What follows belongs to an exercise in optimizing a design on an open flow for small area; a production flow would make more cautious choices.
The RTL was checked by simulation tests, not by an equivalence proof against the original design.
Some runs may be left out. An edit can pass the tests and still lose a function that they never use.

## flow/design.v

```verilog
module Cache #(
    parameter CACHE_SIZE    = 8,
    parameter BLOCK_SIZE    = 4,
    parameter ADDRESS_WIDTH = 6,
    parameter DATA_WIDTH    = 32,
    parameter INDEX_WIDTH   = 3,
    parameter TAG_WIDTH     = ADDRESS_WIDTH - INDEX_WIDTH - $clog2(BLOCK_SIZE)
) (
    input  logic clk, reset,
    input  logic core_req_valid,
    input  logic core_req_type,  
    input  logic [ADDRESS_WIDTH-1:0] core_req_addr,
    input  logic [DATA_WIDTH-1:0] core_req_data,
    input  logic bus_snoop_valid,
    input  logic [1:0] bus_snoop_type,  
    input  logic [ADDRESS_WIDTH-1:0] bus_snoop_addr,
    input  logic [DATA_WIDTH-1:0] bus_data_in,
    input  logic bus_data_in_valid_from_bus,
    output logic core_resp_valid,
    output logic [DATA_WIDTH-1:0] core_resp_data,
    output logic bus_req_valid,
    output logic [1:0] bus_req_type,  
    output logic [ADDRESS_WIDTH-1:0] bus_req_addr,
    output logic [DATA_WIDTH-1:0] bus_data_out,
    output logic snoop_resp_valid,
    output logic [DATA_WIDTH-1:0] snoop_resp_data,
    output logic snoop_resp_hit,
    output logic [1:0] snoop_resp_state
);
    reg [DATA_WIDTH-1:0] cache_data [CACHE_SIZE-1:0];
    reg [TAG_WIDTH-1:0]  cache_tag  [CACHE_SIZE-1:0];
    reg [1:0]            cache_state[CACHE_SIZE-1:0];  
    reg                  cache_valid[CACHE_SIZE-1:0];
    reg core_req_pending;
    reg core_req_type_r;
    reg [ADDRESS_WIDTH-1:0] core_req_addr_r;
    reg [DATA_WIDTH-1:0] core_req_data_r;
    reg [INDEX_WIDTH-1:0] core_index;
    reg [TAG_WIDTH-1:0] core_tag;
    reg bus_req_valid_r;
    reg [1:0] bus_req_type_r;
    reg [ADDRESS_WIDTH-1:0] bus_req_addr_r;
    reg core_resp_valid_r;
    reg [DATA_WIDTH-1:0] core_resp_data_r;
    reg snoop_resp_valid_r;
    reg [DATA_WIDTH-1:0] snoop_resp_data_r;
    reg snoop_resp_hit_r;
    reg [1:0] snoop_resp_state_r;
    function automatic [INDEX_WIDTH-1:0] get_index(input [ADDRESS_WIDTH-1:0] addr);
        get_index = addr[$clog2(BLOCK_SIZE) +: INDEX_WIDTH];
    endfunction
    function automatic [TAG_WIDTH-1:0] get_tag(input [ADDRESS_WIDTH-1:0] addr);
        get_tag = addr[$clog2(BLOCK_SIZE) + INDEX_WIDTH +: TAG_WIDTH];
    endfunction
    wire [INDEX_WIDTH-1:0] req_index   = get_index(core_req_addr);
    wire [TAG_WIDTH-1:0]   req_tag     = get_tag(core_req_addr);
    wire [INDEX_WIDTH-1:0] snoop_index = get_index(bus_snoop_addr);
    wire [TAG_WIDTH-1:0]   snoop_tag   = get_tag(bus_snoop_addr);
    always @(posedge clk or posedge reset) begin
        if (reset) begin
            for (int i = 0; i < CACHE_SIZE; i++) begin
                cache_valid[i] <= 0;
                cache_state[i] <= 2'b00;
            end
            core_req_pending <= 0;
            core_resp_valid_r <= 0;
            bus_req_valid_r <= 0;
            snoop_resp_valid_r <= 0;
            snoop_resp_hit_r <= 0;
        end else begin
            core_resp_valid_r <= 0;
            bus_req_valid_r <= 0;
            snoop_resp_valid_r <= 0;
            if (core_req_valid && !core_req_pending) begin
                core_req_pending <= 1;
                core_req_type_r <= core_req_type;
                core_req_addr_r <= core_req_addr;
                core_req_data_r <= core_req_data;
                core_index <= get_index(core_req_addr);
                core_tag <= get_tag(core_req_addr);
                if (cache_valid[req_index] && cache_tag[req_index] == req_tag) begin
                    if (core_req_type == 1'b0) begin  
                        core_resp_valid_r <= 1;
                        core_resp_data_r <= cache_data[req_index];
                    end else begin  
                        cache_data[req_index] <= core_req_data;
                        cache_state[req_index] <= 2'b11;  
                        core_resp_valid_r <= 1;
                    end
                    core_req_pending <= 0;
                end else begin
                    bus_req_valid_r <= 1;
                    bus_req_addr_r <= core_req_addr;
                    bus_req_type_r <= (core_req_type == 1'b0) ? 2'b01 : 2'b10;
                end
            end
            if (bus_data_in_valid_from_bus && core_req_pending) begin
                cache_data[core_index] <= bus_data_in;
                cache_tag[core_index] <= core_tag;
                cache_valid[core_index] <= 1;
                cache_state[core_index] <= (core_req_type_r == 1'b0) ? 2'b10 : 2'b11;
                core_resp_valid_r <= 1;
                core_resp_data_r <= bus_data_in;
                core_req_pending <= 0;
            end
            if (bus_snoop_valid) begin
                if (cache_valid[snoop_index] && cache_tag[snoop_index] == snoop_tag) begin
                    snoop_resp_hit_r <= 1;
                    snoop_resp_state_r <= cache_state[snoop_index];
                    snoop_resp_valid_r <= 1;
                    snoop_resp_data_r <= cache_data[snoop_index];
                    if (bus_snoop_type == 2'b01) begin  
                        if (cache_state[snoop_index] == 2'b11 || cache_state[snoop_index] == 2'b10)
                            cache_state[snoop_index] <= 2'b01;  
                    end else if (bus_snoop_type == 2'b10) begin  
                        cache_state[snoop_index] <= 2'b00;  
                    end
                end else begin
                    snoop_resp_hit_r <= 0;
                    snoop_resp_state_r <= 2'b00;
                end
            end
        end
    end
    assign core_resp_valid  = core_resp_valid_r;
    assign core_resp_data   = core_resp_data_r;
    assign bus_req_valid    = bus_req_valid_r;
    assign bus_req_type     = bus_req_type_r;
    assign bus_req_addr     = bus_req_addr_r;
    assign bus_data_out     = core_req_data_r;
    assign snoop_resp_valid = snoop_resp_valid_r;
    assign snoop_resp_data  = snoop_resp_data_r;
    assign snoop_resp_hit   = snoop_resp_hit_r;
    assign snoop_resp_state = snoop_resp_state_r;
endmodule
module Bus #(
    parameter ADDRESS_WIDTH = 6,
    parameter DATA_WIDTH    = 32,
    parameter NUM_CORES     = 2
) (
    input  logic clk, reset,
    input  logic [NUM_CORES-1:0] cache_req_valid,
    input  logic [NUM_CORES-1:0] cache_req_type,  
    input  logic [NUM_CORES-1:0][ADDRESS_WIDTH-1:0] cache_req_addr,
    input  logic [NUM_CORES-1:0][DATA_WIDTH-1:0] cache_data_out,
    input  logic mem_resp_valid,
    input  logic [DATA_WIDTH-1:0] mem_resp_data,
    output logic [NUM_CORES-1:0] cache_snoop_valid,
    output logic [NUM_CORES-1:0] cache_snoop_type,
    output logic [NUM_CORES-1:0][ADDRESS_WIDTH-1:0] cache_snoop_addr,
    output logic [NUM_CORES-1:0][DATA_WIDTH-1:0] bus_data_in_to_cache,
    output logic [NUM_CORES-1:0] bus_data_in_valid_to_cache,
    input  logic [NUM_CORES-1:0] snoop_resp_valid_from_cache,
    input  logic [NUM_CORES-1:0][DATA_WIDTH-1:0] snoop_resp_data_from_cache,
    input  logic [NUM_CORES-1:0] snoop_resp_hit_from_cache,
    input  logic [NUM_CORES-1:0] snoop_resp_state_from_cache,
    output logic mem_req_valid,
    output logic mem_req_write,
    output logic [ADDRESS_WIDTH-1:0] mem_req_addr,
    output logic [DATA_WIDTH-1:0] mem_req_data
);
    reg [NUM_CORES-1:0] arb_grant;
    reg [NUM_CORES-1:0] snoop_valid;
    reg [NUM_CORES-1:0] snoop_type;
    reg [ADDRESS_WIDTH-1:0] snoop_addr [NUM_CORES];
    reg [DATA_WIDTH-1:0] bus_data_r;
    reg bus_data_valid;
    reg [NUM_CORES-1:0] bus_data_in_valid_to_cache_r;
    reg mem_req_valid_r;
    reg mem_req_write_r;
    reg [ADDRESS_WIDTH-1:0] mem_req_addr_r;
    reg [DATA_WIDTH-1:0] mem_req_data_r;
    integer i;
    always @(posedge clk or posedge reset) begin
        if (reset) begin
            for (i = 0; i < NUM_CORES; i++) begin
                arb_grant[i] <= 0;
                snoop_valid[i] <= 0;
            end
            bus_data_valid <= 0;
            mem_req_valid_r <= 0;
            bus_data_in_valid_to_cache_r <= '0;
        end else begin
            mem_req_valid_r <= 0;
            bus_data_in_valid_to_cache_r <= '0;
            arb_grant <= '0;
            if (cache_req_valid[0]) arb_grant[0] <= 1;
            else if (cache_req_valid[1]) arb_grant[1] <= 1;
            for (i = 0; i < NUM_CORES; i++) begin
                snoop_valid[i] <= cache_req_valid[NUM_CORES-1-i];
                snoop_addr[i] <= cache_req_addr[NUM_CORES-1-i];
                snoop_type[i] <= cache_req_type[NUM_CORES-1-i];
            end
            bus_data_valid <= 0;
            if (arb_grant[0]) begin
                if (cache_req_type[0] == 1'b0) begin  
                    if (snoop_resp_hit_from_cache[1]) begin
                        bus_data_r <= snoop_resp_data_from_cache[1];
                        bus_data_valid <= 1;
                        bus_data_in_valid_to_cache_r[0] <= 1;
                    end else begin
                        mem_req_valid_r <= 1;
                        mem_req_write_r <= 0;
                        mem_req_addr_r <= cache_req_addr[0];
                    end
                end else begin  
                    bus_data_r <= cache_data_out[0];
                    bus_data_valid <= 1;
                    bus_data_in_valid_to_cache_r[0] <= 1;
                    mem_req_valid_r <= 1;
                    mem_req_write_r <= 1;
                    mem_req_addr_r <= cache_req_addr[0];
                    mem_req_data_r <= cache_data_out[0];
                end
            end
            else if (arb_grant[1]) begin
                if (cache_req_type[1] == 1'b0) begin  
                    if (snoop_resp_hit_from_cache[0]) begin
                        bus_data_r <= snoop_resp_data_from_cache[0];
                        bus_data_valid <= 1;
                        bus_data_in_valid_to_cache_r[1] <= 1;
                    end else begin
                        mem_req_valid_r <= 1;
                        mem_req_write_r <= 0;
                        mem_req_addr_r <= cache_req_addr[1];
                    end
                end else begin  
                    bus_data_r <= cache_data_out[1];
                    bus_data_valid <= 1;
                    bus_data_in_valid_to_cache_r[1] <= 1;
                    mem_req_valid_r <= 1;
                    mem_req_write_r <= 1;
                    mem_req_addr_r <= cache_req_addr[1];
                    mem_req_data_r <= cache_data_out[1];
                end
            end
            if (mem_resp_valid) begin
                bus_data_r <= mem_resp_data;
                bus_data_valid <= 1;
                for (i = 0; i < NUM_CORES; i++) begin
                    bus_data_in_valid_to_cache_r[i] <= 1;
                end
            end
        end
    end
    genvar gi;
    generate
        for (gi = 0; gi < NUM_CORES; gi++) begin
            assign cache_snoop_type[gi]            = snoop_type[gi];
            assign cache_snoop_addr[gi]            = snoop_addr[gi];
            assign bus_data_in_to_cache[gi]        = bus_data_r;
            assign bus_data_in_valid_to_cache[gi]  = bus_data_in_valid_to_cache_r[gi];
        end
    endgenerate
    assign cache_snoop_valid = snoop_valid;
    assign mem_req_valid     = mem_req_valid_r;
    assign mem_req_write     = mem_req_write_r;
    assign mem_req_addr      = mem_req_addr_r;
    assign mem_req_data      = mem_req_data_r;
endmodule
module Memory #(
    parameter ADDRESS_WIDTH = 6,
    parameter DATA_WIDTH    = 32,
    parameter MEMORY_SIZE   = 1 << ADDRESS_WIDTH
) (
    input  logic clk,
    input  logic reset,
    input  logic mem_req_valid,
    input  logic [ADDRESS_WIDTH-1:0] mem_req_addr,
    input  logic mem_req_write,
    input  logic [DATA_WIDTH-1:0] mem_req_data,
    output logic mem_resp_valid,
    output logic [DATA_WIDTH-1:0] mem_resp_data
);
    reg [DATA_WIDTH-1:0] memory [0:MEMORY_SIZE-1];
    reg [DATA_WIDTH-1:0] mem_resp_data_r;
    reg mem_resp_valid_r;
    reg [3:0] delay_count;
    localparam DELAY_CYCLES = 4;
    reg busy;
    reg [ADDRESS_WIDTH-1:0] read_addr_r;
    always @(posedge clk or posedge reset) begin
        if (reset) begin
            mem_resp_valid_r <= 0;
            delay_count <= 0;
            busy <= 0;
            for (int i = 0; i < MEMORY_SIZE; i++)
                memory[i] <= i * 10;
        end else begin
            mem_resp_valid_r <= 0;
            if (mem_req_valid && mem_req_write) begin
                memory[mem_req_addr] <= mem_req_data;
            end
            if (!busy) begin
                if (mem_req_valid && !mem_req_write) begin
                    busy <= 1;
                    read_addr_r <= mem_req_addr;
                    delay_count <= 1;
                end
            end else begin
                if (delay_count == DELAY_CYCLES - 1) begin
                    mem_resp_data_r <= memory[read_addr_r];
                    mem_resp_valid_r <= 1;
                    delay_count <= 0;
                    busy <= 0;
                end else begin
                    delay_count <= delay_count + 1;
                end
            end
        end
    end
    assign mem_resp_data  = mem_resp_data_r;
    assign mem_resp_valid = mem_resp_valid_r;
endmodule
module TopLevel #(
    parameter CACHE_SIZE     = 8,
    parameter BLOCK_SIZE     = 4,
    parameter ADDRESS_WIDTH  = 6,
    parameter DATA_WIDTH     = 32,
    parameter INDEX_WIDTH    = 3,
    parameter TAG_WIDTH      = ADDRESS_WIDTH - INDEX_WIDTH - $clog2(BLOCK_SIZE),
    parameter NUM_CORES      = 2
) (
    input  logic clk,
    input  logic reset,
    input  logic [NUM_CORES-1:0] core_req_valid,
    input  logic [NUM_CORES-1:0] core_req_type,
    input  logic [NUM_CORES*ADDRESS_WIDTH-1:0] core_req_addr,
    input  logic [NUM_CORES*DATA_WIDTH-1:0] core_req_data,
    output logic [NUM_CORES-1:0] cache_resp_valid,
    output logic [NUM_CORES*DATA_WIDTH-1:0] cache_resp_data
);
    logic [NUM_CORES-1:0] bus_req_valid;
    logic [NUM_CORES*2-1:0] bus_req_type2;
    logic [NUM_CORES-1:0] bus_req_type;
    logic [NUM_CORES-1:0][ADDRESS_WIDTH-1:0] bus_req_addr;
    logic [NUM_CORES-1:0][DATA_WIDTH-1:0] bus_data_out;
    logic [NUM_CORES-1:0] bus_snoop_valid;
    logic [NUM_CORES-1:0] bus_snoop_type;
    logic [NUM_CORES-1:0][ADDRESS_WIDTH-1:0] bus_snoop_addr;
    logic [NUM_CORES-1:0][DATA_WIDTH-1:0] bus_data_in;
    logic [NUM_CORES-1:0] bus_data_in_valid_to_cache;
    logic [NUM_CORES-1:0] snoop_resp_valid;
    logic [NUM_CORES-1:0][DATA_WIDTH-1:0] snoop_resp_data;
    logic [NUM_CORES-1:0] snoop_resp_hit;
    logic [NUM_CORES*2-1:0] snoop_resp_state;  
    logic mem_req_valid;
    logic mem_req_write;
    logic [ADDRESS_WIDTH-1:0] mem_req_addr;
    logic [DATA_WIDTH-1:0] mem_req_data;
    logic mem_resp_valid;
    logic [DATA_WIDTH-1:0] mem_resp_data;
    genvar i;
    generate
        for (i = 0; i < NUM_CORES; i++) begin : gen_cache
            assign bus_req_type[i] = bus_req_type2[i*2+1];
            Cache #(
                .CACHE_SIZE(CACHE_SIZE),
                .BLOCK_SIZE(BLOCK_SIZE),
                .ADDRESS_WIDTH(ADDRESS_WIDTH),
                .DATA_WIDTH(DATA_WIDTH),
                .INDEX_WIDTH(INDEX_WIDTH),
                .TAG_WIDTH(TAG_WIDTH)
            ) cache_inst (
                .clk(clk),
                .reset(reset),
                .core_req_valid(core_req_valid[i]),
                .core_req_type(core_req_type[i]),
                .core_req_addr(core_req_addr[i*ADDRESS_WIDTH +: ADDRESS_WIDTH]),
                .core_req_data(core_req_data[i*DATA_WIDTH +: DATA_WIDTH]),
                .bus_snoop_valid(bus_snoop_valid[i]),
                .bus_snoop_type({1'b0, bus_snoop_type[i]}),
                .bus_snoop_addr(bus_snoop_addr[i]),
                .bus_data_in(bus_data_in[i]),
                .bus_data_in_valid_from_bus(bus_data_in_valid_to_cache[i]),
                .core_resp_valid(cache_resp_valid[i]),
                .core_resp_data(cache_resp_data[i*DATA_WIDTH +: DATA_WIDTH]),
                .bus_req_valid(bus_req_valid[i]),
                .bus_req_type(bus_req_type2[i*2 +: 2]),
                .bus_req_addr(bus_req_addr[i]),
                .bus_data_out(bus_data_out[i]),
                .snoop_resp_valid(snoop_resp_valid[i]),
                .snoop_resp_data(snoop_resp_data[i]),
                .snoop_resp_hit(snoop_resp_hit[i]),
                .snoop_resp_state(snoop_resp_state[i*2 +: 2])
            );
        end
    endgenerate
    Bus #(
        .ADDRESS_WIDTH(ADDRESS_WIDTH),
        .DATA_WIDTH(DATA_WIDTH),
        .NUM_CORES(NUM_CORES)
    ) bus_inst (
        .clk(clk),
        .reset(reset),
        .cache_req_valid(bus_req_valid),
        .cache_req_type(bus_req_type),
        .cache_req_addr(bus_req_addr),
        .cache_data_out(bus_data_out),
        .mem_resp_valid(mem_resp_valid),
        .mem_resp_data(mem_resp_data),
        .cache_snoop_valid(bus_snoop_valid),
        .cache_snoop_type(bus_snoop_type),
        .cache_snoop_addr(bus_snoop_addr),
        .bus_data_in_to_cache(bus_data_in),
        .bus_data_in_valid_to_cache(bus_data_in_valid_to_cache),
        .snoop_resp_valid_from_cache(snoop_resp_valid),
        .snoop_resp_data_from_cache(snoop_resp_data),
        .snoop_resp_hit_from_cache(snoop_resp_hit),
        .snoop_resp_state_from_cache(snoop_resp_state[NUM_CORES-1:0]),
        .mem_req_valid(mem_req_valid),
        .mem_req_write(mem_req_write),
        .mem_req_addr(mem_req_addr),
        .mem_req_data(mem_req_data)
    );
    Memory #(
        .ADDRESS_WIDTH(ADDRESS_WIDTH),
        .DATA_WIDTH(DATA_WIDTH),
        .MEMORY_SIZE(1 << ADDRESS_WIDTH)
    ) memory_inst (
        .clk(clk),
        .reset(reset),
        .mem_req_valid(mem_req_valid),
        .mem_req_addr(mem_req_addr),
        .mem_req_write(mem_req_write),
        .mem_req_data(mem_req_data),
        .mem_resp_valid(mem_resp_valid),
        .mem_resp_data(mem_resp_data)
    );
endmodule
```

## flow/constraint.sdc

```tcl
create_clock -name core_clock -period 5.0 [get_ports {clk}]
set_input_delay 1.0000 -clock core_clock [delete_from_list [all_inputs] [get_ports {clk}]]
set_output_delay 1.0000 -clock core_clock [all_outputs]
set_load 0.01 [all_outputs]
```

## flow/config.mk

```make
export PLATFORM = sky130hd
export DESIGN_NAME = TopLevel
export DESIGN_NICKNAME = TopLevel
export VERILOG_FILES = /design/flow/design.v
export SDC_FILE = /design/flow/constraint.sdc
export NUM_CORES = 4
export LEC_CHECK = 0
export CAP_MARGIN = 20
export CORE_MARGIN = 2
export CORE_UTILIZATION = 45
export PLACE_DENSITY = 0.6
export SLEW_MARGIN = 20
```

## flow/run.sh

```bash
#!/bin/bash
# synth_recipe.tcl (not shown) runs the flow's synth.tcl, then flattens the netlist and writes it again
# the make line also repeats each setting of config.mk as NAME=value (left out here)
make -C /OpenROAD-flow-scripts/flow DESIGN_CONFIG=/design/flow/config.mk WORK_HOME=/design/flow/orfs CLKGATE_MAP_FILE= SYNTH_SCRIPT=/design/flow/synth_recipe.tcl finish
```

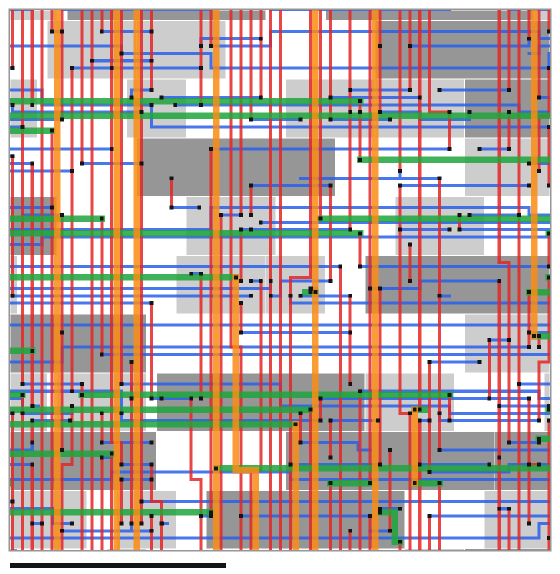
run_1/detail.png
The bar under the picture is 10 um long. Region (266, 155) to (291, 180) um. Cells in grey, sequential cells in the stronger grey; small squares are vias.
| colour | layer |
|---|---|
| red | metal 2 |
| blue | metal 1 |
| green | metal 3 |
| orange | metal 4 |
most frequent: mux2_2 (13)
sequential cells in the window: 8
cells with their middle in the window: 26
netlist names of flops here include: memory_inst.memory (8)

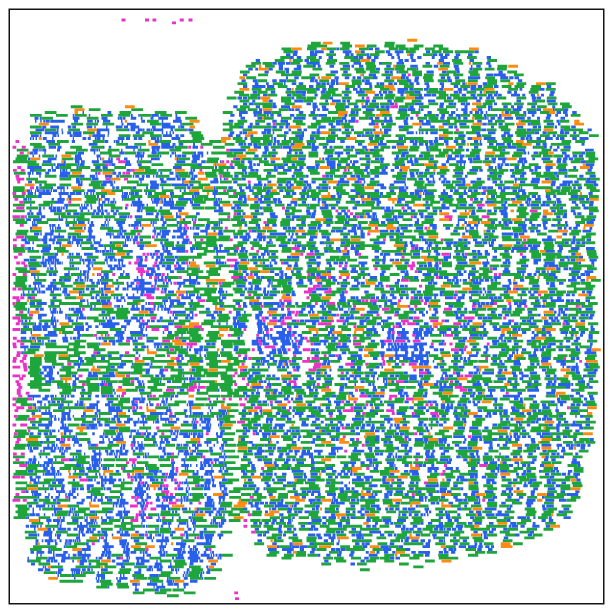
run_1/placement_by_type.png
| colour | class | cells | share of their area |
|---|---|---|---|
| magenta | other buffers and delay cells | 599 | 3.9% |
| green | flops | 2,943 | 52% |
| orange | clock drivers and dummy loads | 591 | 6.9% |
| blue | combinational and other logic | 7,197 | 37% |

==> qor.csv, run 1 <==
metric;value;unit
status;no timing/DRC/antenna violations;
Yosys reg bits;2943;
port bufs;147;
Hold EP;bus_inst.snoop_valid[0];
Placement Setup Slack;0.691;ns
Pre-antenna DRT Iters;8;
Cell Chain, Critical Path;or4b_2 -> nor2_4 -> buf_4 -> a22oi_1 -> nand2_1 -> or3_1 -> nor3_1 -> a31oi_1;
Seq/Total Area, Yosys;56.8;%
Placed Cells;14800;
depth of the worst hold-timing path;0;
WL met1;214000;um
DP HPWL;354000;um
Synth Warn #;9;
antenna violations before repair;65;
TritonCTS clock tree;built;
H-Tree Depth;5;
number of synthesized flops with an enable pin;859;
most frequent cells in the layout;2,176 x mux2_2, 1,826 x dfrtp_1, 1,066 x nand2_1;
min-delay src;gen_cache[1].cache_inst.bus_req_valid_r;
total of max-cap violations;0;
placed cell area;145000;um^2
Post-Syn Area;138000;um^2
Fill cells;26200;
CTS Sinks;2943;
largest net degree at the start of global routing;178;
worst relative slew slack;12.5;%
GR Util met2;54.0;%
Crit Path Class;reg2reg;
Max Clock Skew;0.0713;ns
GPL Wtd Cong;0.925;
detailed-route DRC error count;0;
Antenna Nets Post-Route;0;
Die W;557;um
Core ar.;305000;um^2
commonest non-fill, non-tap cell in the layout;mux2_2;
Syn-to-layout area delta;13.1;%
CP Launch Type;flop;
Post-CTS Resized;0;
Synth Instances;11300;
CP max FO;20;
Slew Viols, Final;0;
Max Clk Rate;0.227;GHz
largest delay contributor family on the critical path;simple AND/OR/NAND/NOR gates;
met3 Usage GRT;10.9;%
vias per cell;6.82;
CP Depth;8;
grt ovf;0;
RSZ-0062 raised after global routing;no;
reg2reg setup slack;0.59;ns
worst hold slack;0.389;ns
Tmin final;4.41;ns
drt wl/cell;38.2;um
Post-synth ARST share;70.8;%
Hold/Removal Path Class;reg2reg;
dominant synthesized flop cell;dfrtp_1;
DR top layer;met5;
global-route wire length before repair;813000;um
die footprint;311000;um^2
Final period util;88.1;%
post-synth cell types;73;
Post-Syn Nets;11400;
Root Driver;clkbuf_16;
Syn Area/Cell;12.2;um^2
floorplan row count;203;
Tot GR Track Use;37.3;%
Hold Buf Count CTS;0;
global routing usage on met1;48.2;%
Finished Cell Area;156000;um^2
Die Span Y;557;um
Most Crowded Layer GR;met2;
multi-input gate area in the final layout;55900;um^2
ratio of cells with drive above 1 in the final layout;32.5;%
met2 routed WL;250000;um
post-route core utilization;51.0;%
drt total wl;590000;um
reg-to-reg endpoint;memory_inst.mem_resp_data_r[0];
Initial Utilization;45.1;%
cell depth of the worst flop-to-flop path;8;
I/O Pins;148;
Worst EP required;5.63;ns
Worst Setup End Kind;flop;
CP bufs+invs;1;
DR WL met3;76800;um
DR iter-0 viols;16600;
worst endpoint data arrival time;5.04;ns
clock slew at reported path FFs;0.06;ns
crit path from;memory_inst.read_addr_r[0];
Clock Latency Late Sink;0.98;ns
CTS buffer count;321;
# Post-CTS Setup Buffers;0;
worst slew pin tran;1.31;ns
vias in the first global route;101000;
Worst Setup EP;memory_inst.mem_resp_data_r[0];
final net count;11100;
FF/Latch Area;78300;um^2
setup ws final;0.594;ns
final hold violation count;0;
Setup TNS Final;0;ns
Critical R2R Launch;memory_inst.read_addr_r[0];
vias;105000;
Critical Path Max Stage Delay;1.01;ns
final setup violation count;0;
CTS max path bufs;4;
Layout Cells excl Fill;15500;
Critical Path Slowest Stage Cell;nor2_4;
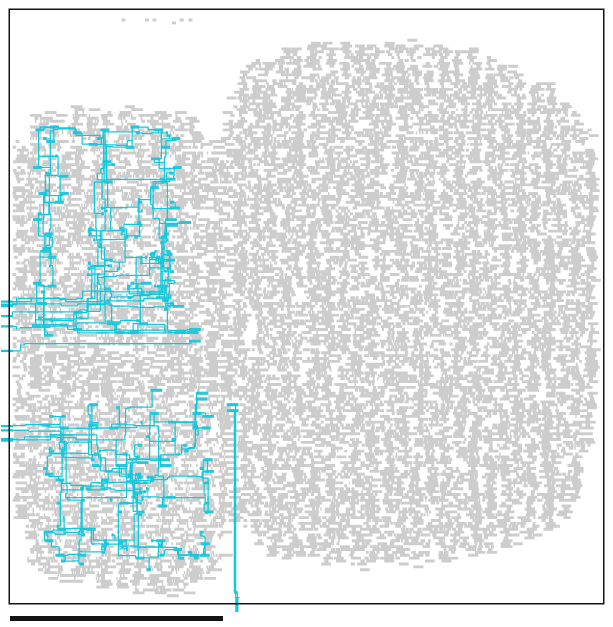
run_1/io_fan.png
The bar under the picture is 200 um long.
| colour | port | bits | direction | end cells | buffers | wire |
|---|---|---|---|---|---|---|
| cyan | core_req_addr | 12 | input | 286 | 23 | 8,870 um |

[run 1: flip-flops by register name, indices dropped and copies added (netlist names), 12 cells and up]
register                                count
bus_inst.bus_data_r                        32
bus_inst.mem_req_data_r                    32
gen_cache.cache_inst.bus_req_addr_r        12
gen_cache.cache_inst.cache_data           512
gen_cache.cache_inst.cache_tag             16
gen_cache.cache_inst.cache_valid           16
gen_cache.cache_inst.core_req_data_r       64
gen_cache.cache_inst.core_resp_data_r      64
gen_cache.cache_inst.snoop_resp_data_r     64
memory_inst.mem_resp_data_r                32
memory_inst.memory                       2048
[run 1: kinds of logic after synthesis]
group,Yosys count,share of synthesized area [%]
AOI/OAI and AO/OA,2122,10.5
xor gates and xnor gates,1,0.00636
adders and majority gates,1,0.00908
buffers and inverters,1215,3.43
DFF,2943,56.8
muxes,2570,21.7
and+or+nand+nor,2441,7.52
[run 1: cell usage after synthesis (5+ instances only)]
master,number,share of area [%]
or4_1,10,0.054
a211oi_1,15,0.082
nor4_1,46,0.21
and2_1,29,0.13
a21oi_1,293,1.1
or2_2,13,0.059
a31oi_1,375,1.7
or3_1,24,0.11
buf_4,6,0.033
buf_6,8,0.065
buf_2,66,0.24
edfxtp_1,859,19
dfrtp_1,1828,33
o22ai_1,40,0.18
o21ai_1,5,0.018
nor3b_1,5,0.027
nor2_1,821,2.2
a221oi_1,95,0.60
dfstp_2,256,4.9
nand2_1,1115,3.0
a222oi_1,32,0.23
o211ai_1,6,0.033
mux2_2,2176,18
nand2b_1,32,0.15
a22o_1,75,0.48
a22oi_1,908,4.9
nand4_1,108,0.49
a221o_1,5,0.036
o31a_1,14,0.089
nor4bb_1,6,0.044
and4_1,11,0.070
and2_0,10,0.045
o21ai_0,217,0.79
mux2i_1,277,2.0
mux4_2,117,1.9
nand3_1,98,0.36
and3_1,24,0.11
nor2b_1,21,0.095
inv_1,56,0.15
clkbuf_1,832,2.3
nor3_1,51,0.19
buf_1,241,0.66
[run 1: area by class of cell]
type | instances | area share, %
sequential | 2943 | 50.2
multi-input combinational | 7135 | 35.8
clock buffer | 484 | 5.99
timing repair buffer | 599 | 3.80
tap | 4100 | 3.29
clock inverter | 107 | 0.659
inverter | 62 | 0.152
antenna | 22 | 0.0353
run_1/flops_by_reg.png
The bar under the picture is 200 um long. Other sequential cells in the stronger grey, the rest of the logic in the fainter grey.
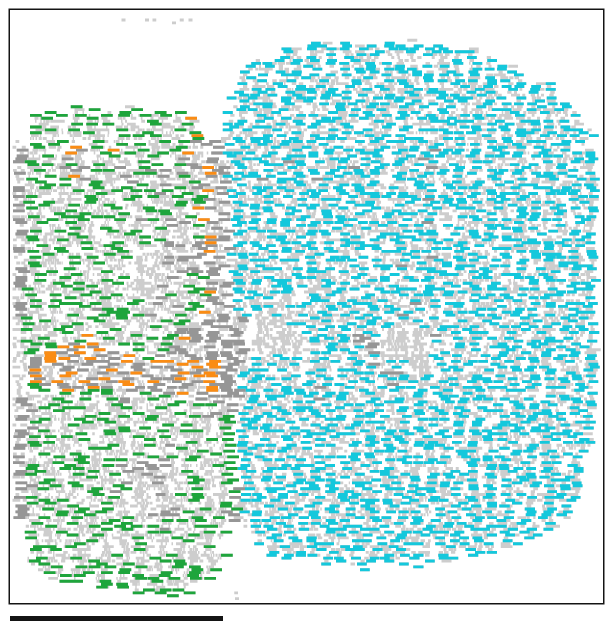

--- run 2 (changed files replaced; the others as in run 1) ---
==> flow/design.v <==
module TopLevel #(
    parameter CACHE_SIZE     = 8,
    parameter BLOCK_SIZE     = 4,
    parameter ADDRESS_WIDTH  = 6,
    parameter DATA_WIDTH     = 32,
    parameter INDEX_WIDTH    = 3,
    parameter TAG_WIDTH      = ADDRESS_WIDTH - INDEX_WIDTH - $clog2(BLOCK_SIZE),
    parameter NUM_CORES      = 2
) (
    input  logic clk,
    input  logic reset,
    input  logic [NUM_CORES-1:0] core_req_valid,
    input  logic [NUM_CORES-1:0] core_req_type,
    input  logic [NUM_CORES*ADDRESS_WIDTH-1:0] core_req_addr,
    input  logic [NUM_CORES*DATA_WIDTH-1:0] core_req_data,
    output logic [NUM_CORES-1:0] cache_resp_valid,
    output logic [NUM_CORES*DATA_WIDTH-1:0] cache_resp_data
);
    localparam MEM_WORDS = 1 << ADDRESS_WIDTH;
    reg [DATA_WIDTH-1:0] c0_data [CACHE_SIZE-1:0];
    reg [DATA_WIDTH-1:0] c1_data [CACHE_SIZE-1:0];
    reg [CACHE_SIZE-1:0] c0_tag, c1_tag;
    reg [CACHE_SIZE-1:0] c0_vld, c1_vld;
    reg [1:0] pend;                        
    reg [1:0] resp_v;                      
    reg [1:0] breq;                        
    reg [1:0] shit;                        
    reg [ADDRESS_WIDTH-1:0] baddr [1:0];   
    reg [1:0] btype;                       
    reg [DATA_WIDTH-1:0] wdat [1:0];       
    reg [DATA_WIDTH-1:0] rdat [1:0];       
    reg [DATA_WIDTH-1:0] sdat [1:0];       
    reg g0;                                
    reg q1;                                
    reg [1:0] bv;                          
    reg [DATA_WIDTH-1:0] bdat;             
    reg [DATA_WIDTH-1:0] mem [MEM_WORDS-1:0];
    reg [MEM_WORDS-1:0] written;
    reg [2:0] mst;                         
    reg mresp_v;
    reg [ADDRESS_WIDTH-1:0] raddr;
    reg [DATA_WIDTH-1:0] mresp_d;
    wire g1 = q1 & ~g0;
    wire [DATA_WIDTH-1:0] c0_wd = core_req_data[0 +: DATA_WIDTH];
    wire [DATA_WIDTH-1:0] c1_wd = core_req_data[DATA_WIDTH +: DATA_WIDTH];
    wire [ADDRESS_WIDTH-1:0] c0_a = core_req_addr[0 +: ADDRESS_WIDTH];
    wire [ADDRESS_WIDTH-1:0] c1_a = core_req_addr[ADDRESS_WIDTH +: ADDRESS_WIDTH];
    wire gsel_type = g0 ? btype[0] : btype[1];
    wire gsel_shit = g0 ? shit[1]  : shit[0];
    wire gany      = g0 | q1;
    wire [ADDRESS_WIDTH-1:0] gaddr = g0 ? baddr[0] : baddr[1];
    wire [DATA_WIDTH-1:0]    gwdat = g0 ? wdat[0]  : wdat[1];
    wire [DATA_WIDTH-1:0]    gsdat = g0 ? sdat[1]  : sdat[0];
    wire mem_wr = gany & gsel_type;
    wire mem_rq = gany & ~gsel_type & ~gsel_shit;
    wire bus_xfer = gany & (gsel_type | gsel_shit);
    always @(posedge clk or posedge reset) begin
        if (reset) begin
            g0 <= 1'b0;
            q1 <= 1'b0;
            bv <= 2'b00;
        end else begin
            g0 <= breq[0];
            q1 <= breq[1];
            bv <= mresp_v ? 2'b11 : {bus_xfer & ~g0, bus_xfer & g0};
        end
    end
    always @(posedge clk) begin
        if (mresp_v)
            bdat <= mresp_d;
        else if (bus_xfer)
            bdat <= gsel_type ? gwdat : gsdat;
    end
    wire [31:0] rdef = {{(32-ADDRESS_WIDTH){1'b0}}, raddr} * 32'd10;
    reg [DATA_WIDTH-1:0] mrd_w;
    reg mrd_wr;
    integer wi;
    always @* begin
        mrd_w = '0;
        mrd_wr = 1'b0;
        for (wi = 0; wi < MEM_WORDS; wi = wi + 1) begin
            mrd_w = mrd_w | (mem[wi] & {DATA_WIDTH{raddr == wi[ADDRESS_WIDTH-1:0]}});
            mrd_wr = mrd_wr | (written[wi] & (raddr == wi[ADDRESS_WIDTH-1:0]));
        end
    end
    wire [DATA_WIDTH-1:0] mrd = mrd_wr ? mrd_w : rdef[DATA_WIDTH-1:0];
    wire midle = (mst == 3'd0) | (mst == 3'd4);
    always @(posedge clk) begin
        if (mem_wr) mem[gaddr] <= gwdat;
    end
    always @(posedge clk) begin
        if (midle & mem_rq) raddr <= gaddr;
        if (mst == 3'd3) mresp_d <= mrd;
    end
    always @(posedge clk or posedge reset) begin
        if (reset) begin
            written <= '0;
            mst <= 3'd0;
            mresp_v <= 1'b0;
        end else begin
            if (mem_wr) written[gaddr] <= 1'b1;
            mresp_v <= (mst == 3'd4);
            case (mst)
                3'd1: mst <= 3'd2;
                3'd2: mst <= 3'd3;
                3'd3: mst <= 3'd4;
                default: mst <= mem_rq ? 3'd1 : 3'd0;
            endcase
        end
    end
    wire [INDEX_WIDTH-1:0] c0_idx = c0_a[4:2];
    wire [INDEX_WIDTH-1:0] c1_idx = c1_a[4:2];
    wire c0_hit = c0_vld[c0_idx] & (c0_tag[c0_idx] == c0_a[5]);
    wire c1_hit = c1_vld[c1_idx] & (c1_tag[c1_idx] == c1_a[5]);
    wire [1:0] acc = core_req_valid & ~pend;
    wire [1:0] fill = bv & pend;
    wire [INDEX_WIDTH-1:0] c0_sidx = baddr[1][4:2];
    wire [INDEX_WIDTH-1:0] c1_sidx = baddr[0][4:2];
    wire c0_shit = c0_vld[c0_sidx] & (c0_tag[c0_sidx] == baddr[1][5]);
    wire c1_shit = c1_vld[c1_sidx] & (c1_tag[c1_sidx] == baddr[0][5]);
    always @(posedge clk or posedge reset) begin
        if (reset) begin
            pend   <= 2'b00;
            resp_v <= 2'b00;
            breq   <= 2'b00;
            shit   <= 2'b00;
            c0_vld <= '0;
            c1_vld <= '0;
        end else begin
            resp_v[0] <= (acc[0] & c0_hit) | fill[0];
            resp_v[1] <= (acc[1] & c1_hit) | fill[1];
            breq[0] <= acc[0] & ~c0_hit;
            breq[1] <= acc[1] & ~c1_hit;
            pend[0] <= (pend[0] & ~bv[0]) | (acc[0] & ~c0_hit);
            pend[1] <= (pend[1] & ~bv[1]) | (acc[1] & ~c1_hit);
            if (fill[0]) c0_vld[baddr[0][4:2]] <= 1'b1;
            if (fill[1]) c1_vld[baddr[1][4:2]] <= 1'b1;
            if (q1) shit[0] <= c0_shit;
            if (g0) shit[1] <= c1_shit;
        end
    end
    always @(posedge clk) begin
        if (acc[0] & ~c0_hit) begin
            baddr[0] <= c0_a;
            btype[0] <= core_req_type[0];
            wdat[0]  <= c0_wd;
        end
        if (acc[0] & c0_hit & ~core_req_type[0]) rdat[0] <= c0_data[c0_idx];
        if (fill[0]) rdat[0] <= bdat;
        if (acc[0] & c0_hit & core_req_type[0]) c0_data[c0_idx] <= c0_wd;
        if (fill[0]) begin
            c0_data[baddr[0][4:2]] <= bdat;
            c0_tag[baddr[0][4:2]] <= baddr[0][5];
        end
        if (q1 & c0_shit) sdat[0] <= c0_data[c0_sidx];
        if (acc[1] & ~c1_hit) begin
            baddr[1] <= c1_a;
            btype[1] <= core_req_type[1];
            wdat[1]  <= c1_wd;
        end
        if (acc[1] & c1_hit & ~core_req_type[1]) rdat[1] <= c1_data[c1_idx];
        if (fill[1]) rdat[1] <= bdat;
        if (acc[1] & c1_hit & core_req_type[1]) c1_data[c1_idx] <= c1_wd;
        if (fill[1]) begin
            c1_data[baddr[1][4:2]] <= bdat;
            c1_tag[baddr[1][4:2]] <= baddr[1][5];
        end
        if (g0 & c1_shit) sdat[1] <= c1_data[c1_sidx];
    end
    assign cache_resp_valid = resp_v;
    assign cache_resp_data  = {rdat[1], rdat[0]};
endmodule
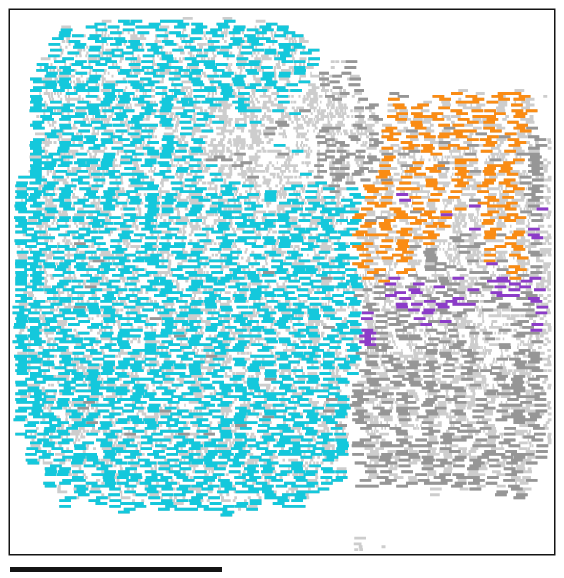
run_2/flops_by_reg.png
The bar under the picture is 200 um long. Other sequential cells in the stronger grey, the rest of the logic in the fainter grey.
| colour | signal | placed flops |
|---|---|---|
| purple | wdat | 64 |
| cyan | mem | 2,048 |
| orange | c1_data | 256 |

==> run 2 against run 1 <==
Against the previous run: setup slack got worse by 0.34 ns; maximum frequency fell by 7.2%; utilization rose by 1.5 points; die area fell by 15%; flip-flop and latch count rose by 5; critical path depth rose by 2; non-clock buffer count fell by 17; final cell count fell by 29%; design area fell by 13%; critical path type unchanged.
==> qor.csv, run 2 <==
metric;value;unit;change
status;no timing/DRC/antenna violations;;
max reg flops;2048;;unchanged
Seq/Total Area, Yosys;75.7;%;+19 points
depth of the worst hold-timing path;0;;unchanged
Core ar.;257000;um^2;-16%
Worst Setup End Kind;flop;;
most frequent cells in the layout;2,852 x edfxtp_1, 559 x nand3_1, 507 x a22oi_1;;
Yosys reg bits;2948;;+0.17%
Reg with most FFs;mem;;
Clock Latency Late Sink;0.98;ns;about the same
Post-Syn Area;116000;um^2;-16%
# Post-CTS Setup Buffers;0;;unchanged
worst slew pin tran;1.36;ns;+0.0452 ns
post-synth cell types;68;;-6.8%
Crit Path Class;reg2reg;;
Tot GR Track Use;36.3;%;-0.99 points
Antenna Nets Post-Route;0;;unchanged
Synth area leader;edfxtp_1;;
Post-synth ARST share;3.26;%;-68 points
Syn-to-layout area delta;16.1;%;
commonest non-fill, non-tap cell in the layout;edfxtp_1;;
share of the synthesized area in the top cell type;73.6;%;+40 points
worst endpoint data arrival time;5.38;ns;+0.34 ns
CP Launch Type;flop;;
detailed-route DRC error count;0;;unchanged
Tmin final;4.75;ns;+0.344 ns
port bufs;147;;unchanged
CP max FO;26;;+30%
Synth Warn #;5;;-4
GPL Wtd Cong;0.957;;+3.5%
Root Driver;clkbuf_16;;
CTS max path bufs;4;;unchanged
Area contributors post-synth;edfxtp_1 74%, mux4_2 5.3%, a22oi_1 3.3%;;
die footprint;263000;um^2;-15%
Setup TNS Final;0;ns;unchanged
grt ovf;0;;unchanged
Commonest cells post-synth;2,852 x edfxtp_1, 559 x nand3_1, 507 x a22oi_1;;
number of synthesized flops with an enable pin;2852;;+230%
Pre-antenna DRT Iters;8;;unchanged
Synth Instances;6860;;-39%
vias in the first global route;72900;;-28%
Die W;512;um;-8.1%
Slew Viols, Final;0;;unchanged
Initial Utilization;45.3;%;+0.13 points
Final period util;95.0;%;+6.9 points
RSZ-0062 raised after global routing;no;;
final setup violation count;0;;unchanged
final net count;7383;;-34%
vias;77900;;-26%
I/O Pins;148;;unchanged
Max Clock Skew;0.0866;ns;+0.0153 ns
DR iter-0 viols;16200;;-2.1%
antenna violations before repair;55;;-15%
Hold/Removal Path Class;reg2reg;;
Post-CTS Resized;0;;unchanged
global-route wire length before repair;642000;um;-21%
reg2reg setup slack;0.25;ns;-0.34 ns
dominant synthesized flop cell;edfxtp_1;;
drt total wl;486000;um;-18%
drt wl/cell;44.6;um;+17%
clock slew at reported path FFs;0.06;ns;about the same
biggest regs;mem: 2048 flops, c0_data: 256 flops, c1_data: 256 flops;;
CTS buffer count;317;;-1.2%
worst relative slew slack;9.34;%;-3.1 points
DP HPWL;289000;um;-18%
Worst EP required;5.63;ns;about the same
final hold violation count;0;;unchanged
most common cell in the netlist;edfxtp_1;;
CTS Sinks;2948;;+0.17%
cell depth of the worst flop-to-flop path;10;;+2
Syn Area/Cell;17.0;um^2;+39%
H-Tree Depth;5;;unchanged
Die Span Y;512;um;-8.1%
ratio of cells with drive above 1 in the final layout;18.9;%;-14 points
Post-Syn Nets;6960;;-39%
Hold Buf Count CTS;0;;unchanged
largest net degree at the start of global routing;116;;-35%
floorplan row count;186;;-8.4%
Max Clk Rate;0.211;GHz;-7.2%
TritonCTS clock tree;built;;
vias per cell;7.14;;+4.7%
total of max-cap violations;0;;unchanged
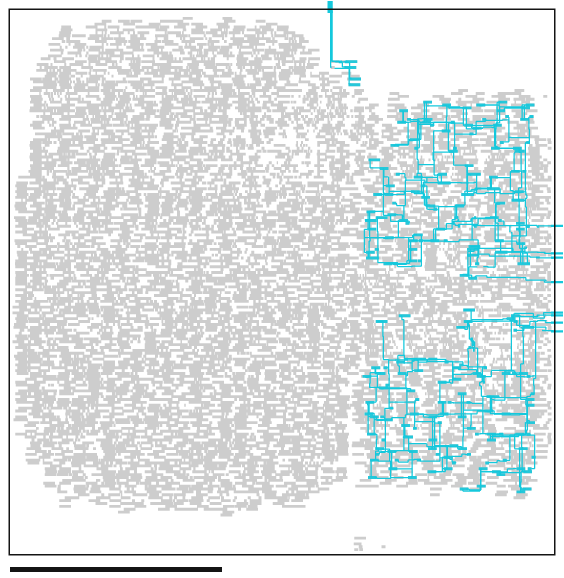
run_2/io_fan.png
The bar under the picture is 200 um long.
| colour | port | bits | direction | end cells | buffers | wire |
|---|---|---|---|---|---|---|
| cyan | core_req_addr | 12 | input | 232 | 20 | 7,320 um |

[run 2: metrics by stage]
step                      hold slack, ns  util [%]  std cells  area, um^2  setup slack [ns]
final                              0.348      52.6      10900      135000             0.251
after global routing               0.356      52.5      10900      135000             0.357
after CTS                          0.329      52.5      10900      135000             0.446
after detailed placement           0.336      48.8      10300      125000             0.456
after global placement             0.333      48.8      10300      125000            0.0996
after floorplan                    0.331         -       6860      116000             0.352
[run 2: logic make-up (layout without fill, tap and decap cells)]
logic type      after synthesis  count (layout)  share of synthesized area (%)
compound gates              974             974                           6.13
mux                         529             529                           7.63
simple gates               1874            1874                           8.54
fa+ha+maj                    18              18                          0.200
flops                      2948            2948                           75.7
other cells                   0              21                              0
buf+inv                     501            1145                           1.69
xor+xnor                     16              16                          0.120
[run 2: cell type report]
type / instances / area [um^2]
antenna: 21 / 52.6
tap: 3384 / 4230
clock inverter: 137 / 1170
inverter: 23 / 88.8
fill: 20600 / 122000
clock buffer: 403 / 8480
multi-input combinational: 3411 / 27400
sequential: 2948 / 88000
timing repair buffer: 582 / 5620
[run 2: worst max-delay path: stages (launching register included)]
cell and delay (ns):
edfxtp_1 1.11, buf_4 0.34, nor4bb_4 0.14, buf_4 0.28
buf_4 0.18, and3_1 0.24, a2111oi_2 1.07, buf_4 0.24
nand3_1 0.06, nor4_1 0.49, a21boi_0 0.27
[run 2: per-layer routing]
| layer | GRT usage [%] | share of wire [%] |
|---|---|---|
| met5 | 1.11 | 0.093 |
| met4 | 23.2 | 8.3 |
| met3 | 11.8 | 15 |
| met2 | 53.0 | 43 |
| met1 | 46.6 | 33 |
[run 2: path summary, 6_finish.rpt]
path / start / to
worst min register to register: breq[0] / g0
worst min-delay path: breq[0] / g0
worst max-delay path: raddr[3] / mresp_d[23]
worst max register to register: raddr[3] / mresp_d[23]
max in group asynchronous: reset / written[23]
min in group asynchronous: reset / written[12]
run_2/placement_by_type.png
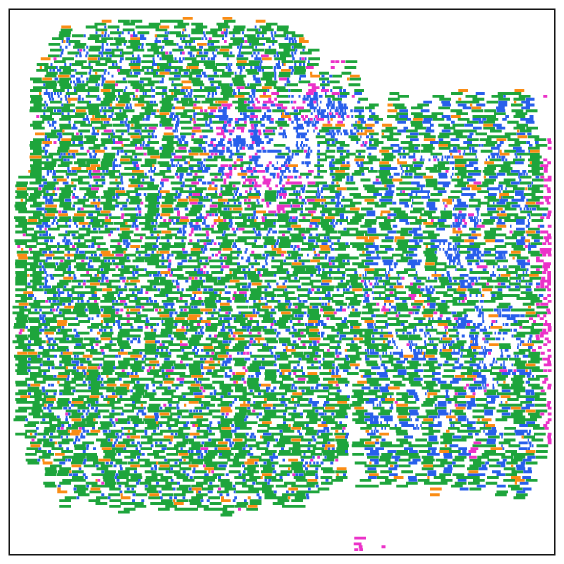

==> run 3: changes to the inputs <==
--- a/flow/design.v
+++ b/flow/design.v
@@ -33,7 +33,6 @@
     reg g0;                                
     reg q1;                                
     reg [1:0] bv;                          
-    reg [DATA_WIDTH-1:0] bdat;             
     reg [DATA_WIDTH-1:0] mem [MEM_WORDS-1:0];
     reg [MEM_WORDS-1:0] written;
     reg [2:0] mst;                         
@@ -62,15 +61,11 @@
         end else begin
             g0 <= breq[0];
             q1 <= breq[1];
-            bv <= mresp_v ? 2'b11 : {bus_xfer & ~g0, bus_xfer & g0};
+            bv <= bv_n;
         end
     end
-    always @(posedge clk) begin
-        if (mresp_v)
-            bdat <= mresp_d;
-        else if (bus_xfer)
-            bdat <= gsel_type ? gwdat : gsdat;
-    end
+    wire [DATA_WIDTH-1:0] bus_src = mresp_v ? mresp_d : (gsel_type ? gwdat : gsdat);
+    wire [1:0] bv_n = mresp_v ? 2'b11 : {bus_xfer & ~g0, bus_xfer & g0};
     wire [31:0] rdef = {{(32-ADDRESS_WIDTH){1'b0}}, raddr} * 32'd10;
     reg [DATA_WIDTH-1:0] mrd_w;
     reg mrd_wr;
@@ -114,6 +109,24 @@
     wire c1_hit = c1_vld[c1_idx] & (c1_tag[c1_idx] == c1_a[5]);
     wire [1:0] acc = core_req_valid & ~pend;
     wire [1:0] fill = bv & pend;
+    wire [1:0] pend_n = (pend & ~bv) | (acc & ~{c1_hit, c0_hit});
+    wire [1:0] take = bv_n & pend_n;       
+    function automatic [DATA_WIDTH-1:0] rd8(input [CACHE_SIZE*DATA_WIDTH-1:0] lines, input [INDEX_WIDTH-1:0] idx);
+        integer k;
+        begin
+            rd8 = '0;
+            for (k = 0; k < CACHE_SIZE; k = k + 1)
+                rd8 = rd8 | (lines[k*DATA_WIDTH +: DATA_WIDTH] & {DATA_WIDTH{idx == k[INDEX_WIDTH-1:0]}});
+        end
+    endfunction
+    wire [CACHE_SIZE*DATA_WIDTH-1:0] c0_flat, c1_flat;
+    genvar gl;
+    generate
+        for (gl = 0; gl < CACHE_SIZE; gl = gl + 1) begin : g_flat
+            assign c0_flat[gl*DATA_WIDTH +: DATA_WIDTH] = c0_data[gl];
+            assign c1_flat[gl*DATA_WIDTH +: DATA_WIDTH] = c1_data[gl];
+        end
+    endgenerate
     wire [INDEX_WIDTH-1:0] c0_sidx = baddr[1][4:2];
     wire [INDEX_WIDTH-1:0] c1_sidx = baddr[0][4:2];
     wire c0_shit = c0_vld[c0_sidx] & (c0_tag[c0_sidx] == baddr[1][5]);
@@ -131,8 +144,7 @@
             resp_v[1] <= (acc[1] & c1_hit) | fill[1];
             breq[0] <= acc[0] & ~c0_hit;
             breq[1] <= acc[1] & ~c1_hit;
-            pend[0] <= (pend[0] & ~bv[0]) | (acc[0] & ~c0_hit);
-            pend[1] <= (pend[1] & ~bv[1]) | (acc[1] & ~c1_hit);
+            pend <= pend_n;
             if (fill[0]) c0_vld[baddr[0][4:2]] <= 1'b1;
             if (fill[1]) c1_vld[baddr[1][4:2]] <= 1'b1;
             if (q1) shit[0] <= c0_shit;
@@ -145,27 +157,27 @@
             btype[0] <= core_req_type[0];
             wdat[0]  <= c0_wd;
         end
-        if (acc[0] & c0_hit & ~core_req_type[0]) rdat[0] <= c0_data[c0_idx];
-        if (fill[0]) rdat[0] <= bdat;
+        if (acc[0] & c0_hit & ~core_req_type[0]) rdat[0] <= rd8(c0_flat, c0_idx);
+        if (take[0]) rdat[0] <= bus_src;
         if (acc[0] & c0_hit & core_req_type[0]) c0_data[c0_idx] <= c0_wd;
         if (fill[0]) begin
-            c0_data[baddr[0][4:2]] <= bdat;
+            c0_data[baddr[0][4:2]] <= rdat[0];
             c0_tag[baddr[0][4:2]] <= baddr[0][5];
         end
-        if (q1 & c0_shit) sdat[0] <= c0_data[c0_sidx];
+        if (q1 & c0_shit) sdat[0] <= rd8(c0_flat, c0_sidx);
         if (acc[1] & ~c1_hit) begin
             baddr[1] <= c1_a;
             btype[1] <= core_req_type[1];
             wdat[1]  <= c1_wd;
         end
-        if (acc[1] & c1_hit & ~core_req_type[1]) rdat[1] <= c1_data[c1_idx];
-        if (fill[1]) rdat[1] <= bdat;
+        if (acc[1] & c1_hit & ~core_req_type[1]) rdat[1] <= rd8(c1_flat, c1_idx);
+        if (take[1]) rdat[1] <= bus_src;
         if (acc[1] & c1_hit & core_req_type[1]) c1_data[c1_idx] <= c1_wd;
         if (fill[1]) begin
-            c1_data[baddr[1][4:2]] <= bdat;
+            c1_data[baddr[1][4:2]] <= rdat[1];
             c1_tag[baddr[1][4:2]] <= baddr[1][5];
         end
-        if (g0 & c1_shit) sdat[1] <= c1_data[c1_sidx];
+        if (g0 & c1_shit) sdat[1] <= rd8(c1_flat, c1_sidx);
     end
     assign cache_resp_valid = resp_v;
     assign cache_resp_data  = {rdat[1], rdat[0]};
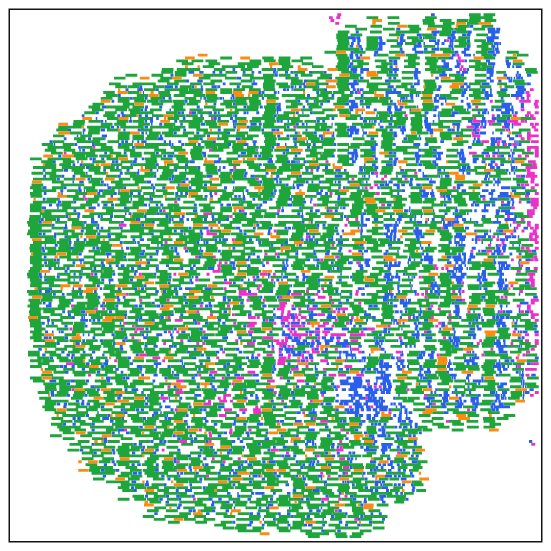
run_3/placement_by_type.png
| colour | class | cells | share of their area |
|---|---|---|---|
| green | flops | 2,916 | 69% |
| magenta | other buffers and delay cells | 571 | 4.5% |
| blue | combinational and other logic | 3,244 | 19% |
| orange | clock drivers and dummy loads | 542 | 7.7% |

==> run 3 against run 2 <==
Against the previous run: area after synthesis decreased by 4.5%; critical path type unchanged; still clean on timing, DRC and antenna; critical path depth decreased by 1; first-iteration DRC count decreased by 7.9%; design area decreased by 3.7%; sequential share of layout area increased by 1.8 points; wire length decreased by 5.7%; final cell count decreased by 3.7%; highest routed layer unchanged; clock skew decreased by 0.011 ns; synthesized cell count decreased by 4.5%.
==> qor.csv, run 3 <==
metric;value;unit;change
CTS max path bufs;4;;unchanged
Post-Syn Area;111000;um^2;-4.5%
Yosys reg bits;2916;;-1.1%
Synth area leader;edfxtp_1;;
number of synthesized flops with an enable pin;2820;;-1.1%
Tot GR Track Use;35.8;%;-0.48 points
Slew Viols, Final;0;;unchanged
worst relative slew slack;15.3;%;+5.9 points
# Post-CTS Setup Buffers;0;;unchanged
port bufs;147;;unchanged
Die Span Y;501;um;-2.3%
Seq/Total Area, Yosys;78.4;%;+2.7 points
grt ovf;0;;unchanged
vias;75100;;-3.6%
Hold/Removal Path Class;reg2reg;;
Post-synth ARST share;3.29;%;+0.036 points
Syn Area/Cell;17.0;um^2;about the same
worst endpoint data arrival time;5.04;ns;-0.34 ns
CP bufs+invs;2;;-2
final net count;7153;;-3.1%
Commonest cells post-synth;2,820 x edfxtp_1, 913 x a22oi_1, 523 x nand2_1;;
DR iter-0 viols;14900;;-7.9%
vias per cell;7.15;;+0.11%
global-route wire length before repair;606000;um;-5.6%
DP HPWL;275000;um;-5.1%
Cell Chain, Critical Path;or2_2 -> nor2_4 -> buf_12 -> buf_4 -> a22oi_1 -> nand2_1 -> nor4_1 -> nand4_1 -> nor2b_1;;
share of the synthesized area in the top cell type;76.2;%;+2.6 points
status;no timing/DRC/antenna violations;;
Final period util;86.6;%;-8.4 points
Syn-to-layout area delta;17.1;%;
H-Tree Depth;5;;unchanged
final setup violation count;0;;unchanged
die footprint;251000;um^2;-4.5%
Placement Setup Slack;-0.0187;ns;-0.475 ns
TritonCTS clock tree;built;;
Root Driver;clkbuf_16;;
Fill cells;19300;;-6.3%
I/O Pins;148;;unchanged
worst slew pin tran;1.27;ns;-0.0907 ns
post-synth cell types;60;;-12%
total of max-cap violations;0;;unchanged
GPL Wtd Cong;0.947;;-1.1%
largest delay contributor family on the critical path;simple AND/OR/NAND/NOR gates;;
final hold violation count;0;;unchanged
Reg with most FFs;mem;;
biggest regs;mem: 2048 flops, c0_data: 256 flops, c1_data: 256 flops;;
multi-input gate area in the final layout;23500;um^2;-14%
largest net degree at the start of global routing;72;;-38%
commonest non-fill, non-tap cell in the layout;edfxtp_1;;
Critical Path Slowest Stage Cell;nor4_1;;
Critical Path Max Stage Delay;0.88;ns;-0.23 ns
FF/Latch Area;87100;um^2;-1.1%
dominant synthesized flop cell;edfxtp_1;;
Antenna Nets Post-Route;0;;unchanged
Tmin final;4.33;ns;-0.419 ns
worst hold slack;0.352;ns;+0.00436 ns
max reg flops;2048;;unchanged
Post-CTS Resized;0;;unchanged
Crit Path Class;reg2reg;;
Hold Buf Count CTS;0;;unchanged
Clock Latency Late Sink;0.98;ns;about the same
setup ws final;0.670;ns;+0.419 ns
Post-Syn Nets;6657;;-4.4%
Max Clock Skew;0.0758;ns;-0.0108 ns
vias in the first global route;68900;;-5.5%
CP max FO;16;;-38%
antenna violations before repair;34;;-38%
most frequent cells in the layout;2,820 x edfxtp_1, 913 x a22oi_1, 522 x nand2_1;;
Die W;501;um;-2.3%
Worst Setup End Kind;flop;;
Core ar.;246000;um^2;-4.4%
Max Clk Rate;0.231;GHz;+9.7%
RSZ-0062 raised after global routing;no;;
CP Launch Type;flop;;
Synth Instances;6552;;-4.5%
ratio of cells with drive above 1 in the final layout;15.8;%;-3.2 points
detailed-route DRC error count;0;;unchanged
Initial Utilization;45.2;%;-0.069 points
drt wl/cell;43.6;um;-2.1%
most common cell in the netlist;edfxtp_1;;
Worst EP required;5.71;ns;+0.08 ns
Area contributors post-synth;edfxtp_1 76%, a22oi_1 6.2%, dfrtp_1 2.2%;;
clock slew at reported path FFs;0.06;ns;about the same
floorplan row count;182;;-2.2%
Synth Warn #;5;;unchanged
Pre-antenna DRT Iters;9;;+1
drt total wl;458000;um;-5.7%
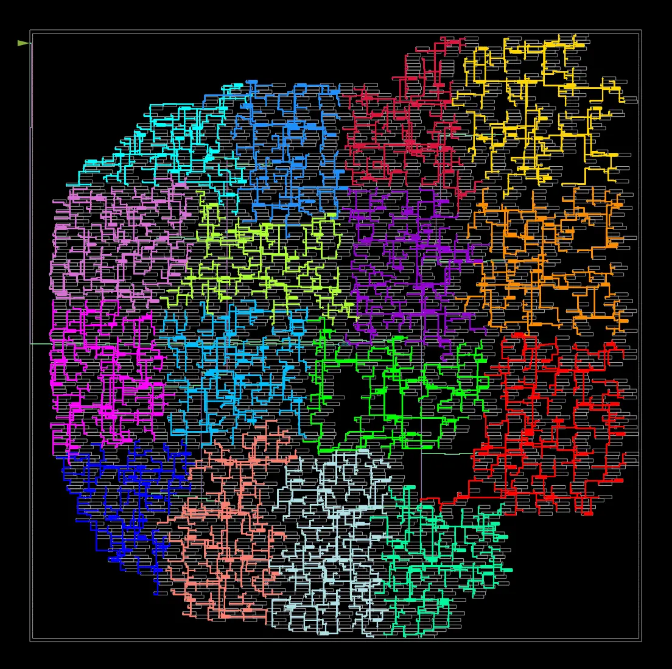
run_3/clock_tree.png
CTS Sinks: 2,916
num sequential: 2,916
CTS buffer count: 315

-- run 3: area by class of cell --
cell class                 instances  area share, %
timing repair buffer             571           4.33
inverter                          29         0.0876
tap                             3220           3.10
sequential                      2916           67.0
clock buffer                     382           6.38
clock inverter                   160           1.03
antenna                           17         0.0327
multi-input combinational       3215           18.1
-- run 3: worst paths after layout --
check                      slack (ns)  depth (start not counted)          end  startpoint
min                              0.35                          0           g0     breq[0]
max reg2reg                      0.67                          9  mresp_d[19]    raddr[0]
min reg2reg                      0.35                          0           g0     breq[0]
max in group asynchronous        3.66                          3  written[63]       reset
min in group asynchronous        0.55                          2      breq[0]       reset
max                              0.67                          9  mresp_d[19]    raddr[0]
-- run 3: logic make-up (layout without fill, tap and decap cells) --
kind of cell / count (synthesis) / in the layout / share of synthesized area (%)
buf+inv: 421 / 1142 / 1.56
mux: 249 / 249 / 2.53
flops: 2916 / 2916 / 78.4
simple gates: 1168 / 1168 / 4.83
other cells: 0 / 17 / 0
compound gates: 1758 / 1758 / 12.3
fa+ha+maj: 23 / 23 / 0.266
xor+xnor: 17 / 17 / 0.134
-- run 3: layer usage --
layer  up-vias  GRT usage, %  wire length [um]
met3      1581          11.8             72500
met2      7268          52.8            198000
met1     38100          46.2            154000
met5         -        0.0579               251
met4        36          21.2             33700
li1      28100             -                 -
-- run 3: per-stage QoR --
step           instances  instance area [um^2]  util (%)  TNS (ns)
2_1_floorplan       6552                111000         -         0
3_3_place_gp        9947                120000      48.9     -1.26
3_5_place_dp        9950                120000      49.0    -0.293
4_1_cts            10500                130000      52.9         0
5_1_grt            10500                130000      52.9         0
6_report           10500                130000      52.9         0
run_3/flops_by_reg.png
The bar under the picture is 200 um long. Other sequential cells in the stronger grey, the rest of the logic in the fainter grey.
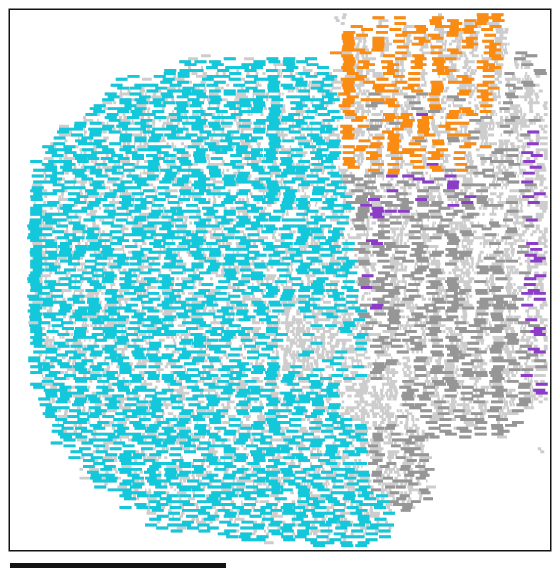

==> run 4: changes to the inputs <==
==> flow/config.mk (replaced) <==
export PLATFORM = sky130hd
export DESIGN_NAME = TopLevel
export DESIGN_NICKNAME = TopLevel
export VERILOG_FILES = /design/flow/design.v
export SDC_FILE = /design/flow/constraint.sdc
export NUM_CORES = 4
export LEC_CHECK = 0
export CAP_MARGIN = 0
export CORE_MARGIN = 2
export CORE_UTILIZATION = 55
export CTS_BUF_LIST = sky130_fd_sc_hd__clkbuf_4 sky130_fd_sc_hd__clkbuf_8 sky130_fd_sc_hd__clkbuf_16
export CTS_CLUSTER_DIAMETER = 50
export CTS_CLUSTER_SIZE = 25
export GPL_TIMING_DRIVEN = 0
export PLACE_DENSITY = 0.65
export SLEW_MARGIN = 0
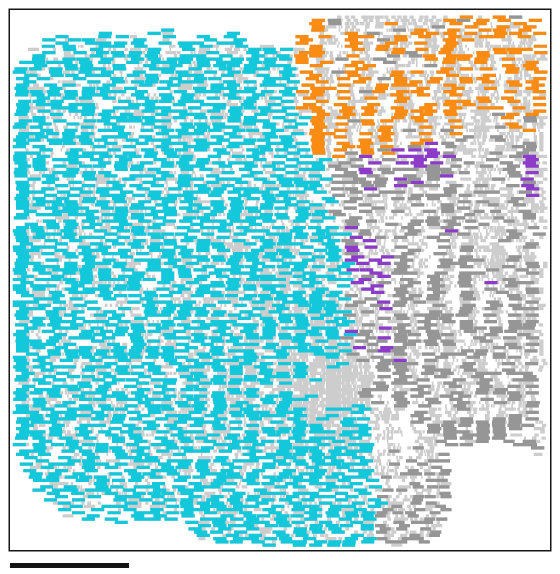
run_4/flops_by_reg.png
The bar under the picture is 100 um long. Other sequential cells in the stronger grey, the rest of the logic in the fainter grey.
| colour | signal | placed flops |
|---|---|---|
| cyan | mem | 2,048 |
| purple | wdat | 64 |
| orange | c1_data | 256 |
not coloured: 548

==> run 4 against run 3 <==
Against the previous run: now fails the layout checks on capacitance limit, slew limit, setup timing; area after synthesis unchanged; flip-flop and latch count unchanged; design area decreased by 0.73%; via count increased by 7.1%; synthesized cell count unchanged.
==> qor.csv, run 4 <==
metric;value;unit;change
Max Clock Skew;0.0489;ns;-0.0269 ns
Die W;453;um;-9.5%
Hold EP;g0;;
Final clock-cell share;6.50;%;-0.91 points
fraction of area in multi-input gates;17.9;%;-0.15 points
die footprint;206000;um^2;-18%
Die Span Y;453;um;-9.5%
Non-clock inverters;29;;unchanged
Tapcell Cnt;2656;;-18%
commonest non-fill, non-tap cell in the layout;edfxtp_1;;
xor/xnor share of the synthesized area;0.134;%;unchanged
Synth area leader;edfxtp_1;;
Synth Warn #;5;;unchanged
cell depth of the worst flop-to-flop path;10;;+1
Syn-to-layout area delta;16.2;%;
worst hold slack;0.353;ns;+0.000801 ns
final net count;7207;;+0.75%
total of max-cap violations;7;;+7
Cell Chain, Critical Path;buf_2 -> nand4b_1 -> nor2_1 -> buf_1 -> clkbuf_2 -> a22oi_1 -> nand4_1 -> nor3_1 -> nand4_1 -> nor2b_1;;
Synth Instances;6552;;unchanged
Yosys reg bits;2916;;unchanged
grt ovf;0;;unchanged
I/O Pins;148;;unchanged
Seq/Total Area, Yosys;78.4;%;unchanged
Post-synth ARST share;3.29;%;unchanged
share of the synthesized area in the top cell type;76.2;%;unchanged
drt wl/cell;50.3;um;+15%
port bufs;147;;unchanged
main combinational cell family by area after synthesis;compound AO/OA/AOI/OAI gates;;
vias per cell;8.01;;+12%
Antenna Nets Post-Route;0;;unchanged
vias;80400;;+7.1%
Syn Area/Cell;17.0;um^2;unchanged
Critical Path Most Common Cell;nand4_1;;
vias in the first global route;70600;;+2.5%
GPL Wtd Cong;1.02;;+7.4%
floorplan row count;164;;-9.9%
reg-to-reg endpoint;mresp_d[16];;
worst slew pin tran;1.57;ns;+0.307 ns
non-clock buffer total of the final layout;711;;+25%
Reg with most FFs;mem;;
final setup violation count;20;;+20
clk_buf instances;236;;-38%
Fill cells;13800;;-28%
DP HPWL;328000;um;+19%
Pre-antenna DRT Iters;10;;+1
post-synth cell types;60;;unchanged
Placement Setup Slack;-0.711;ns;-0.693 ns
biggest regs;mem: 2048 flops, c0_data: 256 flops, c1_data: 256 flops;;
CTS Sinks;2916;;unchanged
Critical Path Max Stage Delay;1.11;ns;+0.23 ns
Core ar.;200000;um^2;-18%
global-route wire length before repair;652000;um;+7.6%
final hold violation count;0;;unchanged
Clock Latency Late Sink;0.96;ns;-0.02 ns
most frequent cells in the layout;2,820 x edfxtp_1, 913 x a22oi_1, 523 x nand2_1;;
setup ws final;-0.457;ns;-1.13 ns
multi-input gate area in the final layout;23100;um^2;-1.6%
detailed-route DRC error count;0;;unchanged
Tot GR Track Use;48.6;%;+13 points
worst endpoint data arrival time;6.24;ns;+1.20 ns
Critical R2R Launch;raddr[3];;
fraction of area in registers;67.5;%;+0.49 points
FF/Latch Area;87100;um^2;about the same
num sequential;2916;;unchanged
Critical Path Slowest Stage Cell;buf_1;;
Initial Utilization;55.5;%;+10 points
DR iter-0 viols;18700;;+25%
antenna violations before repair;59;;+74%
most common cell in the netlist;edfxtp_1;;
Commonest cells post-synth;2,820 x edfxtp_1, 913 x a22oi_1, 523 x nand2_1;;
RSZ-0062 raised after global routing;yes;;
Violated Checks;capacitance limit, slew limit, setup timing;;
Worst Setup End Kind;flop;;
Slew Viols, Final;215;;+215
simple-gate share of the synthesized area;4.83;%;unchanged
Final period util;109;%;+23 points
n_diodes;70;;+53
clock slew at reported path FFs;0.08;ns;+0.02 ns
Worst EP required;5.78;ns;+0.07 ns
buffer share of cell area;5.33;%;+1.0 points
Crit Path Class;reg2reg;;
drt total wl;505000;um;+10%
Area contributors post-synth;edfxtp_1 76%, a22oi_1 6.2%, dfrtp_1 2.2%;;
post-synthesis adder-cell area fraction;0.266;%;unchanged
dominant synthesized flop cell;edfxtp_1;;
TritonCTS clock tree;built;;
Post-Syn Nets;6657;;unchanged
worst relative slew slack;-4.95;%;-20 points
CP Launch Type;flop;;
max reg flops;2048;;unchanged
number of synthesized flops with an enable pin;2820;;unchanged
Tmin final;5.46;ns;+1.13 ns
Post-Syn Area;111000;um^2;unchanged
Area-dominant class;flip-flops and latches;;
multi-input combinational gate total;3215;;unchanged
CP max FO;10;;-6
Hold/Removal Path Class;reg2reg;;
CTS max path bufs;3;;-1
mux contribution to synthesized area;2.53;%;unchanged
status;finished with violations;;
min-delay src;breq[0];;
ratio of cells with drive above 1 in the final layout;14.2;%;-1.5 points
Max Clk Rate;0.183;GHz;-21%
largest net degree at the start of global routing;69;;-4.2%
Hold Buf Count CTS;0;;unchanged
depth of the worst hold-timing path;0;;unchanged
reg2reg setup slack;-0.46;ns;-1.13 ns
Compound-Gate Fraction of Synth Area;12.3;%;unchanged
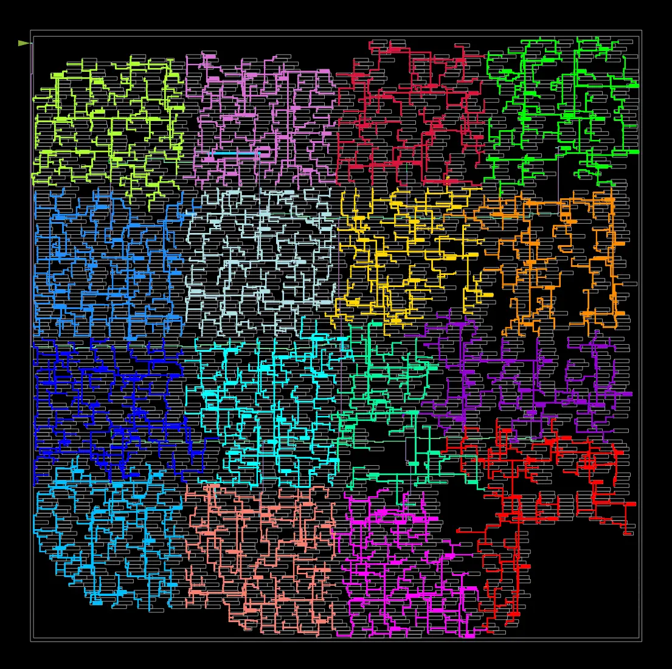
run_4/clock_tree.png
H-Tree Depth: 4
Root Driver: clkbuf_16
CTS buffer count: 229

==> run 4: cell count changes in the layout (fill, tap and decap cells not counted), sizes merged <==
cell	previous run	this run
buf	426	339
inv	35	117
clkbuf	382	453
diode	17	70
clkinv	118	80
clkdlybuf4s15	0	8
bufinv	21	19
clkdlybuf4s50	145	147
==> run 4: kinds of logic after synthesis <==
kind of cell / Yosys count
adder cells (fa/ha/maj): 23
flip-flops: 2916
XOR/XNOR: 17
buffers and inverters: 421
AND/OR/NAND/NOR: 1168
multiplexers: 249
AO/OA/AOI/OAI: 1758
==> run 4: metrics by stage <==
stage	util, %	cells	cell area, um^2	setup TNS [ns]
floorplan	-	6552	111000	0
global placement	57.9	9355	116000	-7000.56
detailed placement	60.0	9526	120000	-52.47
CTS	64.3	9963	129000	-0.0258
global route	64.4	9968	129000	-0.0293
finish	64.5	10000	129000	-4.74
==> run 4: how the worst max path moves through the flow <==
stage                startpoint          end  slack (ns)  cells past startpoint
2_1_floorplan  core_req_addr[8]   rdat[1][0]        0.07                      7
3_3_place_gp                 g0   mem[0][27]       -3.49                      4
3_5_place_dp           raddr[2]  mresp_d[28]       -0.71                     10
4_1_cts                raddr[2]  mresp_d[28]       -0.03                      9
5_1_grt                raddr[2]  mresp_d[25]       -0.02                     11
6_report               raddr[3]  mresp_d[16]       -0.46                     10
==> run 4: layer usage <==
metal	track usage, %	up-vias	share of wire [%]
met5	0.373	-	0.13
met1	58.7	39300	30
met2	66.1	10100	40
li1	-	28300	-
met4	38.7	59	11
met3	23.7	2656	19
==> run 4: timing repair <==
action	in CTS	in global routing
setup endpoints to repair	25	31
setup buffers	0	0
pin swaps	0	2
gates cloned	0	0
resized for setup	32	52
endpoints found under the hold margin	0	0
==> run 4: worst max-delay path: cells and delay by family (launching register included) <==
family                 cells  cell delay [ns]
AND/OR/NAND/NOR            6             2.31
AO/OA/AOI/OAI              1             0.17
flip-flops                 1             0.52
buffers and inverters      3             2.28
run_4/detail.png
The bar under the picture is 10 um long. Region (214, 124) to (239, 149) um. Cells in grey, sequential cells in the stronger grey; small squares are vias.
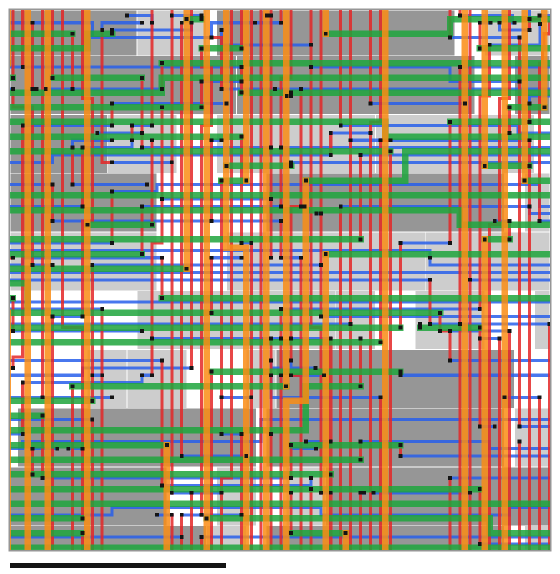

==> run 5: changes to the inputs <==
==> flow/flow/run.sh (new file) <==
#!/bin/bash
# Own layout flow: the standard synthesis unchanged, then the standard layout from
# floorplan to finish with the largest plain buffers set don't-use, so that the resizer
# buffers the memory's high-fanout nets with small buffers instead of buf_12/buf_16 trees
# (and buffers the ports with small buffers too).
set -euo pipefail
W=$(pwd)
R=$W/orfs/results/${FLOW_PLATFORM}/TopLevel/base

bash standard.sh synth > $W/std_synth.log 2>&1

cp $W/config.mk $W/config.mk.std
echo 'export DONT_USE_CELLS = sky130_fd_sc_hd__buf_6 sky130_fd_sc_hd__buf_8 sky130_fd_sc_hd__buf_12 sky130_fd_sc_hd__buf_16 sky130_fd_sc_hd__bufbuf_8 sky130_fd_sc_hd__bufbuf_16' >> $W/config.mk
# keep the synthesis results up to date with respect to the edited config
for f in 1_1_yosys_canonicalize.rtlil 1_2_yosys.v 1_2_yosys.sdc 1_synth.odb 1_synth.sdc; do
  [[ -f $R/$f ]] && touch $R/$f
  sleep 1
done

bash standard.sh finish > $W/std_layout.log 2>&1
==> flow/standard.sh (new file) <==
#!/bin/bash
# synth_recipe.tcl (not shown) runs the flow's synth.tcl, then flattens the netlist and writes it again
# the make line also repeats each setting of config.mk as NAME=value (left out here)
make -C /OpenROAD-flow-scripts/flow DESIGN_CONFIG=/design/flow/config.mk WORK_HOME=/design/flow/orfs CLKGATE_MAP_FILE= SYNTH_SCRIPT=/design/flow/synth_recipe.tcl "${@:-finish}"
==> flow/config.mk (replaced) <==
export PLATFORM = sky130hd
export DESIGN_NAME = TopLevel
export DESIGN_NICKNAME = TopLevel
export VERILOG_FILES = /design/flow/design.v
export SDC_FILE = /design/flow/constraint.sdc
export NUM_CORES = 4
export LEC_CHECK = 0
export CAP_MARGIN = 20
export CORE_MARGIN = 2
export CORE_UTILIZATION = 50
export CTS_BUF_LIST = sky130_fd_sc_hd__clkbuf_4 sky130_fd_sc_hd__clkbuf_8 sky130_fd_sc_hd__clkbuf_16
export CTS_CLUSTER_DIAMETER = 50
export CTS_CLUSTER_SIZE = 25
export PLACE_DENSITY = 0.65
export SLEW_MARGIN = 20
export DONT_USE_CELLS = sky130_fd_sc_hd__buf_6 sky130_fd_sc_hd__buf_8 sky130_fd_sc_hd__buf_12 sky130_fd_sc_hd__buf_16 sky130_fd_sc_hd__bufbuf_8 sky130_fd_sc_hd__bufbuf_16
removed: flow/run.sh
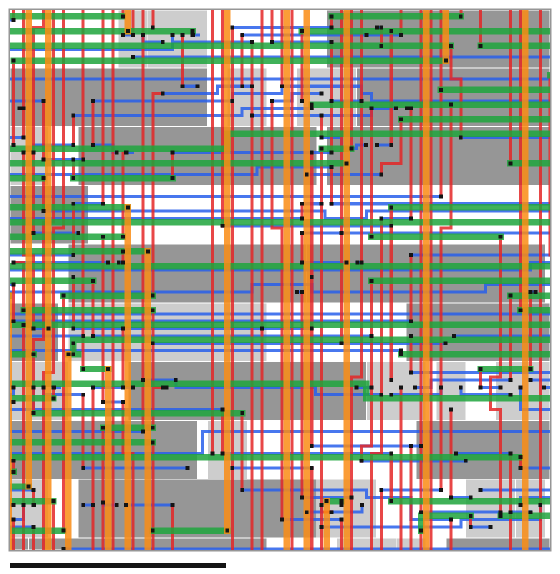
run_5/detail.png
The bar under the picture is 10 um long. Region (225, 130) to (250, 155) um. Cells in grey, sequential cells in the stronger grey; small squares are vias.
| colour | layer |
|---|---|
| red | metal 2 |
| orange | metal 4 |
| blue | metal 1 |
| green | metal 3 |
sequential cells in the window: 12
cells with their middle in the window: 27
netlist names of flops here include: mem (12)
most frequent: edfxtp_1 (12), a22oi_1 (6), nand2_1 (3)

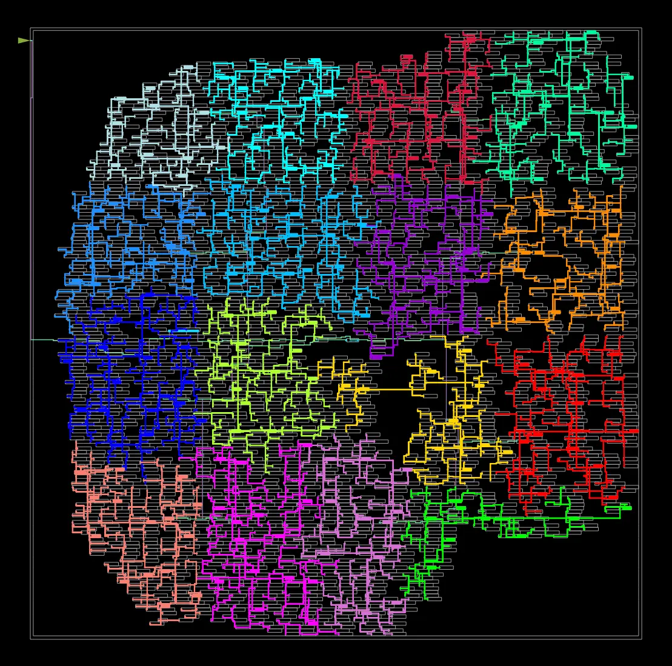
run_5/clock_tree.png
CTS buffer count: 220

==> run 5 against run 4 <==
Against the previous run: the layout fails its checks (setup timing); design area is 2.5% lower; clock skew up 0.043 ns; utilization down 7.6 points; setup slack improved by 0.44 ns; non-clock buffer count is 92 lower; maximum frequency grew 8.8%; count of clock-buffer cells in the layout down 8; critical path depth decreased by 1; register-to-register slack gained 0.44 ns; critical endpoint is now mresp_d[22]; largest cell class unchanged; highest routed layer unchanged.
==> qor.csv, run 5 <==
metric;value;unit;change
Hold/Removal Path Class;in2async;;
# Post-CTS Setup Buffers;0;;unchanged
Pre-antenna DRT Iters;12;;+2
vias in the first global route;69500;;-1.5%
number of synthesized flops with an enable pin;2820;;unchanged
Yosys reg bits;2916;;unchanged
dominant synthesized flop cell;edfxtp_1;;
total of max-cap violations;0;;-7
worst endpoint data arrival time;5.80;ns;-0.44 ns
grt ovf;0;;unchanged
commonest non-fill, non-tap cell in the layout;edfxtp_1;;
Finished Cell Area;126000;um^2;-2.5%
Placed Cells;9751;;+2.4%
TritonCTS clock tree;built;;
global-route wire length before repair;602000;um;-7.7%
Post-CTS Resized;0;;-100%
Root Driver;clkbuf_16;;
Layout Cells excl Fill;10200;;+1.8%
Worst EP required;5.78;ns;about the same
setup ws final;-0.0168;ns;+0.440 ns
largest net degree at the start of global routing;67;;-2.9%
most common cell in the netlist;edfxtp_1;;
max reg flops;2048;;unchanged
Hold Buf Count CTS;0;;unchanged
placed cell area;118000;um^2;-2.2%
Clock Latency Late Sink;0.94;ns;-0.02 ns
Setup TNS Final;-0.0168;ns;+4.72 ns
Syn Area/Cell;17.0;um^2;unchanged
Fill cells;16800;;+21%
Max Clock Skew;0.0919;ns;+0.0430 ns
CP max FO;18;;+8
Core ar.;221000;um^2;+11%
worst slew pin tran;1.31;ns;-0.259 ns
Die W;475;um;+4.8%
clock slew at reported path FFs;0.08;ns;about the same
die footprint;226000;um^2;+9.9%
Synth Warn #;5;;unchanged
antenna violations before repair;43;;-27%
most frequent cells in the layout;2,820 x edfxtp_1, 913 x a22oi_1, 522 x nand2_1;;
Final period util;100;%;-8.8 points
ratio of cells with drive above 1 in the final layout;15.1;%;+0.93 points
biggest regs;mem: 2048 flops, c0_data: 256 flops, c1_data: 256 flops;;
DR iter-0 viols;17200;;-7.6%
CTS Sinks;2916;;unchanged
DP HPWL;287000;um;-13%
port bufs;147;;unchanged
final setup violation count;1;;-95%
Post-Syn Area;111000;um^2;unchanged
floorplan row count;173;;+5.5%
I/O Pins;148;;unchanged
CTS max path bufs;3;;unchanged
Tot GR Track Use;39.6;%;-9.0 points
Crit Path Class;reg2reg;;
Reg with most FFs;mem;;
drt wl/cell;44.5;um;-11%
post-synth cell types;60;;unchanged
vias;76600;;-4.7%
detailed-route DRC error count;0;;unchanged
post-route core utilization;56.8;%;-7.6 points
Antenna Nets Post-Route;0;;unchanged
final hold violation count;0;;unchanged
Syn-to-layout area delta;13.3;%;
status;finished with violations;;
Post-synth ARST share;3.29;%;unchanged
Initial Utilization;50.2;%;-5.3 points
Violated Checks;setup timing;;
worst hold slack;0.184;ns;-0.168 ns
worst relative slew slack;12.1;%;+17 points
Worst Setup End Kind;flop;;
Synth area leader;edfxtp_1;;
Area contributors post-synth;edfxtp_1 76%, a22oi_1 6.2%, dfrtp_1 2.2%;;
Die Span Y;475;um;+4.8%
Commonest cells post-synth;2,820 x edfxtp_1, 913 x a22oi_1, 523 x nand2_1;;
RSZ-0062 raised after global routing;no;;
vias per cell;7.51;;-6.3%
Slew Viols, Final;0;;-100%
final net count;7106;;-1.4%
drt total wl;455000;um;-9.9%
H-Tree Depth;4;;unchanged
Post-Syn Nets;6657;;unchanged
Tmin final;5.02;ns;-0.440 ns
Synth Instances;6552;;unchanged
CP Launch Type;flop;;
Seq/Total Area, Yosys;78.4;%;unchanged
Max Clk Rate;0.199;GHz;+8.8%
GPL Wtd Cong;1.00;;-1.5%
share of the synthesized area in the top cell type;76.2;%;unchanged
Placement Setup Slack;0.406;ns;+1.12 ns
-- run 5: cell counts after synthesis --
No cell type changed its count.
-- run 5: final cells by class --
class	count	area [um^2]	share of cell area, %
flip-flops and latches	2916	87100	69.2
multi-input cells	3215	23500	18.7
clock buffers	228	5580	4.44
well taps	2975	3720	2.96
repair buffers	619	3250	2.58
clock inverters	191	2500	1.99
inverters	29	111	0.0885
diodes	38	95.1	0.0756
-- run 5: routing by layer --
layer	vias to the layer above	GRT usage, %	part of all wire (%)
li1	28100	-	-
met3	2015	16.5	18
met2	8586	56.1	41
met4	36	26.0	8.6
met1	37900	50.0	32
met5	-	0.107	0.062
-- run 5: cell families after synthesis --
family / synth area share, %
simple gates: 4.83
compound gates: 12.3
mux: 2.53
flops: 78.4
xor+xnor: 0.134
fa+ha+maj: 0.266
buf+inv: 1.56
-- run 5: path summary, 6_finish.rpt --
kind	slack, ns	to	startpoint	cells past startpoint
setup / recovery	-0.02	mresp_d[22]	raddr[3]	9
hold / removal	0.18	breq[0]	reset	2
setup reg to reg	-0.02	mresp_d[22]	raddr[3]	9
hold reg to reg	0.37	q1	breq[1]	0
max in group asynchronous	3.59	written[34]	reset	3
min in group core_clock	0.24	baddr[0][1]	core_req_addr[1]	1
-- run 5: worst max-delay path, stage by stage (launching register included) --
cell,delay (ns)
edfxtp_1,0.66
or4b_1,0.78
nor2_4,1.01
buf_4,0.65
buf_1,0.60
a22oi_1,0.23
nand2_1,0.12
nor3_1,0.09
nand4_1,0.47
nor2b_1,0.25
run_5/flops_by_reg.png
The bar under the picture is 100 um long. Other sequential cells in the stronger grey, the rest of the logic in the fainter grey.
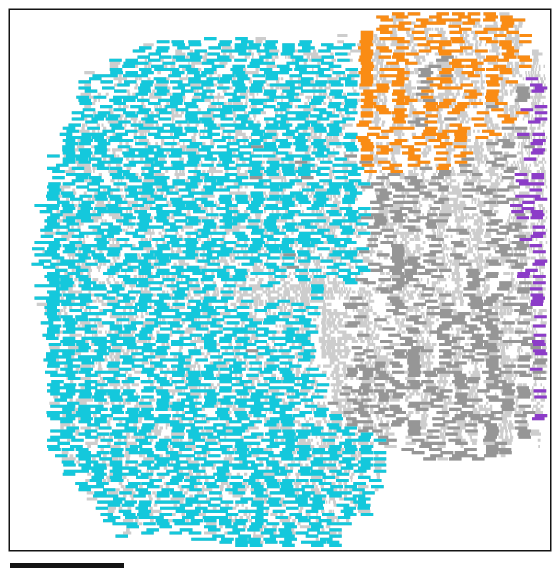

==> run 6: changes to the inputs <==
==> flow/flow/run.sh (replaced) <==
#!/bin/bash
# Own layout flow: the standard synthesis unchanged, then the standard layout from
# floorplan to finish with the two largest plain buffers set don't-use, so that the resizer
# buffers the memory's high-fanout nets with smaller buffers instead of buf_12/buf_16 trees,
# and a clock tree built without dummy loads.
set -euo pipefail
W=$(pwd)
R=$W/orfs/results/${FLOW_PLATFORM}/TopLevel/base

bash standard.sh synth > $W/std_synth.log 2>&1

cp $W/config.mk $W/config.mk.std
echo 'export DONT_USE_CELLS = sky130_fd_sc_hd__buf_12 sky130_fd_sc_hd__buf_16 sky130_fd_sc_hd__bufbuf_16' >> $W/config.mk
# Clock tree: clustered clkbuf_8/clkbuf_16 sink buffers, without ORFS's dummy balancing loads.
echo 'export CTS_ARGS = -sink_clustering_enable -repair_clock_nets -dont_use_dummy_load -buf_list {sky130_fd_sc_hd__clkbuf_8 sky130_fd_sc_hd__clkbuf_16} -sink_clustering_size 20 -sink_clustering_max_diameter 50' >> $W/config.mk
# keep the synthesis results up to date with respect to the edited config
for f in 1_1_yosys_canonicalize.rtlil 1_2_yosys.v 1_2_yosys.sdc 1_synth.odb 1_synth.sdc; do
  [[ -f $R/$f ]] && touch $R/$f
  sleep 1
done

bash standard.sh finish > $W/std_layout.log 2>&1
==> flow/config.mk (replaced) <==
export PLATFORM = sky130hd
export DESIGN_NAME = TopLevel
export DESIGN_NICKNAME = TopLevel
export VERILOG_FILES = /design/flow/design.v
export SDC_FILE = /design/flow/constraint.sdc
export NUM_CORES = 4
export LEC_CHECK = 0
export CAP_MARGIN = 20
export CORE_MARGIN = 2
export CORE_UTILIZATION = 45
export PLACE_DENSITY = 0.6
export SETUP_SLACK_MARGIN = 0.1
export SLEW_MARGIN = 20
export DONT_USE_CELLS = sky130_fd_sc_hd__buf_12 sky130_fd_sc_hd__buf_16 sky130_fd_sc_hd__bufbuf_16
export CTS_ARGS = -sink_clustering_enable -repair_clock_nets -dont_use_dummy_load -buf_list {sky130_fd_sc_hd__clkbuf_8 sky130_fd_sc_hd__clkbuf_16} -sink_clustering_size 20 -sink_clustering_max_diameter 50
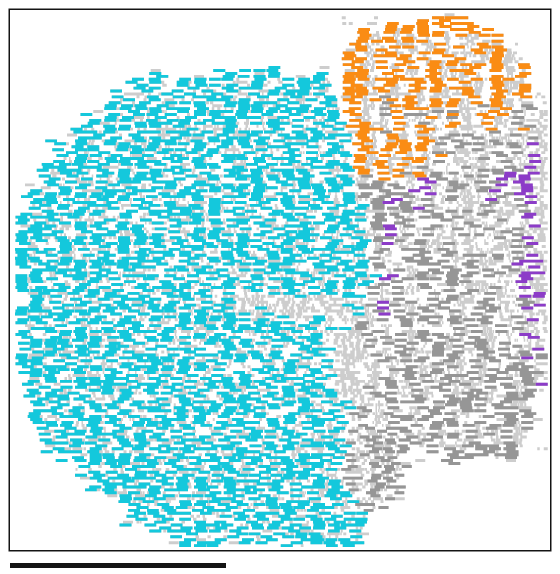
run_6/flops_by_reg.png
The bar under the picture is 200 um long. Other sequential cells in the stronger grey, the rest of the logic in the fainter grey.
| colour | signal | placed flops |
|---|---|---|
| purple | wdat | 64 |
| cyan | mem | 2,048 |
| orange | c1_data | 256 |
not coloured: 548

==> run 6 against run 5 <==
Against the previous run: the run now finishes clean; utilization down 5.2 points; sequential share of layout area decreased by 0.58 points; clock skew up 0.023 ns; maximum frequency increased by 5.4%; first-iteration DRC count decreased by 11%; critical path depth is 3 lower; flip-flop and latch count unchanged; via count fell by 1.8%; largest cell class unchanged.
==> qor.csv, run 6 <==
metric;value;unit;change
status;no timing/DRC/antenna violations;;
DR iter-0 viols;15300;;-11%
Syn Area/Cell;17.0;um^2;unchanged
TritonCTS clock tree;built;;
CP bufs+invs;2;;unchanged
depth of the worst hold-timing path;0;;
largest delay contributor family on the critical path;simple AND/OR/NAND/NOR gates;;
# Post-CTS Setup Buffers;0;;unchanged
detailed-route DRC error count;0;;unchanged
worst slew pin tran;1.29;ns;-0.0218 ns
CP max FO;18;;unchanged
antenna violations before repair;31;;-28%
DP HPWL;295000;um;+3.1%
Critical Path Max Stage Delay;1.02;ns;about the same
Hold EP;g0;;
Hold Buf Count CTS;0;;unchanged
Seq/Total Area, Yosys;78.4;%;unchanged
drt total wl;462000;um;+1.6%
vias per cell;7.26;;-3.3%
Critical R2R Launch;g0;;
dominant synthesized flop cell;edfxtp_1;;
clock slew at reported path FFs;0.07;ns;about the same
Yosys reg bits;2916;;unchanged
Root Driver;clkbuf_16;;
grt ovf;0;;unchanged
Placement Setup Slack;0.300;ns;-0.106 ns
worst hold slack;0.348;ns;+0.164 ns
vias in the first global route;69000;;-0.72%
port bufs;147;;unchanged
Tot GR Track Use;36.1;%;-3.5 points
Worst EP required;5.61;ns;-0.17 ns
Max Clock Skew;0.115;ns;+0.0233 ns
floorplan row count;182;;+5.2%
number of synthesized flops with an enable pin;2820;;unchanged
Post-CTS Resized;0;;unchanged
Reg with most FFs;mem;;
cell depth of the worst flop-to-flop path;6;;-3
Critical Path Slowest Stage Cell;nor2_4;;
Antenna Nets Post-Route;0;;unchanged
share of the synthesized area in the top cell type;76.2;%;unchanged
Post-synth ARST share;3.29;%;unchanged
Synth area leader;edfxtp_1;;
Cell Chain, Critical Path;mux2i_1 -> inv_1 -> nor2_1 -> nand2_1 -> nor2_4 -> buf_4;;
min-delay src;breq[0];;
ratio of cells with drive above 1 in the final layout;15.7;%;+0.59 points
Post-Syn Nets;6657;;unchanged
final setup violation count;0;;-1
Crit Path Class;reg2reg;;
worst relative slew slack;13.6;%;+1.5 points
Pre-antenna DRT Iters;10;;-2
GPL Wtd Cong;0.964;;-3.7%
Synth Warn #;5;;unchanged
Finished Cell Area;127000;um^2;+0.85%
Max Clk Rate;0.210;GHz;+5.4%
Die W;501;um;+5.4%
biggest regs;mem: 2048 flops, c0_data: 256 flops, c1_data: 256 flops;;
CP Depth;6;;-3
CP Launch Type;flop;;
post-route core utilization;51.6;%;-5.2 points
Core ar.;246000;um^2;+11%
Worst Setup End Kind;flop;;
most common cell in the netlist;edfxtp_1;;
I/O Pins;148;;unchanged
drt wl/cell;44.6;um;about the same
largest net degree at the start of global routing;67;;unchanged
worst endpoint data arrival time;5.37;ns;-0.43 ns
Area contributors post-synth;edfxtp_1 76%, a22oi_1 6.2%, dfrtp_1 2.2%;;
most frequent cells in the layout;2,820 x edfxtp_1, 913 x a22oi_1, 522 x nand2_1;;
Die Span Y;501;um;+5.4%
post-synth cell types;60;;unchanged
max reg flops;2048;;unchanged
vias;75300;;-1.8%
Post-Syn Area;111000;um^2;unchanged
placed cell area;119000;um^2;+1.5%
CTS Sinks;2916;;unchanged
Synth Instances;6552;;unchanged
Placed Cells;10000;;+3.1%
Hold/Removal Path Class;reg2reg;;
Clock Latency Late Sink;1.00;ns;+0.06 ns
Commonest cells post-synth;2,820 x edfxtp_1, 913 x a22oi_1, 523 x nand2_1;;
final hold violation count;0;;unchanged
CTS max path bufs;4;;+1
commonest non-fill, non-tap cell in the layout;edfxtp_1;;
Tmin final;4.76;ns;-0.259 ns
reg2reg setup slack;0.24;ns;+0.26 ns
Layout Cells excl Fill;10400;;+1.5%
Initial Utilization;45.2;%;-5.0 points
reg-to-reg endpoint;mem[46][3];;
setup ws final;0.242;ns;+0.259 ns
final net count;7234;;+1.8%
Syn-to-layout area delta;14.2;%;
RSZ-0062 raised after global routing;no;;
Final period util;95.2;%;-5.2 points
total of max-cap violations;0;;unchanged
die footprint;251000;um^2;+11%
Slew Viols, Final;0;;unchanged
Setup TNS Final;0;ns;+0.0168 ns
global-route wire length before repair;610000;um;+1.4%
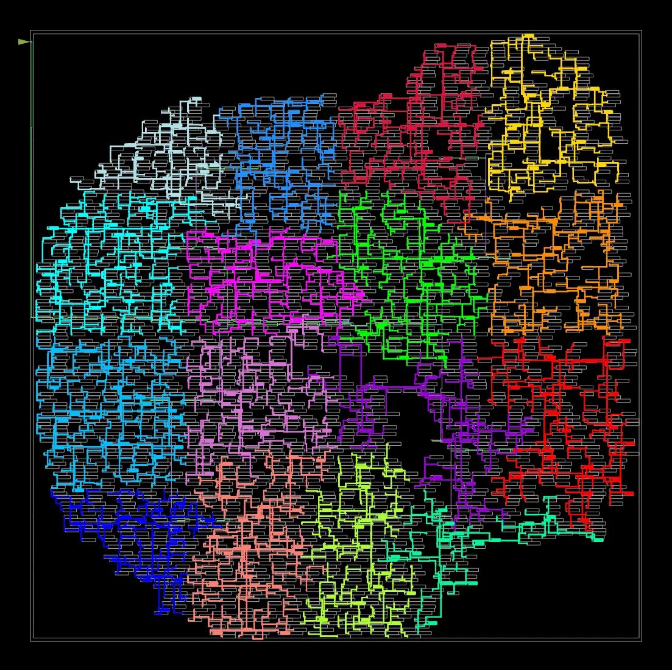
run_6/clock_tree.png
H-Tree Depth: 5
CTS buffer count: 294

[run 6: cell count changes in the layout (fill, tap and decap cells not counted), sizes merged, moves of 63 or more]
cell           previous run  this run
clkdlybuf4s25             0       145
buf                     613       525
clkbuf                  234       297
inv                     124        27
clkinv                   67         2
[run 6: cells by family after synthesis]
logic type / synth area share [%]
and+or+nand+nor: 4.83
AOI/OAI and AO/OA: 12.3
xor gates and xnor gates: 0.134
DFF: 78.4
adders and majority gates: 0.266
buffers and inverters: 1.56
muxes: 2.53
[run 6: worst max path at each step]
stage	from	endpoint	slack (ns)
after floorplan	baddr[0][2]	sdat[1][0]	0.70
after global placement	core_req_addr[2]	c0_data[2][13]	0.30
after detailed placement	core_req_addr[2]	c0_data[2][4]	0.30
after CTS	g0	mem[47][22]	0.53
after global routing	g0	mem[47][22]	0.40
final	g0	mem[46][3]	0.24
[run 6: cell type report]
| type | instances | area, um^2 |
|---|---|---|
| fill | 19700 | 119000 |
| inverter | 29 | 111 |
| multi-input combinational | 3215 | 23500 |
| tap | 3220 | 4030 |
| timing repair buffer | 673 | 4760 |
| sequential | 2916 | 87100 |
| antenna | 22 | 55.1 |
| clock buffer | 294 | 7360 |
[run 6: per-layer routing]
metal | global-route usage (%) | wire [um] | part of all wire, % | vias to the layer above
met5 | 0 | 159 | 0.034 | -
met1 | 47.3 | 157000 | 34 | 38300
met3 | 11.4 | 72500 | 16 | 1608
li1 | - | - | - | 28100
met2 | 53.0 | 199000 | 43 | 7311
met4 | 21.1 | 33800 | 7.3 | 20
run_6/placement_by_type.png
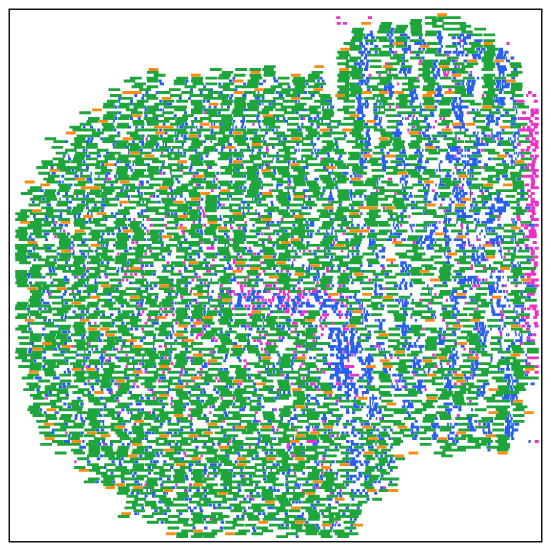

==> run 7: changes to the inputs <==
--- a/flow/flow/run.sh
+++ b/flow/flow/run.sh
@@ -11,8 +11,8 @@
 
 cp $W/config.mk $W/config.mk.std
 echo 'export DONT_USE_CELLS = sky130_fd_sc_hd__buf_12 sky130_fd_sc_hd__buf_16 sky130_fd_sc_hd__bufbuf_16' >> $W/config.mk
-# Clock tree: clustered clkbuf_8/clkbuf_16 sink buffers, without ORFS's dummy balancing loads.
-echo 'export CTS_ARGS = -sink_clustering_enable -repair_clock_nets -dont_use_dummy_load -buf_list {sky130_fd_sc_hd__clkbuf_8 sky130_fd_sc_hd__clkbuf_16} -sink_clustering_size 20 -sink_clustering_max_diameter 50' >> $W/config.mk
+# Clock tree: clustered clkbuf_8 sink buffers, without ORFS's dummy balancing loads.
+echo 'export CTS_ARGS = -sink_clustering_enable -repair_clock_nets -dont_use_dummy_load -buf_list {sky130_fd_sc_hd__clkbuf_8} -sink_clustering_size 20 -sink_clustering_max_diameter 40' >> $W/config.mk
 # keep the synthesis results up to date with respect to the edited config
 for f in 1_1_yosys_canonicalize.rtlil 1_2_yosys.v 1_2_yosys.sdc 1_synth.odb 1_synth.sdc; do
   [[ -f $R/$f ]] && touch $R/$f
--- a/flow/config.mk
+++ b/flow/config.mk
@@ -12,4 +12,4 @@
 export SETUP_SLACK_MARGIN = 0.1
 export SLEW_MARGIN = 20
 export DONT_USE_CELLS = sky130_fd_sc_hd__buf_12 sky130_fd_sc_hd__buf_16 sky130_fd_sc_hd__bufbuf_16
-export CTS_ARGS = -sink_clustering_enable -repair_clock_nets -dont_use_dummy_load -buf_list {sky130_fd_sc_hd__clkbuf_8 sky130_fd_sc_hd__clkbuf_16} -sink_clustering_size 20 -sink_clustering_max_diameter 50
+export CTS_ARGS = -sink_clustering_enable -repair_clock_nets -dont_use_dummy_load -buf_list {sky130_fd_sc_hd__clkbuf_8} -sink_clustering_size 20 -sink_clustering_max_diameter 40
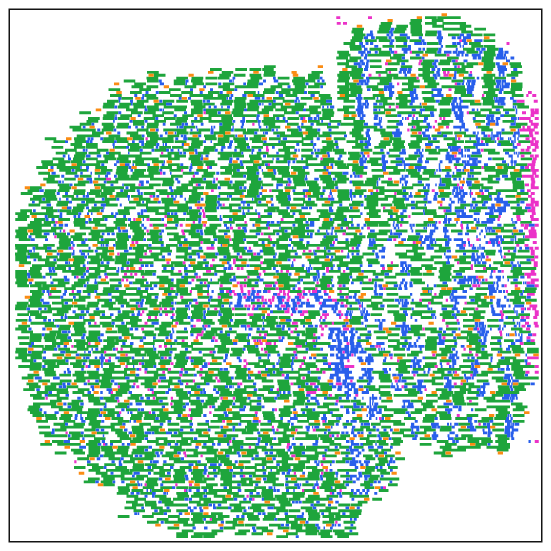
run_7/placement_by_type.png
| colour | class | cells | share of their area |
|---|---|---|---|
| magenta | other buffers and delay cells | 672 | 3.9% |
| orange | clock drivers | 409 | 4.6% |
| blue | combinational and other logic | 3,244 | 20% |
| green | flops | 2,916 | 72% |

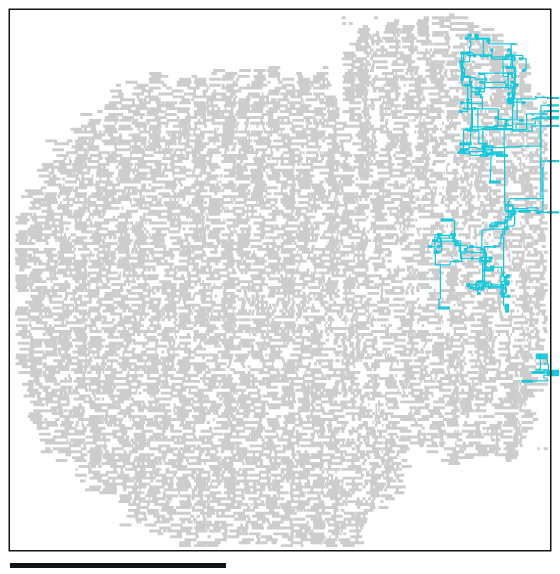
run_7/io_fan.png
The bar under the picture is 200 um long.
| colour | port | bits | direction | end cells | buffers | wire |
|---|---|---|---|---|---|---|
| cyan | core_req_addr | 12 | input | 162 | 18 | 3,210 um |

==> run 7 against run 6 <==
Against the previous run: utilization fell by 0.70 points; wire length rose by 0.22%; clock skew rose by 0.061 ns; area after synthesis did not move; design area fell by 1.4%; register-to-register slack improved by 0.03 ns; setup slack improved by 0.031 ns; die area did not move; count of clock-buffer cells in the layout rose by 115; hold slack got worse by 0.091 ns; flip-flop and latch count did not move; highest routed layer unchanged.
==> qor.csv, run 7 <==
metric;value;unit;change
post-synthesis adder-cell area fraction;0.266;%;unchanged
# Post-CTS Setup Buffers;0;;unchanged
CTS Sinks;2916;;unchanged
GPL Wtd Cong;0.964;;unchanged
ratio of cells with drive above 1 in the final layout;17.1;%;+1.3 points
Root Driver;clkbuf_8;;
Pre-antenna DRT Iters;15;;+5
biggest regs;mem: 2048 flops, c0_data: 256 flops, c1_data: 256 flops;;
worst hold slack;0.257;ns;-0.0910 ns
Die Span Y;501;um;unchanged
share of the synthesized area in the top cell type;76.2;%;unchanged
global-route wire length before repair;612000;um;+0.26%
Worst Setup End Kind;flop;;
Post-synth ARST share;3.29;%;unchanged
dominant synthesized flop cell;edfxtp_1;;
Slew Viols, Final;0;;unchanged
Area contributors post-synth;edfxtp_1 76%, a22oi_1 6.2%, dfrtp_1 2.2%;;
max reg flops;2048;;unchanged
clock slew at reported path FFs;0.06;ns;about the same
Worst EP required;5.71;ns;+0.10 ns
drt total wl;463000;um;+0.22%
simple-gate share of the synthesized area;4.83;%;unchanged
antenna violations before repair;45;;+45%
worst endpoint data arrival time;5.44;ns;+0.07 ns
TritonCTS clock tree;built;;
Antenna Nets Post-Route;0;;unchanged
Compound-Gate Fraction of Synth Area;12.3;%;unchanged
grt ovf;0;;unchanged
vias;75800;;+0.70%
H-Tree Depth;5;;unchanged
largest net degree at the start of global routing;67;;unchanged
worst relative slew slack;7.44;%;-6.1 points
main combinational cell family by area after synthesis;compound AO/OA/AOI/OAI gates;;
Reg with most FFs;mem;;
Cell Chain, Critical Path;mux2i_1 -> inv_1 -> nor2_1 -> nand2_1 -> nor2_4 -> buf_4;;
Die W;501;um;unchanged
Setup TNS Final;0;ns;unchanged
Post-Syn Nets;6657;;unchanged
Tot GR Track Use;36.2;%;+0.048 points
Crit Path Class;reg2reg;;
Synth Warn #;5;;unchanged
CTS max path bufs;4;;unchanged
final net count;7348;;+1.6%
vias per cell;7.22;;-0.53%
Syn Area/Cell;17.0;um^2;unchanged
Critical Path Slowest Stage Cell;nor2_4;;
Clock Latency Late Sink;1.18;ns;+0.18 ns
cell depth of the worst flop-to-flop path;6;;unchanged
final setup violation count;0;;unchanged
vias in the first global route;69800;;+1.1%
Yosys reg bits;2916;;unchanged
Seq/Total Area, Yosys;78.4;%;unchanged
Post-Syn Area;111000;um^2;unchanged
Tmin final;4.73;ns;-0.0313 ns
Post-CTS Resized;0;;unchanged
die footprint;251000;um^2;unchanged
CP Launch Type;flop;;
status;no timing/DRC/antenna violations;;
commonest non-fill, non-tap cell in the layout;edfxtp_1;;
final hold violation count;0;;unchanged
DP HPWL;295000;um;unchanged
most frequent cells in the layout;2,820 x edfxtp_1, 913 x a22oi_1, 522 x nand2_1;;
I/O Pins;148;;unchanged
RSZ-0062 raised after global routing;no;;
Max Clock Skew;0.176;ns;+0.0612 ns
detailed-route DRC error count;0;;unchanged
Synth area leader;edfxtp_1;;
total of max-cap violations;0;;unchanged
CTS buffer count;409;;+39%
post-synth cell types;60;;unchanged
Placed Cells;10000;;unchanged
Core ar.;246000;um^2;unchanged
mux contribution to synthesized area;2.53;%;unchanged
CP max FO;18;;unchanged
Layout Cells excl Fill;10500;;+1.2%
most common cell in the netlist;edfxtp_1;;
Syn-to-layout area delta;12.7;%;
Hold/Removal Path Class;in2async;;
DR iter-0 viols;15200;;-1.0%
Final period util;94.5;%;-0.63 points
Synth Instances;6552;;unchanged
floorplan row count;182;;unchanged
Initial Utilization;45.2;%;unchanged
Commonest cells post-synth;2,820 x edfxtp_1, 913 x a22oi_1, 523 x nand2_1;;
Max Clk Rate;0.212;GHz;+0.66%
[run 7: cell count changes in the layout (fill, tap and decap cells not counted), sizes merged]
cell,before,now
clkbuf,297,411
diode,22,36
[run 7: logic make-up after synthesis]
family          count (synthesis)
compound gates               1758
flops                        2916
simple gates                 1168
mux                           249
xor+xnor                       17
fa+ha+maj                      23
buf+inv                       421
[run 7: cell type report]
class                      count  area (um^2)  share of cell area (%)
clock buffer                 409         5630                    4.50
timing repair buffer         672         4740                    3.79
sequential                  2916        87100                    69.6
inverter                      29          111                  0.0890
multi-input combinational   3215        23500                    18.8
tap                         3220         4030                    3.22
antenna                       36         90.1                  0.0720
[run 7: final timing paths]
path                                   from           to  slack [ns]
setup / recovery                         g0  mem[46][11]        0.27
hold / removal                        reset   written[8]        0.26
setup reg to reg                         g0  mem[46][11]        0.27
hold reg to reg                     breq[0]           g0        0.35
max in group asynchronous             reset   written[0]        3.58
min in group core_clock    core_req_data[5]   wdat[0][5]        0.26
[run 7: layer usage]
layer / global-route usage (%) / vias to the layer above / wire length [um]
li1: - / 28200 / -
met1: 46.8 / 38100 / 156000
met2: 53.3 / 7756 / 199000
met3: 12.2 / 1685 / 74300
met4: 20.4 / 38 / 33300
met5: 0.772 / - / 541
[run 7: worst max-delay path: cells and delay by family (launching register included)]
family	cells	cell delay [ns]
and+or+nand+nor	3	1.82
muxes	1	0.96
buffers and inverters	2	0.82
DFF	1	0.71
[run 7: per-stage QoR]
stage	setup WS, ns	utilization, %	area [um^2]
finish	0.274	50.9	125000
global placement	0.301	48.6	119000
CTS	0.607	50.9	125000
detailed placement	0.300	48.6	119000
global route	0.382	50.9	125000
floorplan	0.698	-	111000

[separate check: timing with driven ports]
The flow's constraints put no driver on any port. The routed layouts listed below were extracted and timed again, unchanged, in two steps. Step 1 sets driving cells, clkbuf_16 on the clock port and buf_2 on the other inputs (assumed; they add their load-dependent delay and slew). Step 2 adds t to the input delays and takes it off the output delays; t is the mean of the earliest and latest rising clock arrival at the registers after step 1. Input paths then give back, and output paths get back, about the clock's delay inside the block. Three values: ideal ports, drivers, drivers and shift; two values: the first two.
run	shift t [ns]	slack for setup (ns)	slew at the worst register clock pin (ns)	worst data-port slew with drivers (ns)
run 1	1.054	0.594 / 0.594 / 0.570	0.07 / 0.07	0.20
run 2	1.043	0.251 / 0.251 / 0.251	0.07 / 0.07	0.17
run 3	1.035	0.670 / 0.670 / -0.112	0.07 / 0.07	0.17
run 4	1.032	-0.457 / -0.457 / -0.894	0.10 / 0.10	0.05
run 5	1.003	-0.017 / -0.017 / -0.017	0.10 / 0.10	0.15
run 6	1.043	0.242 / 0.242 / 0.172	0.08 / 0.08	0.15
run 7	1.188	0.274 / 0.274 / 0.150	0.10 / 0.10	0.18
Met with ideal ports but missed after step 2: setup timing in run 3. The setup slack of run 3, which loses most, moves by 0.000 ns with the drivers and by -0.782 ns with both steps.
